Context: an optimization exercise on an open-source flow, tuned for small area, a short achievable clock period and few clock cycles per item. The choices shown serve that exercise and are no tape-out recipe.
In this exercise RTL edits were held to simulation tests only and were not proved equivalent to the original.
Not every run is shown, and edits may drop behaviour that the tests do not exercise.

### Metal 1, run 1

Scale bar: 100 µm. Supply wires on this layer in grey. Cells faint in the background.
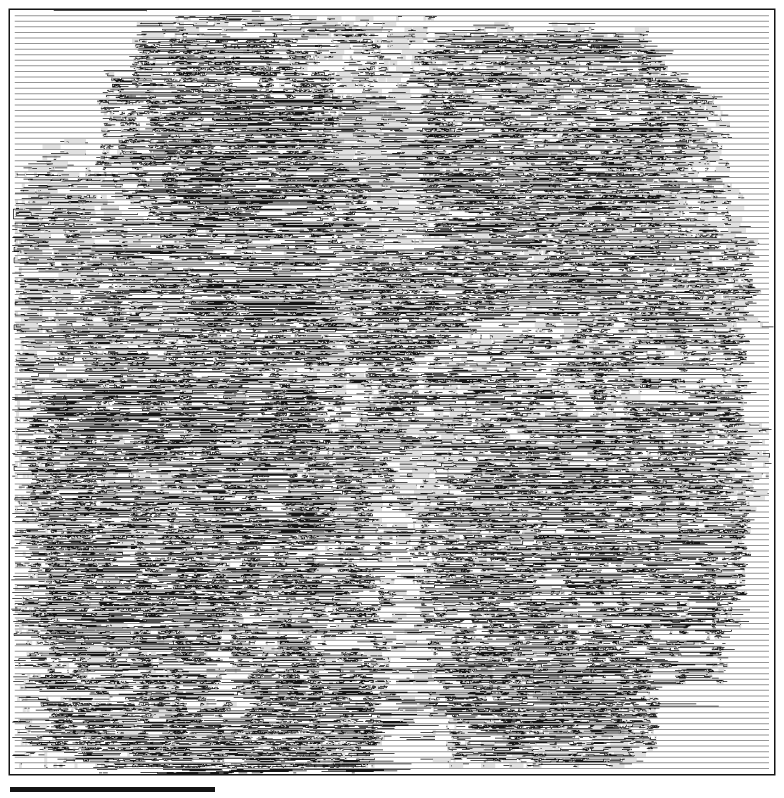
### Signal wires on met2, run 1

Scale bar: 100 µm.
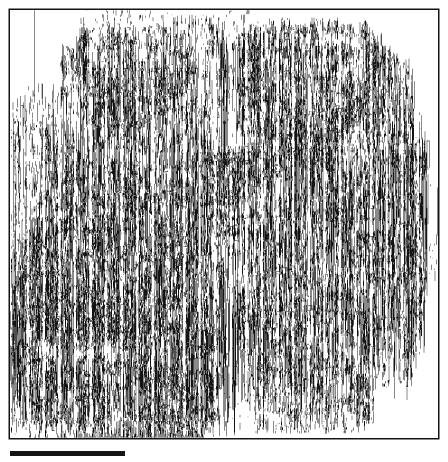
### Met3 routing, run 1

Scale bar: 100 µm.
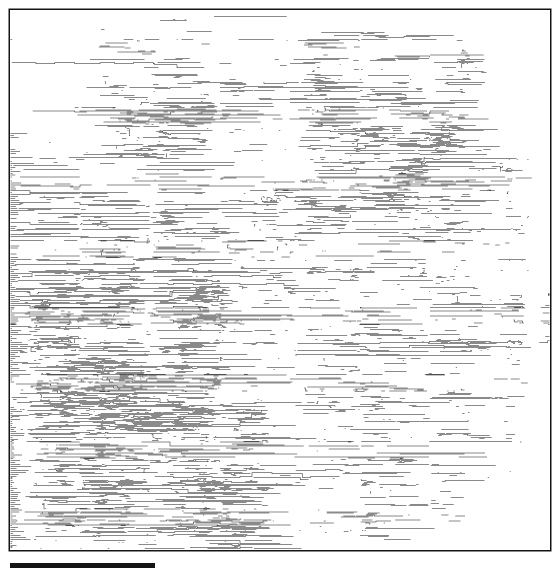
### Signal wires on met4, run 1

Scale bar: 100 µm. Supply wires on this layer in grey.
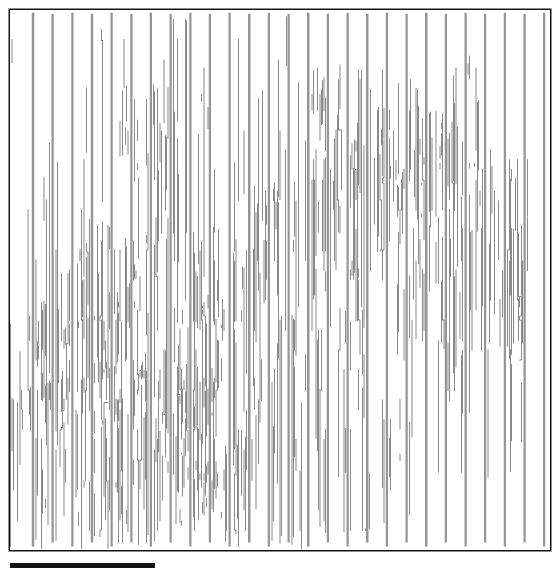
`config.mk`:
```
export PLATFORM = sky130hd
export DESIGN_NAME = rs_mul
export DESIGN_NICKNAME = rs_mul
export VERILOG_FILES = /design/flow/design.v
export SDC_FILE = /design/flow/constraint.sdc
export NUM_CORES = 8
export LEC_CHECK = 0
export ABC_AREA = 1
export CAP_MARGIN = 40
export CORE_MARGIN = 2
export CORE_UTILIZATION = 40
export SLEW_MARGIN = 40
```
`standard.sh`:
```
#!/bin/bash
# synth_recipe.tcl (not shown) runs the flow's synth.tcl, then flattens the netlist and writes it again
# the make line also repeats each setting of config.mk as NAME=value (left out here)
make -C /OpenROAD-flow-scripts/flow DESIGN_CONFIG=/design/flow/config.mk WORK_HOME=/design/flow/orfs CLKGATE_MAP_FILE= SYNTH_SCRIPT=/design/flow/synth_recipe.tcl "${@:-finish}"
```
`constraint.sdc`:
```
create_clock -name core_clock -period 10.0 [get_ports {clk}]
set_input_delay 2.0000 -clock core_clock [delete_from_list [all_inputs] [get_ports {clk}]]
set_output_delay 2.0000 -clock core_clock [all_outputs]
set_load 0.01 [all_outputs]
```
`flow/run.sh`:
```
#!/bin/bash
# Own layout flow: the standard synthesis unchanged, then the standard ORFS layout with
#  - port buffers of the plain sky130_fd_sc_hd__buf_2 cell.
# Each step's full output goes to a log file in this folder (ORFS's own logs are under orfs/logs).
set -euo pipefail
B="BUFFER_PORTS_ARGS=-buffer_cell sky130_fd_sc_hd__buf_2"
bash standard.sh synth > flow_synth.log 2>&1
bash standard.sh SETUP_SLACK_MARGIN=6 "$B" cts > flow_cts.log 2>&1
bash standard.sh SETUP_SLACK_MARGIN=5.75 "$B" finish > flow_finish.log 2>&1
```
`design.v`:
```
module rs_mul
#(
    parameter int RS_COUNT = 2,
    parameter ROB_DEPTH = 32,
    parameter TAG_LEN = $clog2(ROB_DEPTH) - 1
)(
    input logic clk,
    input logic rst,branch_mispredicted,
    input logic [TAG_LEN:0] cdb_tag1,cdb_tag2, cdb_tag3,cdb_tag4,
    input logic [31:0] cdb_result1,cdb_result2,cdb_result3,cdb_result4,
    input logic update_add,update_rob,update_lsq,update_bp,
    input logic dis_valid,
    input logic [1:0] dis_rs_type,
    input logic [4:0] dis_aluop,
    input logic dis_rs1_rdy, dis_rs2_rdy,
    input logic [TAG_LEN:0] dis_Qj, dis_Qk, dis_rob_num,
    input logic [31:0] dis_rs1_data, dis_rs2_data,
    output logic mul_rdy,mul_full,
    output logic [TAG_LEN:0] rob_num_mul,
    output  logic [31:0] rs1m,rs2m,
    output logic [31:0] result_mul
);
localparam int NE = RS_COUNT;
localparam int IW = (NE > 1) ? $clog2(NE) : 1;
wire flush = rst | branch_mispredicted;
logic [NE-1:0] busy, r1, r2, iss;
logic [2:0]  opc [NE];       
logic [4:0]  q1 [NE], q2 [NE], rob [NE];
logic [31:0] v1 [NE], v2 [NE];
logic          nxt_any;      
logic [IW-1:0] nxt_sel;      
logic        out_valid;
logic [4:0]  out_rob;
logic [31:0] out_res, out_a, out_b;
logic          w_valid, w_div, w_hi, w_neg;
logic [4:0]    w_rob;
logic [31:0]   w_a, w_b;
logic          e_busy;       
logic [IW-1:0] e_idx;
logic          e_div;
logic          e_first;      
logic          e_align;      
logic [5:0]    e_cnt;        
logic [17:0]   e_bc;         
logic          e_swap;       
logic          e_hi;         
logic          e_neg;        
logic          e_bn;         
logic          e_dz;         
logic          e_triv;       
logic [5:0]    e_bla, e_blb;  
logic [32:0]   M;            
logic          e_an;         
logic [63:0]   S, C;         
logic [36:0]   D;            
assign D = C[36:0];
logic          e_last;       
logic          e_freed;      
logic          e_fr;         
assign mul_rdy     = out_valid;
assign rob_num_mul = out_rob;
assign result_mul  = out_res;
assign rs1m        = out_a;
assign rs2m        = out_b;
logic [NE-1:0] freeing;
always_comb for (int i = 0; i < NE; i++) freeing[i] = e_fr & (e_idx == IW'(i));
logic [NE-1:0] avail;
assign avail = ~busy | freeing;
logic full_r;        
assign mul_full = full_r;
logic [NE-1:0] alloc;
always_comb begin
    alloc = '0;
    for (int i = NE-1; i >= 0; i--) if (avail[i]) alloc = NE'(1) << i;
end
logic pres;      
assign pres = dis_valid & (dis_rs_type == 2'b01);
function automatic logic [4:0] tmatch(input logic [4:0] t);
    tmatch[0] = out_valid  & (t == out_rob);
    tmatch[1] = update_rob & (t == cdb_tag1);
    tmatch[2] = update_add & (t == cdb_tag2);
    tmatch[3] = update_lsq & (t == cdb_tag3);
    tmatch[4] = update_bp  & (t == cdb_tag4);
endfunction
function automatic logic [31:0] tval(input logic [4:0] m);
    tval = ({32{m[0]}} & out_res) | ({32{m[1]}} & cdb_result1) | ({32{m[2]}} & cdb_result2)
         | ({32{m[3]}} & cdb_result3) | ({32{m[4]}} & cdb_result4);
endfunction
logic [4:0] dm1, dm2;
assign dm1 = dis_rs1_rdy ? 5'd0 : tmatch(dis_Qj);
assign dm2 = dis_rs2_rdy ? 5'd0 : tmatch(dis_Qk);
logic [31:0] dval1, dval2;
assign dval1 = ({32{dis_rs1_rdy}} & dis_rs1_data) | tval(dm1);
assign dval2 = ({32{dis_rs2_rdy}} & dis_rs2_data) | tval(dm2);
logic [2:0] dis_opc;
assign dis_opc = (dis_aluop[4] | dis_aluop[2]) ? {1'b1, dis_aluop[4], dis_aluop[0]}
                                               : {1'b0, dis_aluop[1:0]};
logic can_issue;
assign can_issue = nxt_any & (~e_busy | e_last);
logic [NE-1:0] busy_n, r1_n, r2_n, iss_n, rdy_n, cap1, cap2;
logic [31:0]   cv1 [NE], cv2 [NE];
always_comb begin
    for (int i = 0; i < NE; i++) begin
        logic [4:0] m1, m2;
        m1 = r1[i] ? 5'd0 : tmatch(q1[i]);
        m2 = r2[i] ? 5'd0 : tmatch(q2[i]);
        cap1[i] = |m1;
        cap2[i] = |m2;
        cv1[i] = tval(m1);
        cv2[i] = tval(m2);
        if (alloc[i]) begin
            busy_n[i] = pres & ~full_r;
            iss_n[i]  = 1'b0;
            r1_n[i]   = dis_rs1_rdy | (|dm1);
            r2_n[i]   = dis_rs2_rdy | (|dm2);
        end else begin
            busy_n[i] = busy[i] & ~freeing[i];
            iss_n[i]  = iss[i] | (can_issue & (nxt_sel == IW'(i)));
            r1_n[i]   = r1[i] | cap1[i];
            r2_n[i]   = r2[i] | cap2[i];
        end
        rdy_n[i] = busy_n[i] & r1_n[i] & r2_n[i] & ~iss_n[i];
    end
end
logic [31:0] pa, pb;
logic [2:0]  popc;
assign pa = v1[nxt_sel];
assign pb = v2[nxt_sel];
assign popc = opc[nxt_sel];
function automatic logic [1:0] dfit(input logic [32:0] x);
    dfit[0] = (x[32:11] == 22'd0) || (x[32:11] == {22{1'b1}});
    dfit[1] = (x[32:23] == 10'd0) || (x[32:23] == {10{1'b1}});
endfunction
function automatic logic [17:0] benc(input logic [12:0] w);
    for (int i = 0; i < 6; i++) begin
        logic [2:0] g;
        g = w[2*i +: 3];
        benc[3*i]   = g[0] ^ g[1];
        benc[3*i+1] = (g == 3'b011) | (g == 3'b100);
        benc[3*i+2] = g[2];
    end
endfunction
logic p_sa, p_sb;
assign p_sa = (popc[1:0] != 2'b11);
assign p_sb = ~popc[1];
logic [32:0] pX, pY;
assign pX = {p_sa & pa[31], pa};
assign pY = {p_sb & pb[31], pb};
logic [1:0] p_fx, p_fy, p_fm;
assign p_fx = dfit(pX);
assign p_fy = dfit(pY);
assign p_fm = p_fx | p_fy;
logic p_swap;        
assign p_swap = |(p_fx & ~p_fy);
logic [2:0] p_pos;   
assign p_pos = {~p_fm[1], p_fm[1] & ~p_fm[0], p_fm[0]};
logic [1:0] p_mn1;
assign p_mn1 = {~p_fm[1], p_fm[1] & ~p_fm[0]};
logic [12:0] p_wx, p_wy;
assign p_wx = ({13{p_pos[0]}} & {pX[11:0], 1'b0}) | ({13{p_pos[1]}} & pX[23:11])
            | ({13{p_pos[2]}} & {{3{pX[32]}}, pX[32:23]});
assign p_wy = ({13{p_pos[0]}} & {pY[11:0], 1'b0}) | ({13{p_pos[1]}} & pY[23:11])
            | ({13{p_pos[2]}} & {{3{pY[32]}}, pY[32:23]});
logic [17:0] p_bc;
logic [17:0] p_bcx, p_bcy;
assign p_bcx = benc(p_wx);
assign p_bcy = benc(p_wy);
assign p_bc = p_swap ? p_bcx : p_bcy;
function automatic logic [5:0] blen(input logic [31:0] x);
    blen = 6'd0;
    for (int k = 0; k < 32; k++) if (x[k]) blen = k[5:0] + 6'd1;
endfunction
logic p_dsg, p_an, p_bn, p_dz;
assign p_dsg = ~popc[0];
assign p_an = p_dsg & pa[31];
assign p_bn = p_dsg & pb[31];
assign p_dz = (pb == 32'd0);
logic [5:0] p_bla, p_blb;
assign p_bla = blen(pa ^ {32{p_an}});                   
assign p_blb = blen(pb ^ {32{p_bn}});                   
logic [31:0] p_ta, p_tb;
always_comb begin
    logic [31:0] xa_, xb_;
    xa_ = pa ^ {32{p_an}};
    xb_ = pb ^ {32{p_bn}};
    for (int k = 0; k < 32; k++) begin
        p_ta[k] = |(xa_ >> k);
        p_tb[k] = |(xb_ >> k);
    end
end
logic p_triv;
assign p_triv = (p_an ? |(p_tb[31:1] & ~p_ta[30:0]) : |(p_tb & ~p_ta)) | p_dz;
logic [31:0] p_amag;      
assign p_amag = pa ^ {32{p_an}};
logic [31:0] xa, xb;
assign xa = v1[e_idx];
assign xb = v2[e_idx];
logic [31:0] mP;
assign mP = e_swap ? xa : xb;
logic [12:0] nw;     
assign nw = (e_cnt[1:0] == 2'd2) ? mP[23:11] : {mP[11:0], 1'b0};
function automatic logic [34:0] brow(input logic [2:0] bc, input logic [32:0] m);
    logic [33:0] s;
    s = ({34{bc[0]}} & {m[32], m}) | ({34{bc[1]}} & {m, 1'b0});
    brow = {35{bc[2]}} ^ {s[33], s};
endfunction
logic [34:0] bw0, bw1, bw2, bw3, bw4, bw5;
assign bw0 = brow(e_bc[2:0], M);
assign bw1 = brow(e_bc[5:3], M);
assign bw2 = brow(e_bc[8:6], M);
assign bw3 = brow(e_bc[11:9], M);
assign bw4 = brow(e_bc[14:12], M);
assign bw5 = brow(e_bc[17:15], M);
logic [51:0] corr;
always_comb begin
    case (e_cnt[1:0])
        2'd0:    corr = 52'hffffe00000000;
        2'd1:    corr = 52'hffffdffe00000;
        default: corr = 52'hffffdffdffe00;
    endcase
end
logic [63:0] aS, aC;
assign aS = {(e_first ? corr : S[51:0]), 1'b0, e_bc[17], 1'b0, e_bc[14], 1'b0, e_bc[11],
             1'b0, e_bc[8], 1'b0, e_bc[5], 1'b0, e_bc[2]};
assign aC = {(e_first ? 52'd0 : C[51:0]), 12'd0};
logic [63:0] dS, dC;
wire dd_s1 = aS[10] ^ bw0[10];
wire dd_c2 = aS[10] & bw0[10];
wire dd_s3 = aS[11] ^ bw0[11] ^ bw1[9];
wire dd_c4 = (aS[11] & bw0[11]) | (aS[11] & bw1[9]) | (bw0[11] & bw1[9]);
wire dd_s5 = aS[12] ^ aC[12] ^ bw0[12];
wire dd_c6 = (aS[12] & aC[12]) | (aS[12] & bw0[12]) | (aC[12] & bw0[12]);
wire dd_s7 = bw1[10] ^ bw2[8];
wire dd_c8 = bw1[10] & bw2[8];
wire dd_s9 = aS[13] ^ aC[13] ^ bw0[13];
wire dd_c10 = (aS[13] & aC[13]) | (aS[13] & bw0[13]) | (aC[13] & bw0[13]);
wire dd_s11 = bw1[11] ^ bw2[9] ^ bw3[7];
wire dd_c12 = (bw1[11] & bw2[9]) | (bw1[11] & bw3[7]) | (bw2[9] & bw3[7]);
wire dd_s13 = aS[14] ^ aC[14] ^ bw0[14];
wire dd_c14 = (aS[14] & aC[14]) | (aS[14] & bw0[14]) | (aC[14] & bw0[14]);
wire dd_s15 = bw1[12] ^ bw2[10] ^ bw3[8];
wire dd_c16 = (bw1[12] & bw2[10]) | (bw1[12] & bw3[8]) | (bw2[10] & bw3[8]);
wire dd_s17 = aS[15] ^ aC[15] ^ bw0[15];
wire dd_c18 = (aS[15] & aC[15]) | (aS[15] & bw0[15]) | (aC[15] & bw0[15]);
wire dd_s19 = bw1[13] ^ bw2[11] ^ bw3[9];
wire dd_c20 = (bw1[13] & bw2[11]) | (bw1[13] & bw3[9]) | (bw2[11] & bw3[9]);
wire dd_s21 = aS[16] ^ aC[16] ^ bw0[16];
wire dd_c22 = (aS[16] & aC[16]) | (aS[16] & bw0[16]) | (aC[16] & bw0[16]);
wire dd_s23 = bw1[14] ^ bw2[12] ^ bw3[10];
wire dd_c24 = (bw1[14] & bw2[12]) | (bw1[14] & bw3[10]) | (bw2[12] & bw3[10]);
wire dd_s25 = aS[17] ^ aC[17] ^ bw0[17];
wire dd_c26 = (aS[17] & aC[17]) | (aS[17] & bw0[17]) | (aC[17] & bw0[17]);
wire dd_s27 = bw1[15] ^ bw2[13] ^ bw3[11];
wire dd_c28 = (bw1[15] & bw2[13]) | (bw1[15] & bw3[11]) | (bw2[13] & bw3[11]);
wire dd_s29 = aS[18] ^ aC[18] ^ bw0[18];
wire dd_c30 = (aS[18] & aC[18]) | (aS[18] & bw0[18]) | (aC[18] & bw0[18]);
wire dd_s31 = bw1[16] ^ bw2[14] ^ bw3[12];
wire dd_c32 = (bw1[16] & bw2[14]) | (bw1[16] & bw3[12]) | (bw2[14] & bw3[12]);
wire dd_s33 = aS[19] ^ aC[19] ^ bw0[19];
wire dd_c34 = (aS[19] & aC[19]) | (aS[19] & bw0[19]) | (aC[19] & bw0[19]);
wire dd_s35 = bw1[17] ^ bw2[15] ^ bw3[13];
wire dd_c36 = (bw1[17] & bw2[15]) | (bw1[17] & bw3[13]) | (bw2[15] & bw3[13]);
wire dd_s37 = aS[20] ^ aC[20] ^ bw0[20];
wire dd_c38 = (aS[20] & aC[20]) | (aS[20] & bw0[20]) | (aC[20] & bw0[20]);
wire dd_s39 = bw1[18] ^ bw2[16] ^ bw3[14];
wire dd_c40 = (bw1[18] & bw2[16]) | (bw1[18] & bw3[14]) | (bw2[16] & bw3[14]);
wire dd_s41 = aS[21] ^ aC[21] ^ bw0[21];
wire dd_c42 = (aS[21] & aC[21]) | (aS[21] & bw0[21]) | (aC[21] & bw0[21]);
wire dd_s43 = bw1[19] ^ bw2[17] ^ bw3[15];
wire dd_c44 = (bw1[19] & bw2[17]) | (bw1[19] & bw3[15]) | (bw2[17] & bw3[15]);
wire dd_s45 = aS[22] ^ aC[22] ^ bw0[22];
wire dd_c46 = (aS[22] & aC[22]) | (aS[22] & bw0[22]) | (aC[22] & bw0[22]);
wire dd_s47 = bw1[20] ^ bw2[18] ^ bw3[16];
wire dd_c48 = (bw1[20] & bw2[18]) | (bw1[20] & bw3[16]) | (bw2[18] & bw3[16]);
wire dd_s49 = aS[23] ^ aC[23] ^ bw0[23];
wire dd_c50 = (aS[23] & aC[23]) | (aS[23] & bw0[23]) | (aC[23] & bw0[23]);
wire dd_s51 = bw1[21] ^ bw2[19] ^ bw3[17];
wire dd_c52 = (bw1[21] & bw2[19]) | (bw1[21] & bw3[17]) | (bw2[19] & bw3[17]);
wire dd_s53 = aS[24] ^ aC[24] ^ bw0[24];
wire dd_c54 = (aS[24] & aC[24]) | (aS[24] & bw0[24]) | (aC[24] & bw0[24]);
wire dd_s55 = bw1[22] ^ bw2[20] ^ bw3[18];
wire dd_c56 = (bw1[22] & bw2[20]) | (bw1[22] & bw3[18]) | (bw2[20] & bw3[18]);
wire dd_s57 = aS[25] ^ aC[25] ^ bw0[25];
wire dd_c58 = (aS[25] & aC[25]) | (aS[25] & bw0[25]) | (aC[25] & bw0[25]);
wire dd_s59 = bw1[23] ^ bw2[21] ^ bw3[19];
wire dd_c60 = (bw1[23] & bw2[21]) | (bw1[23] & bw3[19]) | (bw2[21] & bw3[19]);
wire dd_s61 = aS[26] ^ aC[26] ^ bw0[26];
wire dd_c62 = (aS[26] & aC[26]) | (aS[26] & bw0[26]) | (aC[26] & bw0[26]);
wire dd_s63 = bw1[24] ^ bw2[22] ^ bw3[20];
wire dd_c64 = (bw1[24] & bw2[22]) | (bw1[24] & bw3[20]) | (bw2[22] & bw3[20]);
wire dd_s65 = aS[27] ^ aC[27] ^ bw0[27];
wire dd_c66 = (aS[27] & aC[27]) | (aS[27] & bw0[27]) | (aC[27] & bw0[27]);
wire dd_s67 = bw1[25] ^ bw2[23] ^ bw3[21];
wire dd_c68 = (bw1[25] & bw2[23]) | (bw1[25] & bw3[21]) | (bw2[23] & bw3[21]);
wire dd_s69 = aS[28] ^ aC[28] ^ bw0[28];
wire dd_c70 = (aS[28] & aC[28]) | (aS[28] & bw0[28]) | (aC[28] & bw0[28]);
wire dd_s71 = bw1[26] ^ bw2[24] ^ bw3[22];
wire dd_c72 = (bw1[26] & bw2[24]) | (bw1[26] & bw3[22]) | (bw2[24] & bw3[22]);
wire dd_s73 = aS[29] ^ aC[29] ^ bw0[29];
wire dd_c74 = (aS[29] & aC[29]) | (aS[29] & bw0[29]) | (aC[29] & bw0[29]);
wire dd_s75 = bw1[27] ^ bw2[25] ^ bw3[23];
wire dd_c76 = (bw1[27] & bw2[25]) | (bw1[27] & bw3[23]) | (bw2[25] & bw3[23]);
wire dd_s77 = aS[30] ^ aC[30] ^ bw0[30];
wire dd_c78 = (aS[30] & aC[30]) | (aS[30] & bw0[30]) | (aC[30] & bw0[30]);
wire dd_s79 = bw1[28] ^ bw2[26] ^ bw3[24];
wire dd_c80 = (bw1[28] & bw2[26]) | (bw1[28] & bw3[24]) | (bw2[26] & bw3[24]);
wire dd_s81 = aS[31] ^ aC[31] ^ bw0[31];
wire dd_c82 = (aS[31] & aC[31]) | (aS[31] & bw0[31]) | (aC[31] & bw0[31]);
wire dd_s83 = bw1[29] ^ bw2[27] ^ bw3[25];
wire dd_c84 = (bw1[29] & bw2[27]) | (bw1[29] & bw3[25]) | (bw2[27] & bw3[25]);
wire dd_s85 = aS[32] ^ aC[32] ^ bw0[32];
wire dd_c86 = (aS[32] & aC[32]) | (aS[32] & bw0[32]) | (aC[32] & bw0[32]);
wire dd_s87 = bw1[30] ^ bw2[28] ^ bw3[26];
wire dd_c88 = (bw1[30] & bw2[28]) | (bw1[30] & bw3[26]) | (bw2[28] & bw3[26]);
wire dd_s89 = aS[33] ^ aC[33] ^ bw0[33];
wire dd_c90 = (aS[33] & aC[33]) | (aS[33] & bw0[33]) | (aC[33] & bw0[33]);
wire dd_s91 = bw1[31] ^ bw2[29] ^ bw3[27];
wire dd_c92 = (bw1[31] & bw2[29]) | (bw1[31] & bw3[27]) | (bw2[29] & bw3[27]);
wire dd_s93 = aS[34] ^ aC[34] ^ bw0[34];
wire dd_c94 = (aS[34] & aC[34]) | (aS[34] & bw0[34]) | (aC[34] & bw0[34]);
wire dd_s95 = bw1[32] ^ bw2[30] ^ bw3[28];
wire dd_c96 = (bw1[32] & bw2[30]) | (bw1[32] & bw3[28]) | (bw2[30] & bw3[28]);
wire dd_s97 = aS[35] ^ aC[35] ^ bw0[34];
wire dd_c98 = (aS[35] & aC[35]) | (aS[35] & bw0[34]) | (aC[35] & bw0[34]);
wire dd_s99 = bw1[33] ^ bw2[31] ^ bw3[29];
wire dd_c100 = (bw1[33] & bw2[31]) | (bw1[33] & bw3[29]) | (bw2[31] & bw3[29]);
wire dd_s101 = aS[36] ^ aC[36] ^ ~bw0[34];
wire dd_c102 = (aS[36] & aC[36]) | (aS[36] & ~bw0[34]) | (aC[36] & ~bw0[34]);
wire dd_s103 = ~bw1[34] ^ bw2[32] ^ bw3[30];
wire dd_c104 = (~bw1[34] & bw2[32]) | (~bw1[34] & bw3[30]) | (bw2[32] & bw3[30]);
wire dd_s105 = aS[37] ^ aC[37] ^ bw2[33];
wire dd_c106 = (aS[37] & aC[37]) | (aS[37] & bw2[33]) | (aC[37] & bw2[33]);
wire dd_s107 = bw3[31] ^ bw4[29];
wire dd_c108 = bw3[31] & bw4[29];
wire dd_s109 = aS[38] ^ aC[38] ^ ~bw2[34];
wire dd_c110 = (aS[38] & aC[38]) | (aS[38] & ~bw2[34]) | (aC[38] & ~bw2[34]);
wire dd_s111 = aS[39] ^ aC[39];
wire dd_c112 = aS[39] & aC[39];
wire dd_s113 = aS[6] ^ bw0[6];
wire dd_c114 = aS[6] & bw0[6];
wire dd_s115 = aS[7] ^ bw0[7] ^ bw1[5];
wire dd_c116 = (aS[7] & bw0[7]) | (aS[7] & bw1[5]) | (bw0[7] & bw1[5]);
wire dd_s117 = aS[8] ^ bw0[8] ^ bw1[6];
wire dd_c118 = (aS[8] & bw0[8]) | (aS[8] & bw1[6]) | (bw0[8] & bw1[6]);
wire dd_s119 = bw2[4] ^ bw3[2];
wire dd_c120 = bw2[4] & bw3[2];
wire dd_s121 = aS[9] ^ bw0[9] ^ bw1[7];
wire dd_c122 = (aS[9] & bw0[9]) | (aS[9] & bw1[7]) | (bw0[9] & bw1[7]);
wire dd_s123 = bw2[5] ^ bw3[3] ^ bw4[1];
wire dd_c124 = (bw2[5] & bw3[3]) | (bw2[5] & bw4[1]) | (bw3[3] & bw4[1]);
wire dd_s125 = bw1[8] ^ bw2[6] ^ bw3[4];
wire dd_c126 = (bw1[8] & bw2[6]) | (bw1[8] & bw3[4]) | (bw2[6] & bw3[4]);
wire dd_s127 = bw4[2] ^ bw5[0] ^ dd_s1;
wire dd_c128 = (bw4[2] & bw5[0]) | (bw4[2] & dd_s1) | (bw5[0] & dd_s1);
wire dd_s129 = bw2[7] ^ bw3[5] ^ bw4[3];
wire dd_c130 = (bw2[7] & bw3[5]) | (bw2[7] & bw4[3]) | (bw3[5] & bw4[3]);
wire dd_s131 = bw5[1] ^ dd_s3 ^ dd_c2;
wire dd_c132 = (bw5[1] & dd_s3) | (bw5[1] & dd_c2) | (dd_s3 & dd_c2);
wire dd_s133 = bw3[6] ^ bw4[4] ^ bw5[2];
wire dd_c134 = (bw3[6] & bw4[4]) | (bw3[6] & bw5[2]) | (bw4[4] & bw5[2]);
wire dd_s135 = dd_s5 ^ dd_s7 ^ dd_c4;
wire dd_c136 = (dd_s5 & dd_s7) | (dd_s5 & dd_c4) | (dd_s7 & dd_c4);
wire dd_s137 = bw4[5] ^ bw5[3] ^ dd_s9;
wire dd_c138 = (bw4[5] & bw5[3]) | (bw4[5] & dd_s9) | (bw5[3] & dd_s9);
wire dd_s139 = dd_s11 ^ dd_c6 ^ dd_c8;
wire dd_c140 = (dd_s11 & dd_c6) | (dd_s11 & dd_c8) | (dd_c6 & dd_c8);
wire dd_s141 = bw4[6] ^ bw5[4] ^ dd_s13;
wire dd_c142 = (bw4[6] & bw5[4]) | (bw4[6] & dd_s13) | (bw5[4] & dd_s13);
wire dd_s143 = dd_s15 ^ dd_c10 ^ dd_c12;
wire dd_c144 = (dd_s15 & dd_c10) | (dd_s15 & dd_c12) | (dd_c10 & dd_c12);
wire dd_s145 = bw4[7] ^ bw5[5] ^ dd_s17;
wire dd_c146 = (bw4[7] & bw5[5]) | (bw4[7] & dd_s17) | (bw5[5] & dd_s17);
wire dd_s147 = dd_s19 ^ dd_c14 ^ dd_c16;
wire dd_c148 = (dd_s19 & dd_c14) | (dd_s19 & dd_c16) | (dd_c14 & dd_c16);
wire dd_s149 = bw4[8] ^ bw5[6] ^ dd_s21;
wire dd_c150 = (bw4[8] & bw5[6]) | (bw4[8] & dd_s21) | (bw5[6] & dd_s21);
wire dd_s151 = dd_s23 ^ dd_c18 ^ dd_c20;
wire dd_c152 = (dd_s23 & dd_c18) | (dd_s23 & dd_c20) | (dd_c18 & dd_c20);
wire dd_s153 = bw4[9] ^ bw5[7] ^ dd_s25;
wire dd_c154 = (bw4[9] & bw5[7]) | (bw4[9] & dd_s25) | (bw5[7] & dd_s25);
wire dd_s155 = dd_s27 ^ dd_c22 ^ dd_c24;
wire dd_c156 = (dd_s27 & dd_c22) | (dd_s27 & dd_c24) | (dd_c22 & dd_c24);
wire dd_s157 = bw4[10] ^ bw5[8] ^ dd_s29;
wire dd_c158 = (bw4[10] & bw5[8]) | (bw4[10] & dd_s29) | (bw5[8] & dd_s29);
wire dd_s159 = dd_s31 ^ dd_c26 ^ dd_c28;
wire dd_c160 = (dd_s31 & dd_c26) | (dd_s31 & dd_c28) | (dd_c26 & dd_c28);
wire dd_s161 = bw4[11] ^ bw5[9] ^ dd_s33;
wire dd_c162 = (bw4[11] & bw5[9]) | (bw4[11] & dd_s33) | (bw5[9] & dd_s33);
wire dd_s163 = dd_s35 ^ dd_c30 ^ dd_c32;
wire dd_c164 = (dd_s35 & dd_c30) | (dd_s35 & dd_c32) | (dd_c30 & dd_c32);
wire dd_s165 = bw4[12] ^ bw5[10] ^ dd_s37;
wire dd_c166 = (bw4[12] & bw5[10]) | (bw4[12] & dd_s37) | (bw5[10] & dd_s37);
wire dd_s167 = dd_s39 ^ dd_c34 ^ dd_c36;
wire dd_c168 = (dd_s39 & dd_c34) | (dd_s39 & dd_c36) | (dd_c34 & dd_c36);
wire dd_s169 = bw4[13] ^ bw5[11] ^ dd_s41;
wire dd_c170 = (bw4[13] & bw5[11]) | (bw4[13] & dd_s41) | (bw5[11] & dd_s41);
wire dd_s171 = dd_s43 ^ dd_c38 ^ dd_c40;
wire dd_c172 = (dd_s43 & dd_c38) | (dd_s43 & dd_c40) | (dd_c38 & dd_c40);
wire dd_s173 = bw4[14] ^ bw5[12] ^ dd_s45;
wire dd_c174 = (bw4[14] & bw5[12]) | (bw4[14] & dd_s45) | (bw5[12] & dd_s45);
wire dd_s175 = dd_s47 ^ dd_c42 ^ dd_c44;
wire dd_c176 = (dd_s47 & dd_c42) | (dd_s47 & dd_c44) | (dd_c42 & dd_c44);
wire dd_s177 = bw4[15] ^ bw5[13] ^ dd_s49;
wire dd_c178 = (bw4[15] & bw5[13]) | (bw4[15] & dd_s49) | (bw5[13] & dd_s49);
wire dd_s179 = dd_s51 ^ dd_c46 ^ dd_c48;
wire dd_c180 = (dd_s51 & dd_c46) | (dd_s51 & dd_c48) | (dd_c46 & dd_c48);
wire dd_s181 = bw4[16] ^ bw5[14] ^ dd_s53;
wire dd_c182 = (bw4[16] & bw5[14]) | (bw4[16] & dd_s53) | (bw5[14] & dd_s53);
wire dd_s183 = dd_s55 ^ dd_c50 ^ dd_c52;
wire dd_c184 = (dd_s55 & dd_c50) | (dd_s55 & dd_c52) | (dd_c50 & dd_c52);
wire dd_s185 = bw4[17] ^ bw5[15] ^ dd_s57;
wire dd_c186 = (bw4[17] & bw5[15]) | (bw4[17] & dd_s57) | (bw5[15] & dd_s57);
wire dd_s187 = dd_s59 ^ dd_c54 ^ dd_c56;
wire dd_c188 = (dd_s59 & dd_c54) | (dd_s59 & dd_c56) | (dd_c54 & dd_c56);
wire dd_s189 = bw4[18] ^ bw5[16] ^ dd_s61;
wire dd_c190 = (bw4[18] & bw5[16]) | (bw4[18] & dd_s61) | (bw5[16] & dd_s61);
wire dd_s191 = dd_s63 ^ dd_c58 ^ dd_c60;
wire dd_c192 = (dd_s63 & dd_c58) | (dd_s63 & dd_c60) | (dd_c58 & dd_c60);
wire dd_s193 = bw4[19] ^ bw5[17] ^ dd_s65;
wire dd_c194 = (bw4[19] & bw5[17]) | (bw4[19] & dd_s65) | (bw5[17] & dd_s65);
wire dd_s195 = dd_s67 ^ dd_c62 ^ dd_c64;
wire dd_c196 = (dd_s67 & dd_c62) | (dd_s67 & dd_c64) | (dd_c62 & dd_c64);
wire dd_s197 = bw4[20] ^ bw5[18] ^ dd_s69;
wire dd_c198 = (bw4[20] & bw5[18]) | (bw4[20] & dd_s69) | (bw5[18] & dd_s69);
wire dd_s199 = dd_s71 ^ dd_c66 ^ dd_c68;
wire dd_c200 = (dd_s71 & dd_c66) | (dd_s71 & dd_c68) | (dd_c66 & dd_c68);
wire dd_s201 = bw4[21] ^ bw5[19] ^ dd_s73;
wire dd_c202 = (bw4[21] & bw5[19]) | (bw4[21] & dd_s73) | (bw5[19] & dd_s73);
wire dd_s203 = dd_s75 ^ dd_c70 ^ dd_c72;
wire dd_c204 = (dd_s75 & dd_c70) | (dd_s75 & dd_c72) | (dd_c70 & dd_c72);
wire dd_s205 = bw4[22] ^ bw5[20] ^ dd_s77;
wire dd_c206 = (bw4[22] & bw5[20]) | (bw4[22] & dd_s77) | (bw5[20] & dd_s77);
wire dd_s207 = dd_s79 ^ dd_c74 ^ dd_c76;
wire dd_c208 = (dd_s79 & dd_c74) | (dd_s79 & dd_c76) | (dd_c74 & dd_c76);
wire dd_s209 = bw4[23] ^ bw5[21] ^ dd_s81;
wire dd_c210 = (bw4[23] & bw5[21]) | (bw4[23] & dd_s81) | (bw5[21] & dd_s81);
wire dd_s211 = dd_s83 ^ dd_c78 ^ dd_c80;
wire dd_c212 = (dd_s83 & dd_c78) | (dd_s83 & dd_c80) | (dd_c78 & dd_c80);
wire dd_s213 = bw4[24] ^ bw5[22] ^ dd_s85;
wire dd_c214 = (bw4[24] & bw5[22]) | (bw4[24] & dd_s85) | (bw5[22] & dd_s85);
wire dd_s215 = dd_s87 ^ dd_c82 ^ dd_c84;
wire dd_c216 = (dd_s87 & dd_c82) | (dd_s87 & dd_c84) | (dd_c82 & dd_c84);
wire dd_s217 = bw4[25] ^ bw5[23] ^ dd_s89;
wire dd_c218 = (bw4[25] & bw5[23]) | (bw4[25] & dd_s89) | (bw5[23] & dd_s89);
wire dd_s219 = dd_s91 ^ dd_c86 ^ dd_c88;
wire dd_c220 = (dd_s91 & dd_c86) | (dd_s91 & dd_c88) | (dd_c86 & dd_c88);
wire dd_s221 = bw4[26] ^ bw5[24] ^ dd_s93;
wire dd_c222 = (bw4[26] & bw5[24]) | (bw4[26] & dd_s93) | (bw5[24] & dd_s93);
wire dd_s223 = dd_s95 ^ dd_c90 ^ dd_c92;
wire dd_c224 = (dd_s95 & dd_c90) | (dd_s95 & dd_c92) | (dd_c90 & dd_c92);
wire dd_s225 = bw4[27] ^ bw5[25] ^ dd_s97;
wire dd_c226 = (bw4[27] & bw5[25]) | (bw4[27] & dd_s97) | (bw5[25] & dd_s97);
wire dd_s227 = dd_s99 ^ dd_c94 ^ dd_c96;
wire dd_c228 = (dd_s99 & dd_c94) | (dd_s99 & dd_c96) | (dd_c94 & dd_c96);
wire dd_s229 = bw4[28] ^ bw5[26] ^ dd_s101;
wire dd_c230 = (bw4[28] & bw5[26]) | (bw4[28] & dd_s101) | (bw5[26] & dd_s101);
wire dd_s231 = dd_s103 ^ dd_c98 ^ dd_c100;
wire dd_c232 = (dd_s103 & dd_c98) | (dd_s103 & dd_c100) | (dd_c98 & dd_c100);
wire dd_s233 = bw5[27] ^ 1'b1 ^ dd_s105;
wire dd_c234 = (bw5[27] & 1'b1) | (bw5[27] & dd_s105) | (1'b1 & dd_s105);
wire dd_s235 = dd_s107 ^ dd_c102 ^ dd_c104;
wire dd_c236 = (dd_s107 & dd_c102) | (dd_s107 & dd_c104) | (dd_c102 & dd_c104);
wire dd_s237 = bw3[32] ^ bw4[30] ^ bw5[28];
wire dd_c238 = (bw3[32] & bw4[30]) | (bw3[32] & bw5[28]) | (bw4[30] & bw5[28]);
wire dd_s239 = dd_s109 ^ dd_c106 ^ dd_c108;
wire dd_c240 = (dd_s109 & dd_c106) | (dd_s109 & dd_c108) | (dd_c106 & dd_c108);
wire dd_s241 = bw3[33] ^ bw4[31] ^ bw5[29];
wire dd_c242 = (bw3[33] & bw4[31]) | (bw3[33] & bw5[29]) | (bw4[31] & bw5[29]);
wire dd_s243 = 1'b1 ^ dd_s111 ^ dd_c110;
wire dd_c244 = (1'b1 & dd_s111) | (1'b1 & dd_c110) | (dd_s111 & dd_c110);
wire dd_s245 = aS[40] ^ aC[40] ^ ~bw3[34];
wire dd_c246 = (aS[40] & aC[40]) | (aS[40] & ~bw3[34]) | (aC[40] & ~bw3[34]);
wire dd_s247 = bw4[32] ^ bw5[30] ^ dd_c112;
wire dd_c248 = (bw4[32] & bw5[30]) | (bw4[32] & dd_c112) | (bw5[30] & dd_c112);
wire dd_s249 = aS[41] ^ aC[41] ^ bw4[33];
wire dd_c250 = (aS[41] & aC[41]) | (aS[41] & bw4[33]) | (aC[41] & bw4[33]);
wire dd_s251 = bw5[31] ^ 1'b1;
wire dd_c252 = bw5[31] & 1'b1;
wire dd_s253 = aS[42] ^ aC[42] ^ ~bw4[34];
wire dd_c254 = (aS[42] & aC[42]) | (aS[42] & ~bw4[34]) | (aC[42] & ~bw4[34]);
wire dd_s255 = aS[43] ^ aC[43];
wire dd_c256 = aS[43] & aC[43];
wire dd_s257 = aS[4] ^ bw0[4];
wire dd_c258 = aS[4] & bw0[4];
wire dd_s259 = aS[5] ^ bw0[5] ^ bw1[3];
wire dd_c260 = (aS[5] & bw0[5]) | (aS[5] & bw1[3]) | (bw0[5] & bw1[3]);
wire dd_s261 = bw1[4] ^ bw2[2] ^ bw3[0];
wire dd_c262 = (bw1[4] & bw2[2]) | (bw1[4] & bw3[0]) | (bw2[2] & bw3[0]);
wire dd_s263 = bw2[3] ^ bw3[1] ^ dd_s115;
wire dd_c264 = (bw2[3] & bw3[1]) | (bw2[3] & dd_s115) | (bw3[1] & dd_s115);
wire dd_s265 = bw4[0] ^ dd_s117 ^ dd_s119;
wire dd_c266 = (bw4[0] & dd_s117) | (bw4[0] & dd_s119) | (dd_s117 & dd_s119);
wire dd_s267 = dd_s121 ^ dd_s123 ^ dd_c118;
wire dd_c268 = (dd_s121 & dd_s123) | (dd_s121 & dd_c118) | (dd_s123 & dd_c118);
wire dd_s269 = dd_s125 ^ dd_s127 ^ dd_c122;
wire dd_c270 = (dd_s125 & dd_s127) | (dd_s125 & dd_c122) | (dd_s127 & dd_c122);
wire dd_s271 = dd_s129 ^ dd_s131 ^ dd_c126;
wire dd_c272 = (dd_s129 & dd_s131) | (dd_s129 & dd_c126) | (dd_s131 & dd_c126);
wire dd_s273 = dd_s133 ^ dd_s135 ^ dd_c130;
wire dd_c274 = (dd_s133 & dd_s135) | (dd_s133 & dd_c130) | (dd_s135 & dd_c130);
wire dd_s275 = dd_s137 ^ dd_s139 ^ dd_c134;
wire dd_c276 = (dd_s137 & dd_s139) | (dd_s137 & dd_c134) | (dd_s139 & dd_c134);
wire dd_s277 = dd_s141 ^ dd_s143 ^ dd_c138;
wire dd_c278 = (dd_s141 & dd_s143) | (dd_s141 & dd_c138) | (dd_s143 & dd_c138);
wire dd_s279 = dd_s145 ^ dd_s147 ^ dd_c142;
wire dd_c280 = (dd_s145 & dd_s147) | (dd_s145 & dd_c142) | (dd_s147 & dd_c142);
wire dd_s281 = dd_s149 ^ dd_s151 ^ dd_c146;
wire dd_c282 = (dd_s149 & dd_s151) | (dd_s149 & dd_c146) | (dd_s151 & dd_c146);
wire dd_s283 = dd_s153 ^ dd_s155 ^ dd_c150;
wire dd_c284 = (dd_s153 & dd_s155) | (dd_s153 & dd_c150) | (dd_s155 & dd_c150);
wire dd_s285 = dd_s157 ^ dd_s159 ^ dd_c154;
wire dd_c286 = (dd_s157 & dd_s159) | (dd_s157 & dd_c154) | (dd_s159 & dd_c154);
wire dd_s287 = dd_s161 ^ dd_s163 ^ dd_c158;
wire dd_c288 = (dd_s161 & dd_s163) | (dd_s161 & dd_c158) | (dd_s163 & dd_c158);
wire dd_s289 = dd_s165 ^ dd_s167 ^ dd_c162;
wire dd_c290 = (dd_s165 & dd_s167) | (dd_s165 & dd_c162) | (dd_s167 & dd_c162);
wire dd_s291 = dd_s169 ^ dd_s171 ^ dd_c166;
wire dd_c292 = (dd_s169 & dd_s171) | (dd_s169 & dd_c166) | (dd_s171 & dd_c166);
wire dd_s293 = dd_s173 ^ dd_s175 ^ dd_c170;
wire dd_c294 = (dd_s173 & dd_s175) | (dd_s173 & dd_c170) | (dd_s175 & dd_c170);
wire dd_s295 = dd_s177 ^ dd_s179 ^ dd_c174;
wire dd_c296 = (dd_s177 & dd_s179) | (dd_s177 & dd_c174) | (dd_s179 & dd_c174);
wire dd_s297 = dd_s181 ^ dd_s183 ^ dd_c178;
wire dd_c298 = (dd_s181 & dd_s183) | (dd_s181 & dd_c178) | (dd_s183 & dd_c178);
wire dd_s299 = dd_s185 ^ dd_s187 ^ dd_c182;
wire dd_c300 = (dd_s185 & dd_s187) | (dd_s185 & dd_c182) | (dd_s187 & dd_c182);
wire dd_s301 = dd_s189 ^ dd_s191 ^ dd_c186;
wire dd_c302 = (dd_s189 & dd_s191) | (dd_s189 & dd_c186) | (dd_s191 & dd_c186);
wire dd_s303 = dd_s193 ^ dd_s195 ^ dd_c190;
wire dd_c304 = (dd_s193 & dd_s195) | (dd_s193 & dd_c190) | (dd_s195 & dd_c190);
wire dd_s305 = dd_s197 ^ dd_s199 ^ dd_c194;
wire dd_c306 = (dd_s197 & dd_s199) | (dd_s197 & dd_c194) | (dd_s199 & dd_c194);
wire dd_s307 = dd_s201 ^ dd_s203 ^ dd_c198;
wire dd_c308 = (dd_s201 & dd_s203) | (dd_s201 & dd_c198) | (dd_s203 & dd_c198);
wire dd_s309 = dd_s205 ^ dd_s207 ^ dd_c202;
wire dd_c310 = (dd_s205 & dd_s207) | (dd_s205 & dd_c202) | (dd_s207 & dd_c202);
wire dd_s311 = dd_s209 ^ dd_s211 ^ dd_c206;
wire dd_c312 = (dd_s209 & dd_s211) | (dd_s209 & dd_c206) | (dd_s211 & dd_c206);
wire dd_s313 = dd_s213 ^ dd_s215 ^ dd_c210;
wire dd_c314 = (dd_s213 & dd_s215) | (dd_s213 & dd_c210) | (dd_s215 & dd_c210);
wire dd_s315 = dd_s217 ^ dd_s219 ^ dd_c214;
wire dd_c316 = (dd_s217 & dd_s219) | (dd_s217 & dd_c214) | (dd_s219 & dd_c214);
wire dd_s317 = dd_s221 ^ dd_s223 ^ dd_c218;
wire dd_c318 = (dd_s221 & dd_s223) | (dd_s221 & dd_c218) | (dd_s223 & dd_c218);
wire dd_s319 = dd_s225 ^ dd_s227 ^ dd_c222;
wire dd_c320 = (dd_s225 & dd_s227) | (dd_s225 & dd_c222) | (dd_s227 & dd_c222);
wire dd_s321 = dd_s229 ^ dd_s231 ^ dd_c226;
wire dd_c322 = (dd_s229 & dd_s231) | (dd_s229 & dd_c226) | (dd_s231 & dd_c226);
wire dd_s323 = dd_s233 ^ dd_s235 ^ dd_c230;
wire dd_c324 = (dd_s233 & dd_s235) | (dd_s233 & dd_c230) | (dd_s235 & dd_c230);
wire dd_s325 = dd_s237 ^ dd_s239 ^ dd_c234;
wire dd_c326 = (dd_s237 & dd_s239) | (dd_s237 & dd_c234) | (dd_s239 & dd_c234);
wire dd_s327 = dd_s241 ^ dd_s243 ^ dd_c238;
wire dd_c328 = (dd_s241 & dd_s243) | (dd_s241 & dd_c238) | (dd_s243 & dd_c238);
wire dd_s329 = dd_s245 ^ dd_s247 ^ dd_c242;
wire dd_c330 = (dd_s245 & dd_s247) | (dd_s245 & dd_c242) | (dd_s247 & dd_c242);
wire dd_s331 = dd_s249 ^ dd_s251 ^ dd_c246;
wire dd_c332 = (dd_s249 & dd_s251) | (dd_s249 & dd_c246) | (dd_s251 & dd_c246);
wire dd_s333 = bw5[32] ^ dd_s253 ^ dd_c250;
wire dd_c334 = (bw5[32] & dd_s253) | (bw5[32] & dd_c250) | (dd_s253 & dd_c250);
wire dd_s335 = bw5[33] ^ 1'b1 ^ dd_s255;
wire dd_c336 = (bw5[33] & 1'b1) | (bw5[33] & dd_s255) | (1'b1 & dd_s255);
wire dd_s337 = aS[44] ^ aC[44] ^ ~bw5[34];
wire dd_c338 = (aS[44] & aC[44]) | (aS[44] & ~bw5[34]) | (aC[44] & ~bw5[34]);
wire dd_s339 = aS[2] ^ bw0[2];
wire dd_c340 = aS[2] & bw0[2];
wire dd_s341 = aS[3] ^ bw0[3] ^ bw1[1];
wire dd_c342 = (aS[3] & bw0[3]) | (aS[3] & bw1[1]) | (bw0[3] & bw1[1]);
wire dd_s343 = bw1[2] ^ bw2[0] ^ dd_s257;
wire dd_c344 = (bw1[2] & bw2[0]) | (bw1[2] & dd_s257) | (bw2[0] & dd_s257);
wire dd_s345 = bw2[1] ^ dd_s259 ^ dd_c258;
wire dd_c346 = (bw2[1] & dd_s259) | (bw2[1] & dd_c258) | (dd_s259 & dd_c258);
wire dd_s347 = dd_s113 ^ dd_s261 ^ dd_c260;
wire dd_c348 = (dd_s113 & dd_s261) | (dd_s113 & dd_c260) | (dd_s261 & dd_c260);
wire dd_s349 = dd_c114 ^ dd_s263 ^ dd_c262;
wire dd_c350 = (dd_c114 & dd_s263) | (dd_c114 & dd_c262) | (dd_s263 & dd_c262);
wire dd_s351 = dd_c116 ^ dd_s265 ^ dd_c264;
wire dd_c352 = (dd_c116 & dd_s265) | (dd_c116 & dd_c264) | (dd_s265 & dd_c264);
wire dd_s353 = dd_c120 ^ dd_s267 ^ dd_c266;
wire dd_c354 = (dd_c120 & dd_s267) | (dd_c120 & dd_c266) | (dd_s267 & dd_c266);
wire dd_s355 = dd_c124 ^ dd_s269 ^ dd_c268;
wire dd_c356 = (dd_c124 & dd_s269) | (dd_c124 & dd_c268) | (dd_s269 & dd_c268);
wire dd_s357 = dd_c128 ^ dd_s271 ^ dd_c270;
wire dd_c358 = (dd_c128 & dd_s271) | (dd_c128 & dd_c270) | (dd_s271 & dd_c270);
wire dd_s359 = dd_c132 ^ dd_s273 ^ dd_c272;
wire dd_c360 = (dd_c132 & dd_s273) | (dd_c132 & dd_c272) | (dd_s273 & dd_c272);
wire dd_s361 = dd_c136 ^ dd_s275 ^ dd_c274;
wire dd_c362 = (dd_c136 & dd_s275) | (dd_c136 & dd_c274) | (dd_s275 & dd_c274);
wire dd_s363 = dd_c140 ^ dd_s277 ^ dd_c276;
wire dd_c364 = (dd_c140 & dd_s277) | (dd_c140 & dd_c276) | (dd_s277 & dd_c276);
wire dd_s365 = dd_c144 ^ dd_s279 ^ dd_c278;
wire dd_c366 = (dd_c144 & dd_s279) | (dd_c144 & dd_c278) | (dd_s279 & dd_c278);
wire dd_s367 = dd_c148 ^ dd_s281 ^ dd_c280;
wire dd_c368 = (dd_c148 & dd_s281) | (dd_c148 & dd_c280) | (dd_s281 & dd_c280);
wire dd_s369 = dd_c152 ^ dd_s283 ^ dd_c282;
wire dd_c370 = (dd_c152 & dd_s283) | (dd_c152 & dd_c282) | (dd_s283 & dd_c282);
wire dd_s371 = dd_c156 ^ dd_s285 ^ dd_c284;
wire dd_c372 = (dd_c156 & dd_s285) | (dd_c156 & dd_c284) | (dd_s285 & dd_c284);
wire dd_s373 = dd_c160 ^ dd_s287 ^ dd_c286;
wire dd_c374 = (dd_c160 & dd_s287) | (dd_c160 & dd_c286) | (dd_s287 & dd_c286);
wire dd_s375 = dd_c164 ^ dd_s289 ^ dd_c288;
wire dd_c376 = (dd_c164 & dd_s289) | (dd_c164 & dd_c288) | (dd_s289 & dd_c288);
wire dd_s377 = dd_c168 ^ dd_s291 ^ dd_c290;
wire dd_c378 = (dd_c168 & dd_s291) | (dd_c168 & dd_c290) | (dd_s291 & dd_c290);
wire dd_s379 = dd_c172 ^ dd_s293 ^ dd_c292;
wire dd_c380 = (dd_c172 & dd_s293) | (dd_c172 & dd_c292) | (dd_s293 & dd_c292);
wire dd_s381 = dd_c176 ^ dd_s295 ^ dd_c294;
wire dd_c382 = (dd_c176 & dd_s295) | (dd_c176 & dd_c294) | (dd_s295 & dd_c294);
wire dd_s383 = dd_c180 ^ dd_s297 ^ dd_c296;
wire dd_c384 = (dd_c180 & dd_s297) | (dd_c180 & dd_c296) | (dd_s297 & dd_c296);
wire dd_s385 = dd_c184 ^ dd_s299 ^ dd_c298;
wire dd_c386 = (dd_c184 & dd_s299) | (dd_c184 & dd_c298) | (dd_s299 & dd_c298);
wire dd_s387 = dd_c188 ^ dd_s301 ^ dd_c300;
wire dd_c388 = (dd_c188 & dd_s301) | (dd_c188 & dd_c300) | (dd_s301 & dd_c300);
wire dd_s389 = dd_c192 ^ dd_s303 ^ dd_c302;
wire dd_c390 = (dd_c192 & dd_s303) | (dd_c192 & dd_c302) | (dd_s303 & dd_c302);
wire dd_s391 = dd_c196 ^ dd_s305 ^ dd_c304;
wire dd_c392 = (dd_c196 & dd_s305) | (dd_c196 & dd_c304) | (dd_s305 & dd_c304);
wire dd_s393 = dd_c200 ^ dd_s307 ^ dd_c306;
wire dd_c394 = (dd_c200 & dd_s307) | (dd_c200 & dd_c306) | (dd_s307 & dd_c306);
wire dd_s395 = dd_c204 ^ dd_s309 ^ dd_c308;
wire dd_c396 = (dd_c204 & dd_s309) | (dd_c204 & dd_c308) | (dd_s309 & dd_c308);
wire dd_s397 = dd_c208 ^ dd_s311 ^ dd_c310;
wire dd_c398 = (dd_c208 & dd_s311) | (dd_c208 & dd_c310) | (dd_s311 & dd_c310);
wire dd_s399 = dd_c212 ^ dd_s313 ^ dd_c312;
wire dd_c400 = (dd_c212 & dd_s313) | (dd_c212 & dd_c312) | (dd_s313 & dd_c312);
wire dd_s401 = dd_c216 ^ dd_s315 ^ dd_c314;
wire dd_c402 = (dd_c216 & dd_s315) | (dd_c216 & dd_c314) | (dd_s315 & dd_c314);
wire dd_s403 = dd_c220 ^ dd_s317 ^ dd_c316;
wire dd_c404 = (dd_c220 & dd_s317) | (dd_c220 & dd_c316) | (dd_s317 & dd_c316);
wire dd_s405 = dd_c224 ^ dd_s319 ^ dd_c318;
wire dd_c406 = (dd_c224 & dd_s319) | (dd_c224 & dd_c318) | (dd_s319 & dd_c318);
wire dd_s407 = dd_c228 ^ dd_s321 ^ dd_c320;
wire dd_c408 = (dd_c228 & dd_s321) | (dd_c228 & dd_c320) | (dd_s321 & dd_c320);
wire dd_s409 = dd_c232 ^ dd_s323 ^ dd_c322;
wire dd_c410 = (dd_c232 & dd_s323) | (dd_c232 & dd_c322) | (dd_s323 & dd_c322);
wire dd_s411 = dd_c236 ^ dd_s325 ^ dd_c324;
wire dd_c412 = (dd_c236 & dd_s325) | (dd_c236 & dd_c324) | (dd_s325 & dd_c324);
wire dd_s413 = dd_c240 ^ dd_s327 ^ dd_c326;
wire dd_c414 = (dd_c240 & dd_s327) | (dd_c240 & dd_c326) | (dd_s327 & dd_c326);
wire dd_s415 = dd_c244 ^ dd_s329 ^ dd_c328;
wire dd_c416 = (dd_c244 & dd_s329) | (dd_c244 & dd_c328) | (dd_s329 & dd_c328);
wire dd_s417 = dd_c248 ^ dd_s331 ^ dd_c330;
wire dd_c418 = (dd_c248 & dd_s331) | (dd_c248 & dd_c330) | (dd_s331 & dd_c330);
wire dd_s419 = dd_c252 ^ dd_s333 ^ dd_c332;
wire dd_c420 = (dd_c252 & dd_s333) | (dd_c252 & dd_c332) | (dd_s333 & dd_c332);
wire dd_s421 = dd_c254 ^ dd_s335 ^ dd_c334;
wire dd_c422 = (dd_c254 & dd_s335) | (dd_c254 & dd_c334) | (dd_s335 & dd_c334);
wire dd_s423 = dd_c256 ^ dd_s337 ^ dd_c336;
wire dd_c424 = (dd_c256 & dd_s337) | (dd_c256 & dd_c336) | (dd_s337 & dd_c336);
wire dd_s425 = aS[45] ^ aC[45] ^ dd_c338;
wire dd_c426 = (aS[45] & aC[45]) | (aS[45] & dd_c338) | (aC[45] & dd_c338);
wire dd_s427 = aS[46] ^ aC[46];
wire dd_c428 = aS[46] & aC[46];
wire dd_s429 = aS[47] ^ aC[47];
wire dd_c430 = aS[47] & aC[47];
wire dd_s431 = aS[48] ^ aC[48];
wire dd_c432 = aS[48] & aC[48];
wire dd_s433 = aS[49] ^ aC[49];
wire dd_c434 = aS[49] & aC[49];
wire dd_s435 = aS[50] ^ aC[50];
wire dd_c436 = aS[50] & aC[50];
wire dd_s437 = aS[51] ^ aC[51];
wire dd_c438 = aS[51] & aC[51];
wire dd_s439 = aS[52] ^ aC[52];
wire dd_c440 = aS[52] & aC[52];
wire dd_s441 = aS[53] ^ aC[53];
wire dd_c442 = aS[53] & aC[53];
wire dd_s443 = aS[54] ^ aC[54];
wire dd_c444 = aS[54] & aC[54];
wire dd_s445 = aS[55] ^ aC[55];
wire dd_c446 = aS[55] & aC[55];
wire dd_s447 = aS[56] ^ aC[56];
wire dd_c448 = aS[56] & aC[56];
wire dd_s449 = aS[57] ^ aC[57];
wire dd_c450 = aS[57] & aC[57];
wire dd_s451 = aS[58] ^ aC[58];
wire dd_c452 = aS[58] & aC[58];
wire dd_s453 = aS[59] ^ aC[59];
wire dd_c454 = aS[59] & aC[59];
wire dd_s455 = aS[60] ^ aC[60];
wire dd_c456 = aS[60] & aC[60];
wire dd_s457 = aS[61] ^ aC[61];
wire dd_c458 = aS[61] & aC[61];
wire dd_s459 = aS[62] ^ aC[62];
wire dd_c460 = aS[62] & aC[62];
wire dd_s461 = aS[63] ^ aC[63];
wire dd_c462 = aS[63] & aC[63];
assign dS = {dd_s461, dd_s459, dd_s457, dd_s455, dd_s453, dd_s451, dd_s449, dd_s447, dd_s445, dd_s443, dd_s441, dd_s439, dd_s437, dd_s435, dd_s433, dd_s431, dd_s429, dd_s427, dd_s425, dd_s423, dd_s421, dd_s419, dd_s417, dd_s415, dd_s413, dd_s411, dd_s409, dd_s407, dd_s405, dd_s403, dd_s401, dd_s399, dd_s397, dd_s395, dd_s393, dd_s391, dd_s389, dd_s387, dd_s385, dd_s383, dd_s381, dd_s379, dd_s377, dd_s375, dd_s373, dd_s371, dd_s369, dd_s367, dd_s365, dd_s363, dd_s361, dd_s359, dd_s357, dd_s355, dd_s353, dd_s351, dd_s349, dd_s347, dd_s345, dd_s343, dd_s341, bw1[0], aS[1], aS[0]};
assign dC = {dd_c460, dd_c458, dd_c456, dd_c454, dd_c452, dd_c450, dd_c448, dd_c446, dd_c444, dd_c442, dd_c440, dd_c438, dd_c436, dd_c434, dd_c432, dd_c430, dd_c428, dd_c426, dd_c424, dd_c422, dd_c420, dd_c418, dd_c416, dd_c414, dd_c412, dd_c410, dd_c408, dd_c406, dd_c404, dd_c402, dd_c400, dd_c398, dd_c396, dd_c394, dd_c392, dd_c390, dd_c388, dd_c386, dd_c384, dd_c382, dd_c380, dd_c378, dd_c376, dd_c374, dd_c372, dd_c370, dd_c368, dd_c366, dd_c364, dd_c362, dd_c360, dd_c358, dd_c356, dd_c354, dd_c352, dd_c350, dd_c348, dd_c346, dd_c344, dd_c342, dd_c340, dd_s339, bw0[1], bw0[0]};
function automatic logic [36:0] ksadd(input logic [36:0] a, input logic [36:0] b, input logic ci);
    logic [36:0] g, p, gg, pp, gn, pn;
    g = a & b;
    p = a ^ b;
    gg = {g[36:1], g[0] | (p[0] & ci)};
    pp = p;
    for (int d = 1; d < 37; d = d * 2) begin
        gn = gg;
        pn = pp;
        for (int k = d; k < 37; k++) begin
            gn[k] = gg[k] | (pp[k] & gg[k-d]);
            pn[k] = pp[k] & pp[k-d];
        end
        gg = gn;
        pp = pn;
    end
    ksadd = p ^ {gg[35:0], ci};
endfunction
logic [36:0] dX, tR, t1, t2a, t2b, x3s, x3c;
assign dX  = {D[35:0], ~e_bn};                     
assign tR  = {5'b0, S[31:0]};
assign x3s = tR ^ dX ^ D;
assign x3c = {(tR[35:0] & dX[35:0]) | (tR[35:0] & D[35:0]) | (dX[35:0] & D[35:0]), ~e_bn};
assign t1  = ksadd(tR, dX, ~e_bn);                  
assign t2a = ksadd(x3s, x3c, ~e_bn);                
assign t2b = ksadd(tR, D, ~e_bn);                   
logic qh, ql;
assign qh = ~t1[36];
assign ql = qh ? ~t2a[36] : ~t2b[36];
logic [31:0] rnext;
assign rnext = ({32{qh & ql}} & t2a[31:0]) | ({32{qh & ~ql}} & t1[31:0])
             | ({32{~qh & ql}} & t2b[31:0]) | ({32{~qh & ~ql}} & S[31:0]);
logic [6:0] a_sd;
assign a_sd = {1'b0, e_bla} + {6'd0, e_an} - {1'b0, e_blb};
logic [5:0] a_s;
assign a_s = (a_sd[6] | e_dz) ? 6'd0 : {a_sd[5:1], 1'b0};    
logic [36:0] dsh;
always_comb begin
    logic fill;
    fill = ~e_bn;
    dsh = {{5{e_bn & xb[31]}}, xb} ^ {37{fill}};
    for (int k = 1; k < 6; k++)
        if (a_s[k]) dsh = (dsh << (1 << k)) | ({37{fill}} & ((37'd1 << (1 << k)) - 37'd1));
end
logic [63:0] psum;
assign psum = S + C;
logic [31:0] wdiv;
assign wdiv = ((w_hi ? S[63:32] : S[31:0]) ^ {32{w_neg}}) + {31'd0, w_neg};
assign e_last = e_busy & (e_align ? e_triv : (e_cnt == 6'd0));
assign e_fr = e_busy & ~e_freed & (e_last | e_align | (~e_div & (e_cnt == 6'd1)));
logic          el_n;
logic [NE-1:0] freeing_n;
always_comb begin
    if (can_issue)
        el_n = popc[2] | ~p_mn1[1];
    else if (e_busy & ~e_last)
        el_n = ~e_div & (e_cnt == 6'd2);
    else
        el_n = 1'b0;
    for (int i = 0; i < NE; i++)
        freeing_n[i] = el_n & ((can_issue ? nxt_sel : e_idx) == IW'(i));
end
always_ff @(posedge clk) begin
    for (int i = 0; i < NE; i++) begin
        if (alloc[i]) begin
            opc[i] <= dis_opc;
            rob[i] <= dis_rob_num;
            q1[i]  <= dis_Qj;
            q2[i]  <= dis_Qk;
        end
        v1[i] <= ({32{alloc[i]}} & dval1) | ({32{~alloc[i] & r1[i]}} & v1[i])
               | ({32{~alloc[i] & ~r1[i]}} & cv1[i]);
        v2[i] <= ({32{alloc[i]}} & dval2) | ({32{~alloc[i] & r2[i]}} & v2[i])
               | ({32{~alloc[i] & ~r2[i]}} & cv2[i]);
    end
    r1 <= r1_n;
    r2 <= r2_n;
    out_res <= w_div ? wdiv : (w_hi ? psum[63:32] : psum[31:0]);
    out_a   <= w_a;
    out_b   <= w_b;
    out_rob <= w_rob;
    if (e_fr) begin
        w_a   <= xa;
        w_b   <= xb;
        w_rob <= rob[e_idx];
    end
    if (e_fr) e_freed <= 1'b1;
    if (can_issue) e_freed <= 1'b0;
    w_div <= e_div;
    w_hi  <= e_hi;
    w_neg <= e_neg;
    if (!e_div) begin
        S <= dS;
        C <= dC;
    end else if (e_align) begin
        S <= {{32{e_dz}}, M[31:0] + {31'd0, e_an}};
        C <= {dC[63:37], dsh};
    end else begin
        S <= {S[61:32], qh, ql, rnext};
        C <= {dC[63:37], {2{D[36]}}, D[36:2]};
    end
    e_bc <= benc(nw);
    if (e_busy) begin
        if (e_div) begin
            if (e_align) begin
                e_cnt <= a_s;
                e_align <= 1'b0;
            end else begin
                e_cnt <= e_cnt - 6'd2;
            end
        end else begin
            e_first <= 1'b0;
            e_cnt <= e_cnt - 6'd1;
        end
    end
    e_an   <= p_an;
    e_dz   <= p_dz;
    e_triv <= p_triv;
    e_bla  <= p_bla;
    e_blb  <= p_blb;
    if (can_issue) begin
        e_idx   <= nxt_sel;
        e_div   <= popc[2];
        e_first <= 1'b1;
        e_align <= popc[2];
        if (popc[2]) begin
            M      <= {1'b0, p_amag};
            e_hi   <= ~popc[1];
            e_neg  <= popc[1] ? p_an : ((p_an ^ p_bn) & ~p_dz);
            e_bn   <= p_bn;
        end else begin
            M      <= p_swap ? pY : pX;
            e_cnt  <= {4'b0, p_mn1};
            e_bc   <= p_bc;
            e_swap <= p_swap;
            e_hi   <= (popc[1:0] != 2'b00);
        end
    end
    if (flush) begin
        busy <= '0;
        iss <= '0;
        nxt_any <= 1'b0;
        nxt_sel <= '0;
        full_r <= 1'b0;
        e_busy <= 1'b0;
        w_valid <= 1'b0;
        out_valid <= 1'b0;
    end else begin
        busy <= busy_n;
        iss <= iss_n;
        nxt_any <= |rdy_n;
        full_r <= &(busy_n & ~freeing_n);
        nxt_sel <= '0;
        for (int i = NE-1; i >= 0; i--) if (rdy_n[i]) nxt_sel <= IW'(i);
        e_busy <= can_issue | (e_busy & ~e_last);
        w_valid <= e_last;
        out_valid <= w_valid;
    end
end
endmodule
```
==> results.json, run 1 <==
{
  "drc": 0,
  "startpoint": "S[2]$_DFF_P_",
  "async_flop_share_pct": 0,
  "cts_tree": "yes",
  "max-cap-violations": 0,
  "mostFrequentLayoutCell": "nand2_1",
  "largest_class": "multi-input combinational cells",
  "synth-seq-cells": 560,
  "timing.final.crit_period_ns": 4.34,
  "rows": 135,
  "syn_to_final_growth_pct": 16.5,
  "endpoint_kind": "flop",
  "clkTransAtPathRegs_ns": 0.06,
  "cp_data_arrival_time_ns": 4.98,
  "clockBufferDepth": 3,
  "cts_max_level": 3,
  "place_hpwl_um": 222000,
  "cp.depth": 23,
  "ctsResizeCount": 381,
  "hold_end": "out_a[22]$_DFF_P_",
  "muxShareOfSynthArea_pct": 0.460,
  "crit_path_cell_trace": "fa_2, ha_1, inv_1, nor2_4, nand2_2, nor2_4, nor2_4, o21ai_4, a21oi_4, o21ai_2, a21oi_2, o21bai_2, a21oi_4, o21ai_4, nand2_2, nand2_2, nand2_2, nand2_4, nand2_8, buf_12, o211ai_1, o211ai_1, nand2_1",
  "num-nets-final": 8731,
  "synthesis.area_um2": 54400,
  "cts_hold_buffers": 0,
  "highest_layer": "met5",
  "synthCells": 7764,
  "ys.flop_type": "dfxtp_1",
  "slew_viol_final": 0,
  "crit_path_end": "S[14]$_DFF_P_",
  "synth_top_cell_area_share_pct": 15.3,
  "coreArea_um2": 135000,
  "seq_cell_count": 560,
  "n_all_buffers": 612,
  "grt_pass1_wl_um": 420000,
  "status": "no timing/DRC/antenna violations",
  "holdCritPathClass": "reg2reg",
  "nClkBuffers": 91,
  "nMultiInputCombCells": 5757,
  "gp_congestion": 1.04,
  "drive_gt1_share_pct": 14.7,
  "timing.final.crit_share_pct": 43.4,
  "holdWs_ns": 0.338,
  "path_common_cell": "nand2_2",
  "synth.area.top_cells": "dfxtp_1, nand2_1, fa_1",
  "start_util_pct": 40.2,
  "rsz0062_at_grt": "true",
  "fmax_mhz": 231,
  "synth_fa_ha_area_share_pct": 13.8,
  "worstPathBufferInverterCount": 2,
  "postCtsSetupBuffers": 85,
  "fin_skew_ns": 0.0433,
  "startpoint_type": "flop",
  "placed_area_um2": 57900,
  "grt_pass1_vias": 57775,
  "fin_ws_ns": 5.66,
  "grt.overflow.total": 0,
  "grt_usage_pct": 41.5,
  "cts_sinks": 560,
  "root_buffer": "clkbuf_16",
  "worstRegToRegCells": 23,
  "clkCellAreaFrac_pct": 3.70,
  "yosysWarnings": 9,
  "pin_count": 347,
  "critPathMaxStageDelay_ns": 0.53,
  "path_class": "reg2reg",
  "bufAreaShareNonClock_pct": 6.68,
  "hold_depth": 0,
  "synth_compound_area_share_pct": 23.3,
  "synth-edff-count": 145,
  "yosysUniqueCellTypes": 75,
  "antenna_cells": 14,
  "synthTopCellsByCount": "nand2_1, inv_1, nor2_1",
  "inverters": 1025,
  "die_area_um2": 139000,
  "cp_data_required_time_ns": 10.64,
  "worstMarginPinSlew_ns": 0.921,
  "final_util_pct": 46.9,
  "placed_cells": 9602,
  "avgSynthCellArea_um2": 7.00,
  "syn_nets": 8468,
  "wl_met2_um": 125000,
  "dieWidth_um": 373,
  "busiest_layer": "met2",
  "synth_top_family_by_area": "compound AO/OA/AOI/OAI gates",
  "wl_met3_um": 35000,
  "wire_per_inst_um": 30.4,
  "seq_area_frac_synth_pct": 23.3,
  "mostFrequentLayoutCells": "nand2_1, inv_1, nor2_1",
  "grt_max_degree": 81,
  "regArea_um2": 12800,
  "synth_xor_area_share_pct": 7.72,
  "seq_share_pct": 20.1
}
Testbench counts for the RTL of run 1, summed over its fixed seeds: cycles 5,196, items 1,840.
-- 'Metal 1' (at the start) --
The layer carries 113 mm of wire. The longest straight run is 146 µm. 8,197 nets have wire on it. The layer holds 38% of the routed length. The wires run mostly horizontal.
met1 usage: 52.1%
final wirelength: 300,000 µm
routed vias: 62,077

-- 'Signal wires on met2' (at the start) --
7,165 nets have wire on it. The wires run mostly vertical. The layer carries 125 mm of wire. The longest straight run is 163 µm. The layer holds 42% of the routed length.
grt met2 use: 61.7%

-- 'Met3 routing' (at the start) --
The layer holds 12% of the routed length. The longest straight run is 141 µm. The layer carries 35.0 mm of wire. 1,409 nets have wire on it.
met3 GRT Util: 10.3%

-- 'Signal wires on met4' (at the start) --
The longest straight run is 195 µm. 391 nets have wire on it. The wires run mostly vertical. The layer carries 26.9 mm of wire.

==> run 1 -> run 2 <==
--- a/config.mk
+++ b/config.mk
@@ -8,5 +8,5 @@
 export ABC_AREA = 1
 export CAP_MARGIN = 40
 export CORE_MARGIN = 2
-export CORE_UTILIZATION = 40
+export CORE_UTILIZATION = 72
 export SLEW_MARGIN = 40
==> results.json, run 2 <==
{
  "grt_max_degree": 95,
  "muxShareOfSynthArea_pct": 0.460,
  "syn_nets": 8468,
  "synth-seq-cells": 560,
  "synth_top_cell_area_share_pct": 15.3,
  "yosys.area.top_type": "dfxtp_1",
  "postCtsSetupBuffers": 87,
  "placed_cells": 8757,
  "tool.error": "[ERROR GRT-0232] Routing congestion too high. Check the congestion heatmap in the GUI.",
  "rows": 100,
  "lastStage": "global routing",
  "status": "stopped before the end",
  "place_hpwl_um": 182000,
  "synthTopCellsByCount": "nand2_1, inv_1, nor2_1",
  "grtUsageMet1_pct": 78.6,
  "grt_usage_pct": 77.0,
  "synth_most_common_cell": "nand2_1",
  "synth-edff-count": 145,
  "met2_usage_pct": 91.3,
  "busiest_layer": "met2",
  "clockBufferDepth": 3,
  "dieWidth_um": 279,
  "synthCells": 7764,
  "pin_count": 347,
  "async_flop_share_pct": 0,
  "yosysWarnings": 9,
  "synthesis.area_um2": 54400,
  "start_util_pct": 72.9,
  "synth.area.top_cells": "dfxtp_1, nand2_1, fa_1",
  "cts_buffers": 60,
  "placed_area_um2": 56700,
  "synth_fa_ha_area_share_pct": 13.8,
  "cts_max_level": 2,
  "grt-worst-endpoint": "S[8]$_DFF_P_/D",
  "gp_congestion": 1.17,
  "synth_xor_area_share_pct": 7.72,
  "synth_top_family_by_area": "compound AO/OA/AOI/OAI gates",
  "grt_use_met3_pct": 62.5,
  "synth_compound_area_share_pct": 23.3,
  "grt.overflow.total": 5,
  "root_buffer": "clkbuf_16",
  "yosysUniqueCellTypes": 75,
  "seq_area_frac_synth_pct": 23.3,
  "cts_hold_buffers": 0,
  "ys.flop_type": "dfxtp_1",
  "avgSynthCellArea_um2": 7.00,
  "cts_sinks": 560,
  "ctsResizeCount": 298
}
==> run 2 -> run 3 <==
--- a/config.mk
+++ b/config.mk
@@ -8,5 +8,5 @@
 export ABC_AREA = 1
 export CAP_MARGIN = 40
 export CORE_MARGIN = 2
-export CORE_UTILIZATION = 72
+export CORE_UTILIZATION = 50
 export SLEW_MARGIN = 40
==> results.json, run 3 <==
{
  "crit_path_end": "v1[1][24]$_DFF_P_",
  "grt_pass1_vias": 58237,
  "slew_viol_final": 0,
  "finalSetupTns_ns": 0,
  "met2_usage_pct": 72.0,
  "final_util_pct": 57.8,
  "cts_tree": "yes",
  "synthTopCellsByCount": "nand2_1, inv_1, nor2_1",
  "start_util_pct": 50.6,
  "hp-start": "w_rob[0]$_DFFE_PP_",
  "synth-simple-area-share_pct": 21.1,
  "cpMaxStageDelayCell": "a2111oi_0",
  "ys.flop_type": "dfxtp_1",
  "drt_first_iter_violations": 10550,
  "multi_input_area_share_pct": 60.2,
  "bufAreaShareNonClock_pct": 6.02,
  "grt_max_degree": 79,
  "hold_violations": 0,
  "busiest_layer": "met2",
  "muxShareOfSynthArea_pct": 0.460,
  "postCtsSetupBuffers": 63,
  "status": "no timing/DRC/antenna violations",
  "cp_data_required_time_ns": 10.61,
  "slew_headroom_pct": 28.4,
  "timing.final.crit_period_ns": 4.26,
  "grt_usage_pct": 50.3,
  "grt.overflow.total": 0,
  "synth.area.top_cells": "dfxtp_1, nand2_1, fa_1",
  "synth_xor_area_share_pct": 7.72,
  "max-cap-violations": 0,
  "multi_input_area_um2": 37400,
  "seq_area_frac_synth_pct": 23.3,
  "coreArea_um2": 108000,
  "crit_family": "buffers and inverters",
  "crit_path_cell_trace": "buf_2, clkinvlp_4, a2111oi_0, nand3_2, clkinv_1, buf_4, a22oi_1, o211ai_1, nand2_1, nand3_1",
  "synth_fa_ha_area_share_pct": 13.8,
  "clkCellAreaFrac_pct": 3.85,
  "largest_class": "multi-input combinational cells",
  "clockBufferDepth": 3,
  "path_max_fanout": 20,
  "placed_cells": 9203,
  "nMultiInputCombCells": 5757,
  "die_area_um2": 111000,
  "dieWidth_um": 334,
  "mostFrequentLayoutCells": "nand2_1, inv_1, nor2_1",
  "ant_nets": 0,
  "synthCells": 7764,
  "cts_sinks": 560,
  "synth-edff-count": 145,
  "placed_area_um2": 57200,
  "yosysWarnings": 9,
  "worstMarginPinSlew_ns": 1.06,
  "gp_congestion": 1.08,
  "num-fill-cells": 10377,
  "avgSynthCellArea_um2": 7.00,
  "cts_hold_buffers": 0,
  "hold_depth": 0,
  "synth_compound_area_share_pct": 23.3,
  "regArea_um2": 12800,
  "nClkBuffers": 84,
  "clkTransAtPathRegs_ns": 0.06,
  "startpoint_type": "input port",
  "synthesis.area_um2": 54400,
  "yosysUniqueCellTypes": 75,
  "holdCritPathClass": "reg2reg",
  "synth_top_family_by_area": "compound AO/OA/AOI/OAI gates",
  "async_flop_share_pct": 0,
  "grtUsageMet1_pct": 60.2,
  "wire_per_inst_um": 30.7,
  "path_class": "in2reg",
  "instances_no_fill": 9435,
  "highest_layer": "met5",
  "nWellTaps": 1403,
  "synth_top_cell_area_share_pct": 15.3,
  "n_all_buffers": 549,
  "place_hpwl_um": 208000,
  "fmax_mhz": 235,
  "root_buffer": "clkbuf_16",
  "rows": 120,
  "timing.final.crit_share_pct": 42.6,
  "fin_ws_ns": 5.74,
  "cp.depth": 10,
  "yosys.area.top_type": "dfxtp_1",
  "grt_use_met3_pct": 18.8,
  "synth_most_common_cell": "nand2_1",
  "ctsResizeCount": 335,
  "syn_nets": 8468,
  "cts_max_level": 3,
  "cts_buffers": 69,
  "synth-seq-cells": 560,
  "syn_to_final_growth_pct": 14.2
}
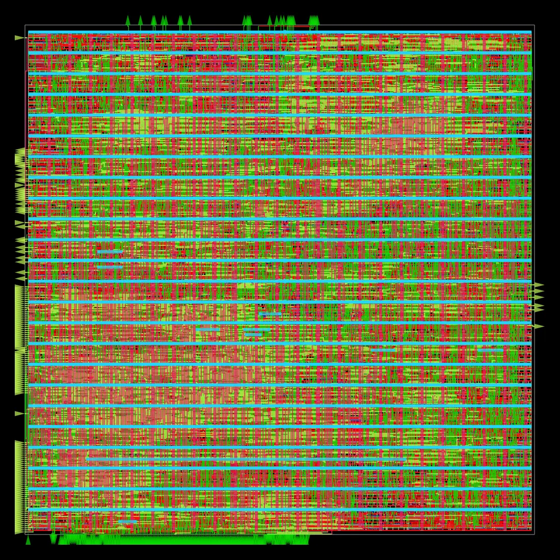
*Final layout, run 3*
die height: 334 µm
Final Instance Area: 62,100 µm²
IO Count: 347

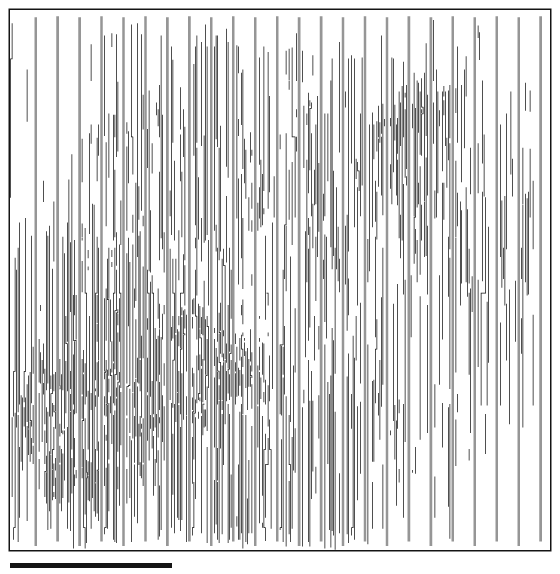
*Signal wires on met4, run 3*
Scale bar: 100 µm. Supply wires on this layer in grey.
The layer carries 30.9 mm of wire. The wires run mostly vertical.
routed vias: 62,834
final wirelength: 290,000 µm

### Signal wires on met2, run 3

Scale bar: 100 µm.
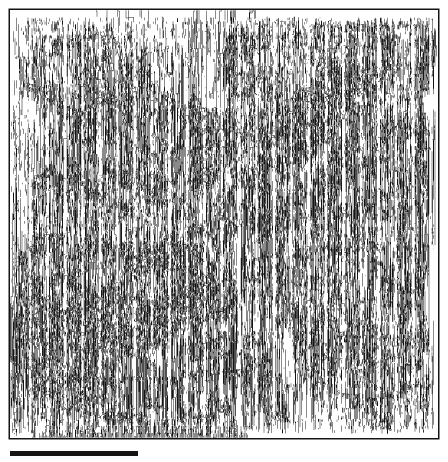

==> run 3 -> run 4 <==
--- a/config.mk
+++ b/config.mk
@@ -8,5 +8,6 @@
 export ABC_AREA = 1
 export CAP_MARGIN = 40
 export CORE_MARGIN = 2
-export CORE_UTILIZATION = 50
+export CORE_UTILIZATION = 55
+export PLACE_DENSITY = 0.7
 export SLEW_MARGIN = 40
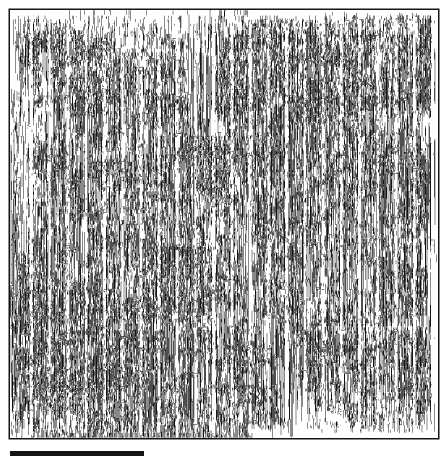
*Signal wires on met2, run 4*
Scale bar: 100 µm.
The longest straight run is 132 µm. 7,272 nets have wire on it.
routed vias: 63,922
grt met2 use: 74.3%

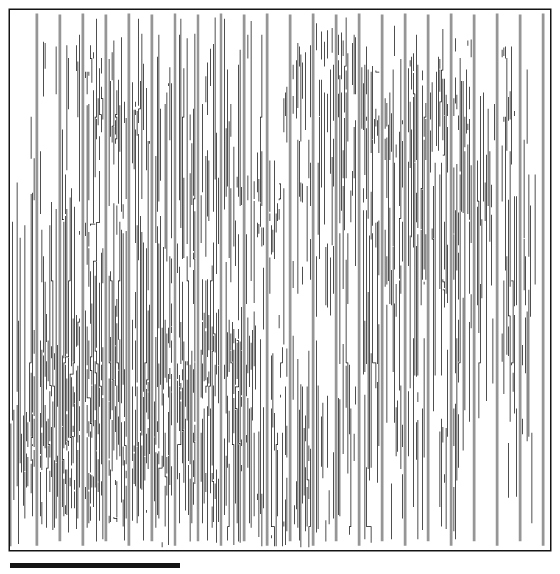
*Signal wires on met4, run 4*
Scale bar: 100 µm. Supply wires on this layer in grey.
The layer carries 32.7 mm of wire. The wires run mostly vertical. The longest straight run is 153 µm.
final wirelength: 283,000 µm

==> results.json, run 4 <==
{
  "place_hpwl_um": 203000,
  "crit_path_cell_trace": "buf_2, inv_1, a2111oi_0, nand3_2, clkinv_2, buf_4, a22oi_2, o211ai_1, nand2_1, nand3_1",
  "synthTopCellsByCount": "nand2_1, inv_1, nor2_1",
  "multi_input_area_um2": 37300,
  "root_buffer": "clkbuf_16",
  "synthesis.area_um2": 54400,
  "grt_max_degree": 86,
  "synth_top_family_by_area": "compound AO/OA/AOI/OAI gates",
  "cp.depth": 10,
  "fmax_mhz": 233,
  "nClkBuffers": 84,
  "clkTransAtPathRegs_ns": 0.06,
  "async_flop_share_pct": 0,
  "cts_sinks": 560,
  "yosysUniqueCellTypes": 75,
  "status": "no timing/DRC/antenna violations",
  "bufAreaShareNonClock_pct": 6.36,
  "drt_first_iter_violations": 10785,
  "path_max_fanout": 15,
  "pin_count": 347,
  "ant_nets": 0,
  "instances_no_fill": 9356,
  "nMultiInputCombCells": 5755,
  "synth-seq-cells": 560,
  "crit_family": "buffers and inverters",
  "syn_to_final_growth_pct": 14.0,
  "cts_buffers": 69,
  "slew_viol_final": 0,
  "timing.final.crit_share_pct": 42.9,
  "synth_top_cell_area_share_pct": 15.3,
  "start_util_pct": 55.4,
  "num-fill-cells": 8961,
  "yosysWarnings": 9,
  "mostFrequentLayoutCells": "nand2_1, inv_1, nor2_1",
  "grt_usage_pct": 53.5,
  "nWellTaps": 1287,
  "synth-edff-count": 145,
  "gp_congestion": 1.13,
  "hold_violations": 0,
  "fin_area_um2": 62000,
  "placed_area_um2": 57200,
  "largest_class": "multi-input combinational cells",
  "regArea_um2": 12800,
  "muxShareOfSynthArea_pct": 0.460
}
==> run 4 -> run 5 <==
--- a/config.mk
+++ b/config.mk
@@ -9,5 +9,4 @@
 export CAP_MARGIN = 40
 export CORE_MARGIN = 2
 export CORE_UTILIZATION = 55
-export PLACE_DENSITY = 0.7
 export SLEW_MARGIN = 40
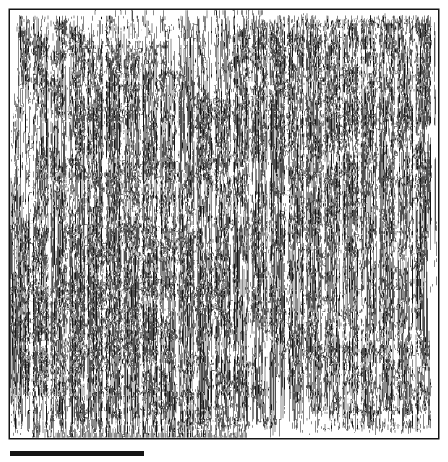
*Signal wires on met2, run 5*
Scale bar: 100 µm.
The longest straight run is 119 µm. The layer carries 109 mm of wire. 7,201 nets have wire on it. The wires run mostly vertical. The layer holds 39% of the routed length.
routed vias: 63,471
grt met2 use: 74.7%

==> results.json, run 5 <==
{
  "placed_cells": 9083,
  "seq_area_frac_synth_pct": 23.3,
  "start_util_pct": 55.4,
  "n_all_buffers": 545,
  "grt_usage_pct": 53.9,
  "seq_share_pct": 20.6,
  "clkTransAtPathRegs_ns": 0.06,
  "pin_count": 347,
  "mostFrequentLayoutCells": "nand2_1, inv_1, nor2_1",
  "r2r-end": "C[19]$_DFF_P_",
  "synth_compound_area_share_pct": 23.3,
  "yosysUniqueCellTypes": 75,
  "drive_gt1_share_pct": 13.6,
  "path_max_fanout": 56,
  "dieWidth_um": 318,
  "syn_to_final_growth_pct": 14.0,
  "antenna_cells": 13,
  "crit_path_cell_trace": "buf_6, inv_1, buf_12, nand2_1, fa_1, fa_1, fa_1, inv_1, fa_1, o21ai_0, o221ai_1",
  "largest_class": "multi-input combinational cells",
  "synth_top_cell_area_share_pct": 15.3,
  "crit_path_end": "C[19]$_DFF_P_",
  "instances_no_fill": 9314,
  "final_util_pct": 63.2,
  "synthCells": 7764,
  "ant_nets": 0,
  "num-fill-cells": 9048,
  "worstPathBufferInverterCount": 4,
  "synth-simple-area-share_pct": 21.1,
  "slew_headroom_pct": 30.0,
  "placed_area_um2": 57100,
  "worstMarginPinSlew_ns": 1.04,
  "path_common_cell": "fa_1",
  "postCtsSetupBuffers": 61,
  "rsz0062_at_grt": "true",
  "synth-seq-cells": 560,
  "fin_area_um2": 62000,
  "status": "no timing/DRC/antenna violations",
  "finalSetupTns_ns": 0,
  "portBuffers": 345,
  "synth_most_common_cell": "nand2_1",
  "drt-pass1-iter-count": 13,
  "coreArea_um2": 98100,
  "holdCritPathClass": "reg2reg",
  "die_area_um2": 101000,
  "place_hpwl_um": 201000,
  "nWellTaps": 1287,
  "inverters": 1030,
  "synth_top_family_by_area": "compound AO/OA/AOI/OAI gates",
  "busiest_layer": "met2",
  "timing.final.crit_share_pct": 42.7,
  "synthesis.area_um2": 54400,
  "yosys.area.top_type": "dfxtp_1",
  "avgSynthCellArea_um2": 7.00,
  "cts_max_level": 3,
  "gp_congestion": 1.11,
  "drt_first_iter_violations": 11204,
  "ctsResizeCount": 324,
  "bufAreaShareNonClock_pct": 6.20,
  "async_flop_share_pct": 0,
  "grt_pass1_wl_um": 401000,
  "synthTopCellsByCount": "nand2_1, inv_1, nor2_1",
  "slew_viol_final": 0,
  "holdWs_ns": 0.330,
  "grt_max_degree": 83,
  "startpoint": "e_first$_SDFFE_PP1P_",
  "multi_input_area_um2": 37500,
  "clkLatencyLatePin_ns": 0.73,
  "nClkBuffers": 83,
  "synth.area.top_cells": "dfxtp_1, nand2_1, fa_1",
  "root_buffer": "clkbuf_16",
  "wire_per_inst_um": 30.4,
  "muxShareOfSynthArea_pct": 0.460,
  "hold_violations": 0,
  "nMultiInputCombCells": 5757,
  "endpoint_kind": "flop",
  "yosysWarnings": 9,
  "crit_family": "adder cells",
  "cp.depth": 11,
  "regArea_um2": 12800,
  "fmax_mhz": 234,
  "timing.final.crit_period_ns": 4.27,
  "synth-edff-count": 145,
  "cts_buffers": 66,
  "hold_depth": 0,
  "fin_ws_ns": 5.73,
  "cts_sinks": 560
}
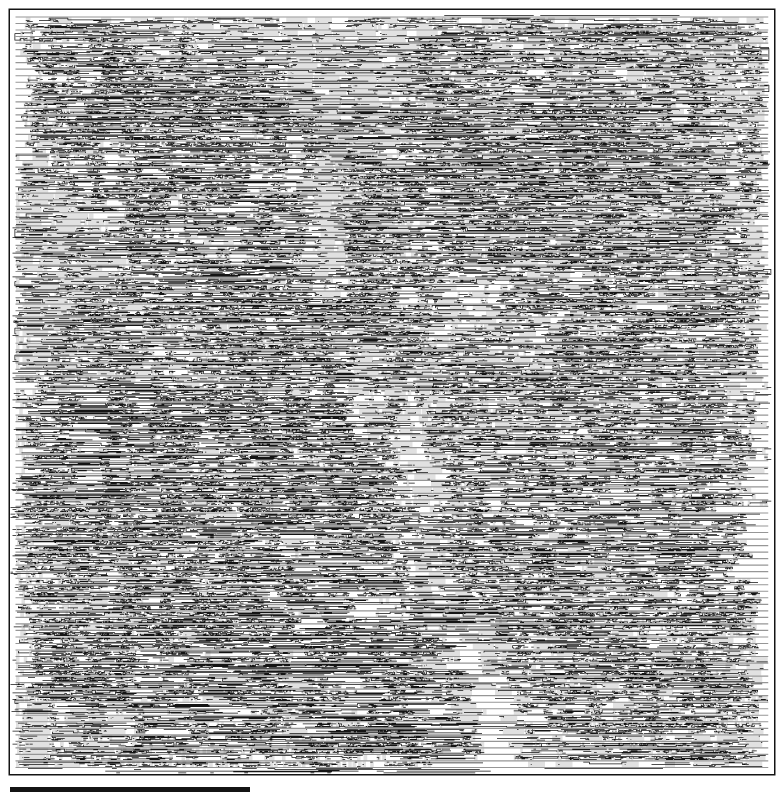
*Metal 1, run 5*
Scale bar: 100 µm. Supply wires on this layer in grey. Cells faint in the background.
The wires run mostly horizontal. The layer carries 96.0 mm of wire. The longest straight run is 107 µm. The layer holds 34% of the routed length.
final wirelength: 283,000 µm
met1 usage: 64.1%

==> run 5 -> run 6 <==
==> flow/run.sh (replaced) <==
#!/bin/bash
# Own layout flow: the standard synthesis unchanged, then the standard ORFS layout with
#  - port buffers of the plain sky130_fd_sc_hd__buf_2 cell.
# Each step's full output goes to a log file in this folder (ORFS's own logs are under orfs/logs).
set -euo pipefail
bash standard.sh synth > flow_synth.log 2>&1
bash standard.sh SETUP_SLACK_MARGIN=6 "BUFFER_PORTS_ARGS=-buffer_cell sky130_fd_sc_hd__buf_2" finish > flow_layout.log 2>&1
--- a/config.mk
+++ b/config.mk
@@ -8,5 +8,5 @@
 export ABC_AREA = 1
 export CAP_MARGIN = 40
 export CORE_MARGIN = 2
-export CORE_UTILIZATION = 55
+export CORE_UTILIZATION = 40
 export SLEW_MARGIN = 40
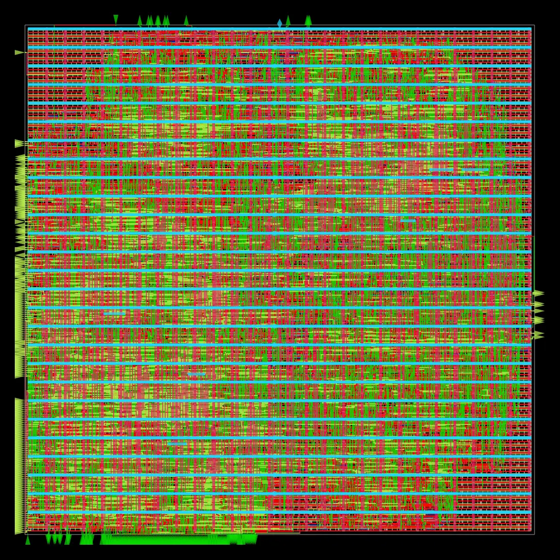
*Final layout, run 6*
final wirelength: 303,000 µm
Die W: 373 µm
Final Instance Area: 65,200 µm²

==> results.json, run 6 <==
{
  "cts_buffers": 71,
  "nMultiInputCombCells": 5757,
  "synth-edff-count": 145,
  "synth-seq-cells": 560,
  "ctsResizeCount": 381,
  "placed_cells": 9602,
  "inverters": 1027,
  "holdWs_ns": 0.339,
  "die_area_um2": 139000,
  "timing.final.crit_period_ns": 4.31,
  "hold_depth": 0,
  "multi_input_area_um2": 38400,
  "path_common_cell": "nand2_2",
  "placed_area_um2": 57900,
  "status": "no timing/DRC/antenna violations",
  "endpoint_kind": "flop",
  "finalSetupTns_ns": 0,
  "holdCritPathClass": "reg2reg",
  "timing.final.crit_share_pct": 43.1,
  "cts_sinks": 560,
  "synth_most_common_cell": "nand2_1",
  "fin_ws_ns": 5.69,
  "ant_nets": 0,
  "grt_usage_pct": 41.5,
  "nClkBuffers": 91,
  "cp.depth": 23,
  "rsz0062_at_grt": "true",
  "path_max_fanout": 6,
  "slew_viol_final": 0,
  "largest_class": "multi-input combinational cells",
  "portBuffers": 345,
  "synth-simple-area-share_pct": 21.1,
  "startpoint": "S[2]$_DFF_P_",
  "yosysWarnings": 9,
  "regArea_um2": 12800,
  "fmax_mhz": 232,
  "place_hpwl_um": 222000,
  "pin_count": 347,
  "crit_family": "compound AO/OA/AOI/OAI gates",
  "worstPathBufferInverterCount": 2,
  "nWellTaps": 1781,
  "postCtsSetupBuffers": 85,
  "syn_to_final_growth_pct": 20.0,
  "bufAreaShareNonClock_pct": 8.21,
  "synthTopCellsByCount": "nand2_1, inv_1, nor2_1",
  "drive_gt1_share_pct": 17.2,
  "seq_area_frac_synth_pct": 23.3,
  "gp_congestion": 1.04,
  "avgSynthCellArea_um2": 7.00
}
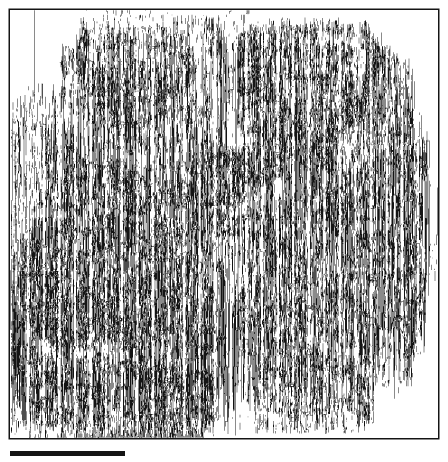
*Signal wires on met2, run 6*
Scale bar: 100 µm.
7,308 nets have wire on it. The layer holds 42% of the routed length.
grt met2 use: 61.7%
routed vias: 62,723

==> run 7: too many edits to list; what changed since run 6 <==
design.v: 850 -> 1007 lines; modules unchanged: 0
  rs_mul: edited, 850 -> 1007 lines
==> flow/run.sh (replaced) <==
#!/bin/bash
# Own layout flow: the standard synthesis unchanged, then the standard ORFS layout with
#  - port buffers of the plain sky130_fd_sc_hd__buf_2 cell.
# Each step's full output goes to a log file in this folder (ORFS's own logs are under orfs/logs).
set -euo pipefail
B="BUFFER_PORTS_ARGS=-buffer_cell sky130_fd_sc_hd__buf_2"
bash standard.sh synth > flow_synth.log 2>&1
bash standard.sh SETUP_SLACK_MARGIN=6 "$B" cts > flow_cts.log 2>&1
bash standard.sh SETUP_SLACK_MARGIN=5.75 "$B" finish > flow_finish.log 2>&1
--- a/config.mk
+++ b/config.mk
@@ -9,4 +9,4 @@
 export CAP_MARGIN = 40
 export CORE_MARGIN = 2
-export CORE_UTILIZATION = 40
+export CORE_UTILIZATION = 50
 export SLEW_MARGIN = 40
==> results.json, run 7 <==
{
  "status": "no timing/DRC/antenna violations",
  "hold_depth": 0,
  "synth.area.top_cells": "dfxtp_1, nand2_1, fa_1",
  "synth_most_common_cell": "nand2_1",
  "drive_gt1_share_pct": 15.4,
  "slew_viol_final": 0,
  "setup_viol": 0,
  "ctsResizeCount": 483,
  "cts_buffers": 69,
  "placed_area_um2": 60300,
  "wl_met2_um": 122000,
  "r2r_setup_slack_ns": 5.48,
  "placed_cells": 9602,
  "hp-start": "w_rob[4]$_DFFE_PP_",
  "yosysUniqueCellTypes": 70,
  "path_common_cell": "nand2_2",
  "start_util_pct": 50.2,
  "fin_skew_ns": 0.0404,
  "drc": 0,
  "dpl_worst_slack_ns": 4.26,
  "m1WireLength_um": 109000,
  "multi_input_area_um2": 40100,
  "endpoint_kind": "flop",
  "met2_usage_pct": 71.8,
  "num-nets-final": 9140,
  "fin_ws_ns": 5.48,
  "seq_area_frac_synth_pct": 22.3,
  "hold_end": "out_rob[4]$_DFF_P_",
  "gp_congestion": 1.07,
  "die_area_um2": 117000,
  "path_max_fanout": 5,
  "fin_area_um2": 66400,
  "timing.final.crit_share_pct": 45.2,
  "fmax_mhz": 221,
  "crit_family": "simple AND/OR/NAND/NOR gates",
  "yosysWarnings": 9,
  "wl_met3_um": 41700,
  "highest_layer": "met5",
  "rsz0062_at_grt": "true",
  "synth-simple-area-share_pct": 19.7,
  "synth_fa_ha_area_share_pct": 15.8,
  "slew_headroom_pct": 29.6,
  "ant_nets": 0,
  "regArea_um2": 12900,
  "clockBufferDepth": 3,
  "nClkBuffers": 83,
  "busiest_layer": "met2",
  "vias": 65553,
  "portBuffers": 345,
  "antenna_found_initial": 56,
  "timing.final.crit_period_ns": 4.52,
  "pin_count": 347,
  "yosys.area.top_type": "dfxtp_1",
  "cp_data_required_time_ns": 10.53,
  "bufAreaShareNonClock_pct": 7.41,
  "critPathMaxStageDelay_ns": 0.62,
  "synthTopCellsByCount": "nand2_1, inv_1, o21ai_0",
  "cts_tree": "yes",
  "syn_to_final_growth_pct": 16.0,
  "cpMaxStageDelayCell": "fa_1",
  "mostFrequentLayoutCell": "nand2_1",
  "synth_xor_area_share_pct": 8.26,
  "seq_share_pct": 19.4,
  "seq_cell_count": 566,
  "nMultiInputCombCells": 5972,
  "postCtsSetupBuffers": 139,
  "finalSetupTns_ns": 0,
  "synth-edff-count": 145,
  "startpoint": "C[0]$_DFF_P_",
  "place_hpwl_um": 219000,
  "largest_class": "multi-input combinational cells",
  "cp_data_arrival_time_ns": 5.05,
  "cts_sinks": 566,
  "nWellTaps": 1512,
  "grt_usage_pct": 50.9,
  "path_class": "reg2reg",
  "async_flop_share_pct": 0,
  "cts_hold_buffers": 0,
  "holdWs_ns": 0.328,
  "clkTransAtPathRegs_ns": 0.07,
  "wire_per_inst_um": 30.8,
  "worstPathBufferInverterCount": 3,
  "num-fill-cells": 10909,
  "holdCritPathClass": "reg2reg",
  "startpoint_type": "flop",
  "dieWidth_um": 342,
  "inverters": 1079,
  "grt_use_met3_pct": 17.4,
  "grt_max_degree": 86,
  "avgSynthCellArea_um2": 7.09,
  "cp.depth": 28,
  "synth-seq-cells": 566
}
Testbench counts for the RTL of run 7, summed over its fixed seeds: cycles 4,795, items 1,840.
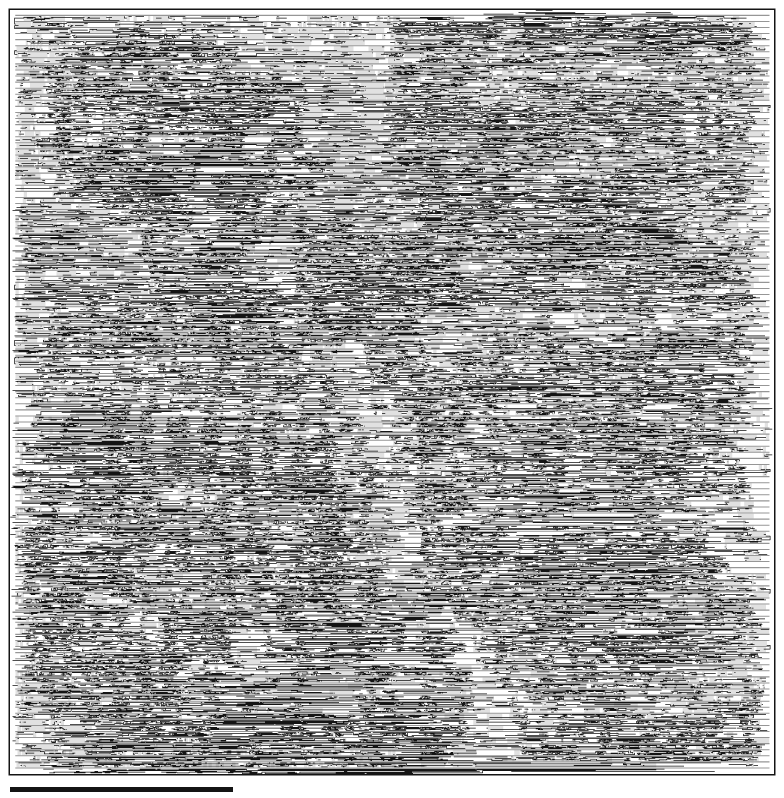
*Metal 1, run 7*
Scale bar: 100 µm. Supply wires on this layer in grey. Cells faint in the background.
8,542 nets have wire on it. The longest straight run is 179 µm. The layer carries 109 mm of wire. The wires run mostly horizontal. The layer holds 35% of the routed length.
met1 usage: 62.3%
final wirelength: 306,000 µm

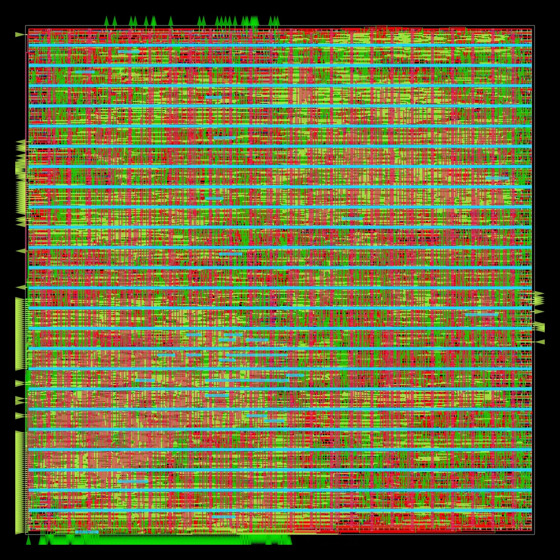
*Final layout, run 7*
row count: 124
die height: 342 µm
Post-Route Utilization: 58.3%

==> run 7 -> run 8 <==
--- a/config.mk
+++ b/config.mk
@@ -8,5 +8,5 @@
 export ABC_AREA = 1
 export CAP_MARGIN = 40
 export CORE_MARGIN = 2
-export CORE_UTILIZATION = 50
+export CORE_UTILIZATION = 55
 export SLEW_MARGIN = 40
==> results.json, run 8 <==
{
  "regArea_um2": 12900,
  "cts_buffers": 67,
  "place_hpwl_um": 212000,
  "postCtsSetupBuffers": 133,
  "num-fill-cells": 9304,
  "ant_nets": 0,
  "synth.area.top_cells": "dfxtp_1, nand2_1, fa_1",
  "crit_family": "simple AND/OR/NAND/NOR gates",
  "endpoint_kind": "flop",
  "drive_gt1_share_pct": 14.7,
  "synthTopCellsByCount": "nand2_1, inv_1, o21ai_0",
  "async_flop_share_pct": 0,
  "inverters": 1080,
  "hold_end": "out_a[0]$_DFF_P_",
  "gp_congestion": 1.12,
  "die_h_um": 327,
  "bufAreaShareNonClock_pct": 7.15,
  "timing.final.crit_share_pct": 42.6,
  "path_max_fanout": 6,
  "cp_data_arrival_time_ns": 4.78,
  "dieWidth_um": 327,
  "synth-edff-count": 145,
  "wl_met3_um": 47300,
  "die_area_um2": 107000,
  "grt_usage_pct": 55.3,
  "pin_count": 347,
  "status": "no timing/DRC/antenna violations",
  "nClkBuffers": 88,
  "start_util_pct": 55.4,
  "grt_max_degree": 97,
  "holdCritPathClass": "reg2reg",
  "portBuffers": 345,
  "yosysWarnings": 9,
  "finalSetupTns_ns": 0,
  "drc": 0,
  "cp.depth": 28,
  "fin_skew_ns": 0.0302,
  "clockBufferDepth": 3,
  "holdWs_ns": 0.320,
  "slew_headroom_pct": 28.6,
  "cpMaxStageDelayCell": "edfxtp_1",
  "seq_area_frac_synth_pct": 22.3,
  "fin_ws_ns": 5.74,
  "syn_to_final_growth_pct": 15.2,
  "nWellTaps": 1380,
  "cts_sinks": 566,
  "hp-start": "w_a[0]$_DFFE_PP_",
  "synth_most_common_cell": "nand2_1",
  "yosys.area.top_type": "dfxtp_1",
  "placed_area_um2": 60000,
  "largest_class": "multi-input combinational cells",
  "slew_viol_final": 0,
  "rsz0062_at_grt": "true",
  "path_class": "reg2reg",
  "nMultiInputCombCells": 5971,
  "path_common_cell": "nand2_2",
  "m1WireLength_um": 100000
}
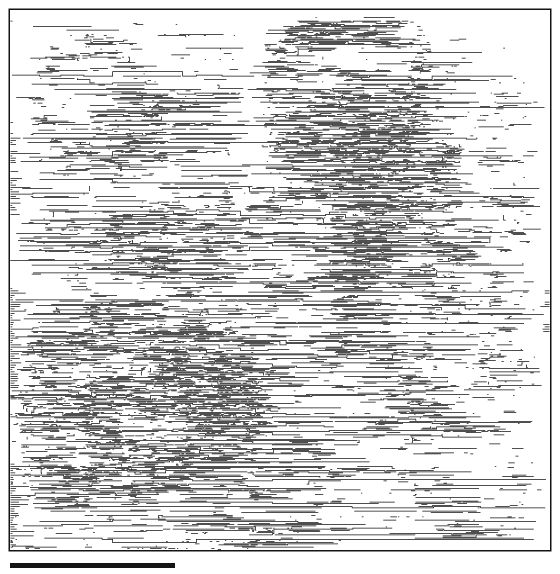
*Met3 routing, run 8*
Scale bar: 100 µm.
1,714 nets have wire on it. The layer holds 16% of the routed length.
met3 GRT Util: 23.0%
routed vias: 67,298
final wirelength: 305,000 µm

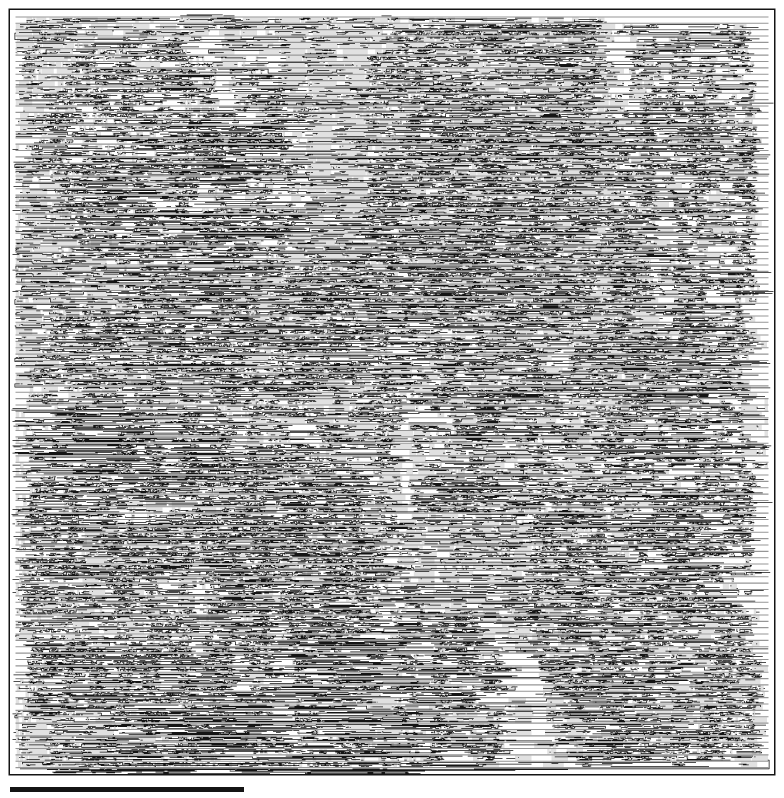
*Metal 1, run 8*
Scale bar: 100 µm. Supply wires on this layer in grey. Cells faint in the background.
The layer holds 33% of the routed length. 8,547 nets have wire on it. The wires run mostly horizontal. The longest straight run is 127 µm. The layer carries 100 mm of wire.
met1 usage: 63.6%

[re-timing with driven ports]
The flow's constraints put no driver on any port. The routed layouts listed below were extracted and timed again, unchanged, in two steps. Step 1, drivers: a clkbuf_16 drives clk and a buf_2 each remaining input, both assumed. Step 2 moves the port delays by t, midway between the first and last clock arrival at a register: inputs arrive t later, outputs are due t later. That takes back most of the time a late clock gives input paths. Three values: no drivers, after step 1, after step 2; two values: the first two.
run | t, ns | setup WS [ns] | worst data-port slew with drivers (ns)
run 1 | 0.781 | 5.662 / 5.662 / 5.077 | 0.24
run 3 | 0.753 | 5.740 / 5.781 / 5.028 | 0.15
run 4 | 0.746 | 5.709 / 5.746 / 5.011 | 0.17
run 5 | 0.794 | 5.730 / 5.730 / 5.016 | 0.28
run 6 | 0.786 | 5.687 / 5.687 / 5.293 | 0.24
run 7 | 0.778 | 5.481 / 5.481 / 4.973 | 0.32
run 8 | 0.756 | 5.737 / 5.737 / 5.037 | 0.35
After both steps setup and hold are still met in every run listed. For run 5, which loses most, drivers alone change the setup slack by 0.000 ns; drivers and shift together by -0.714 ns.
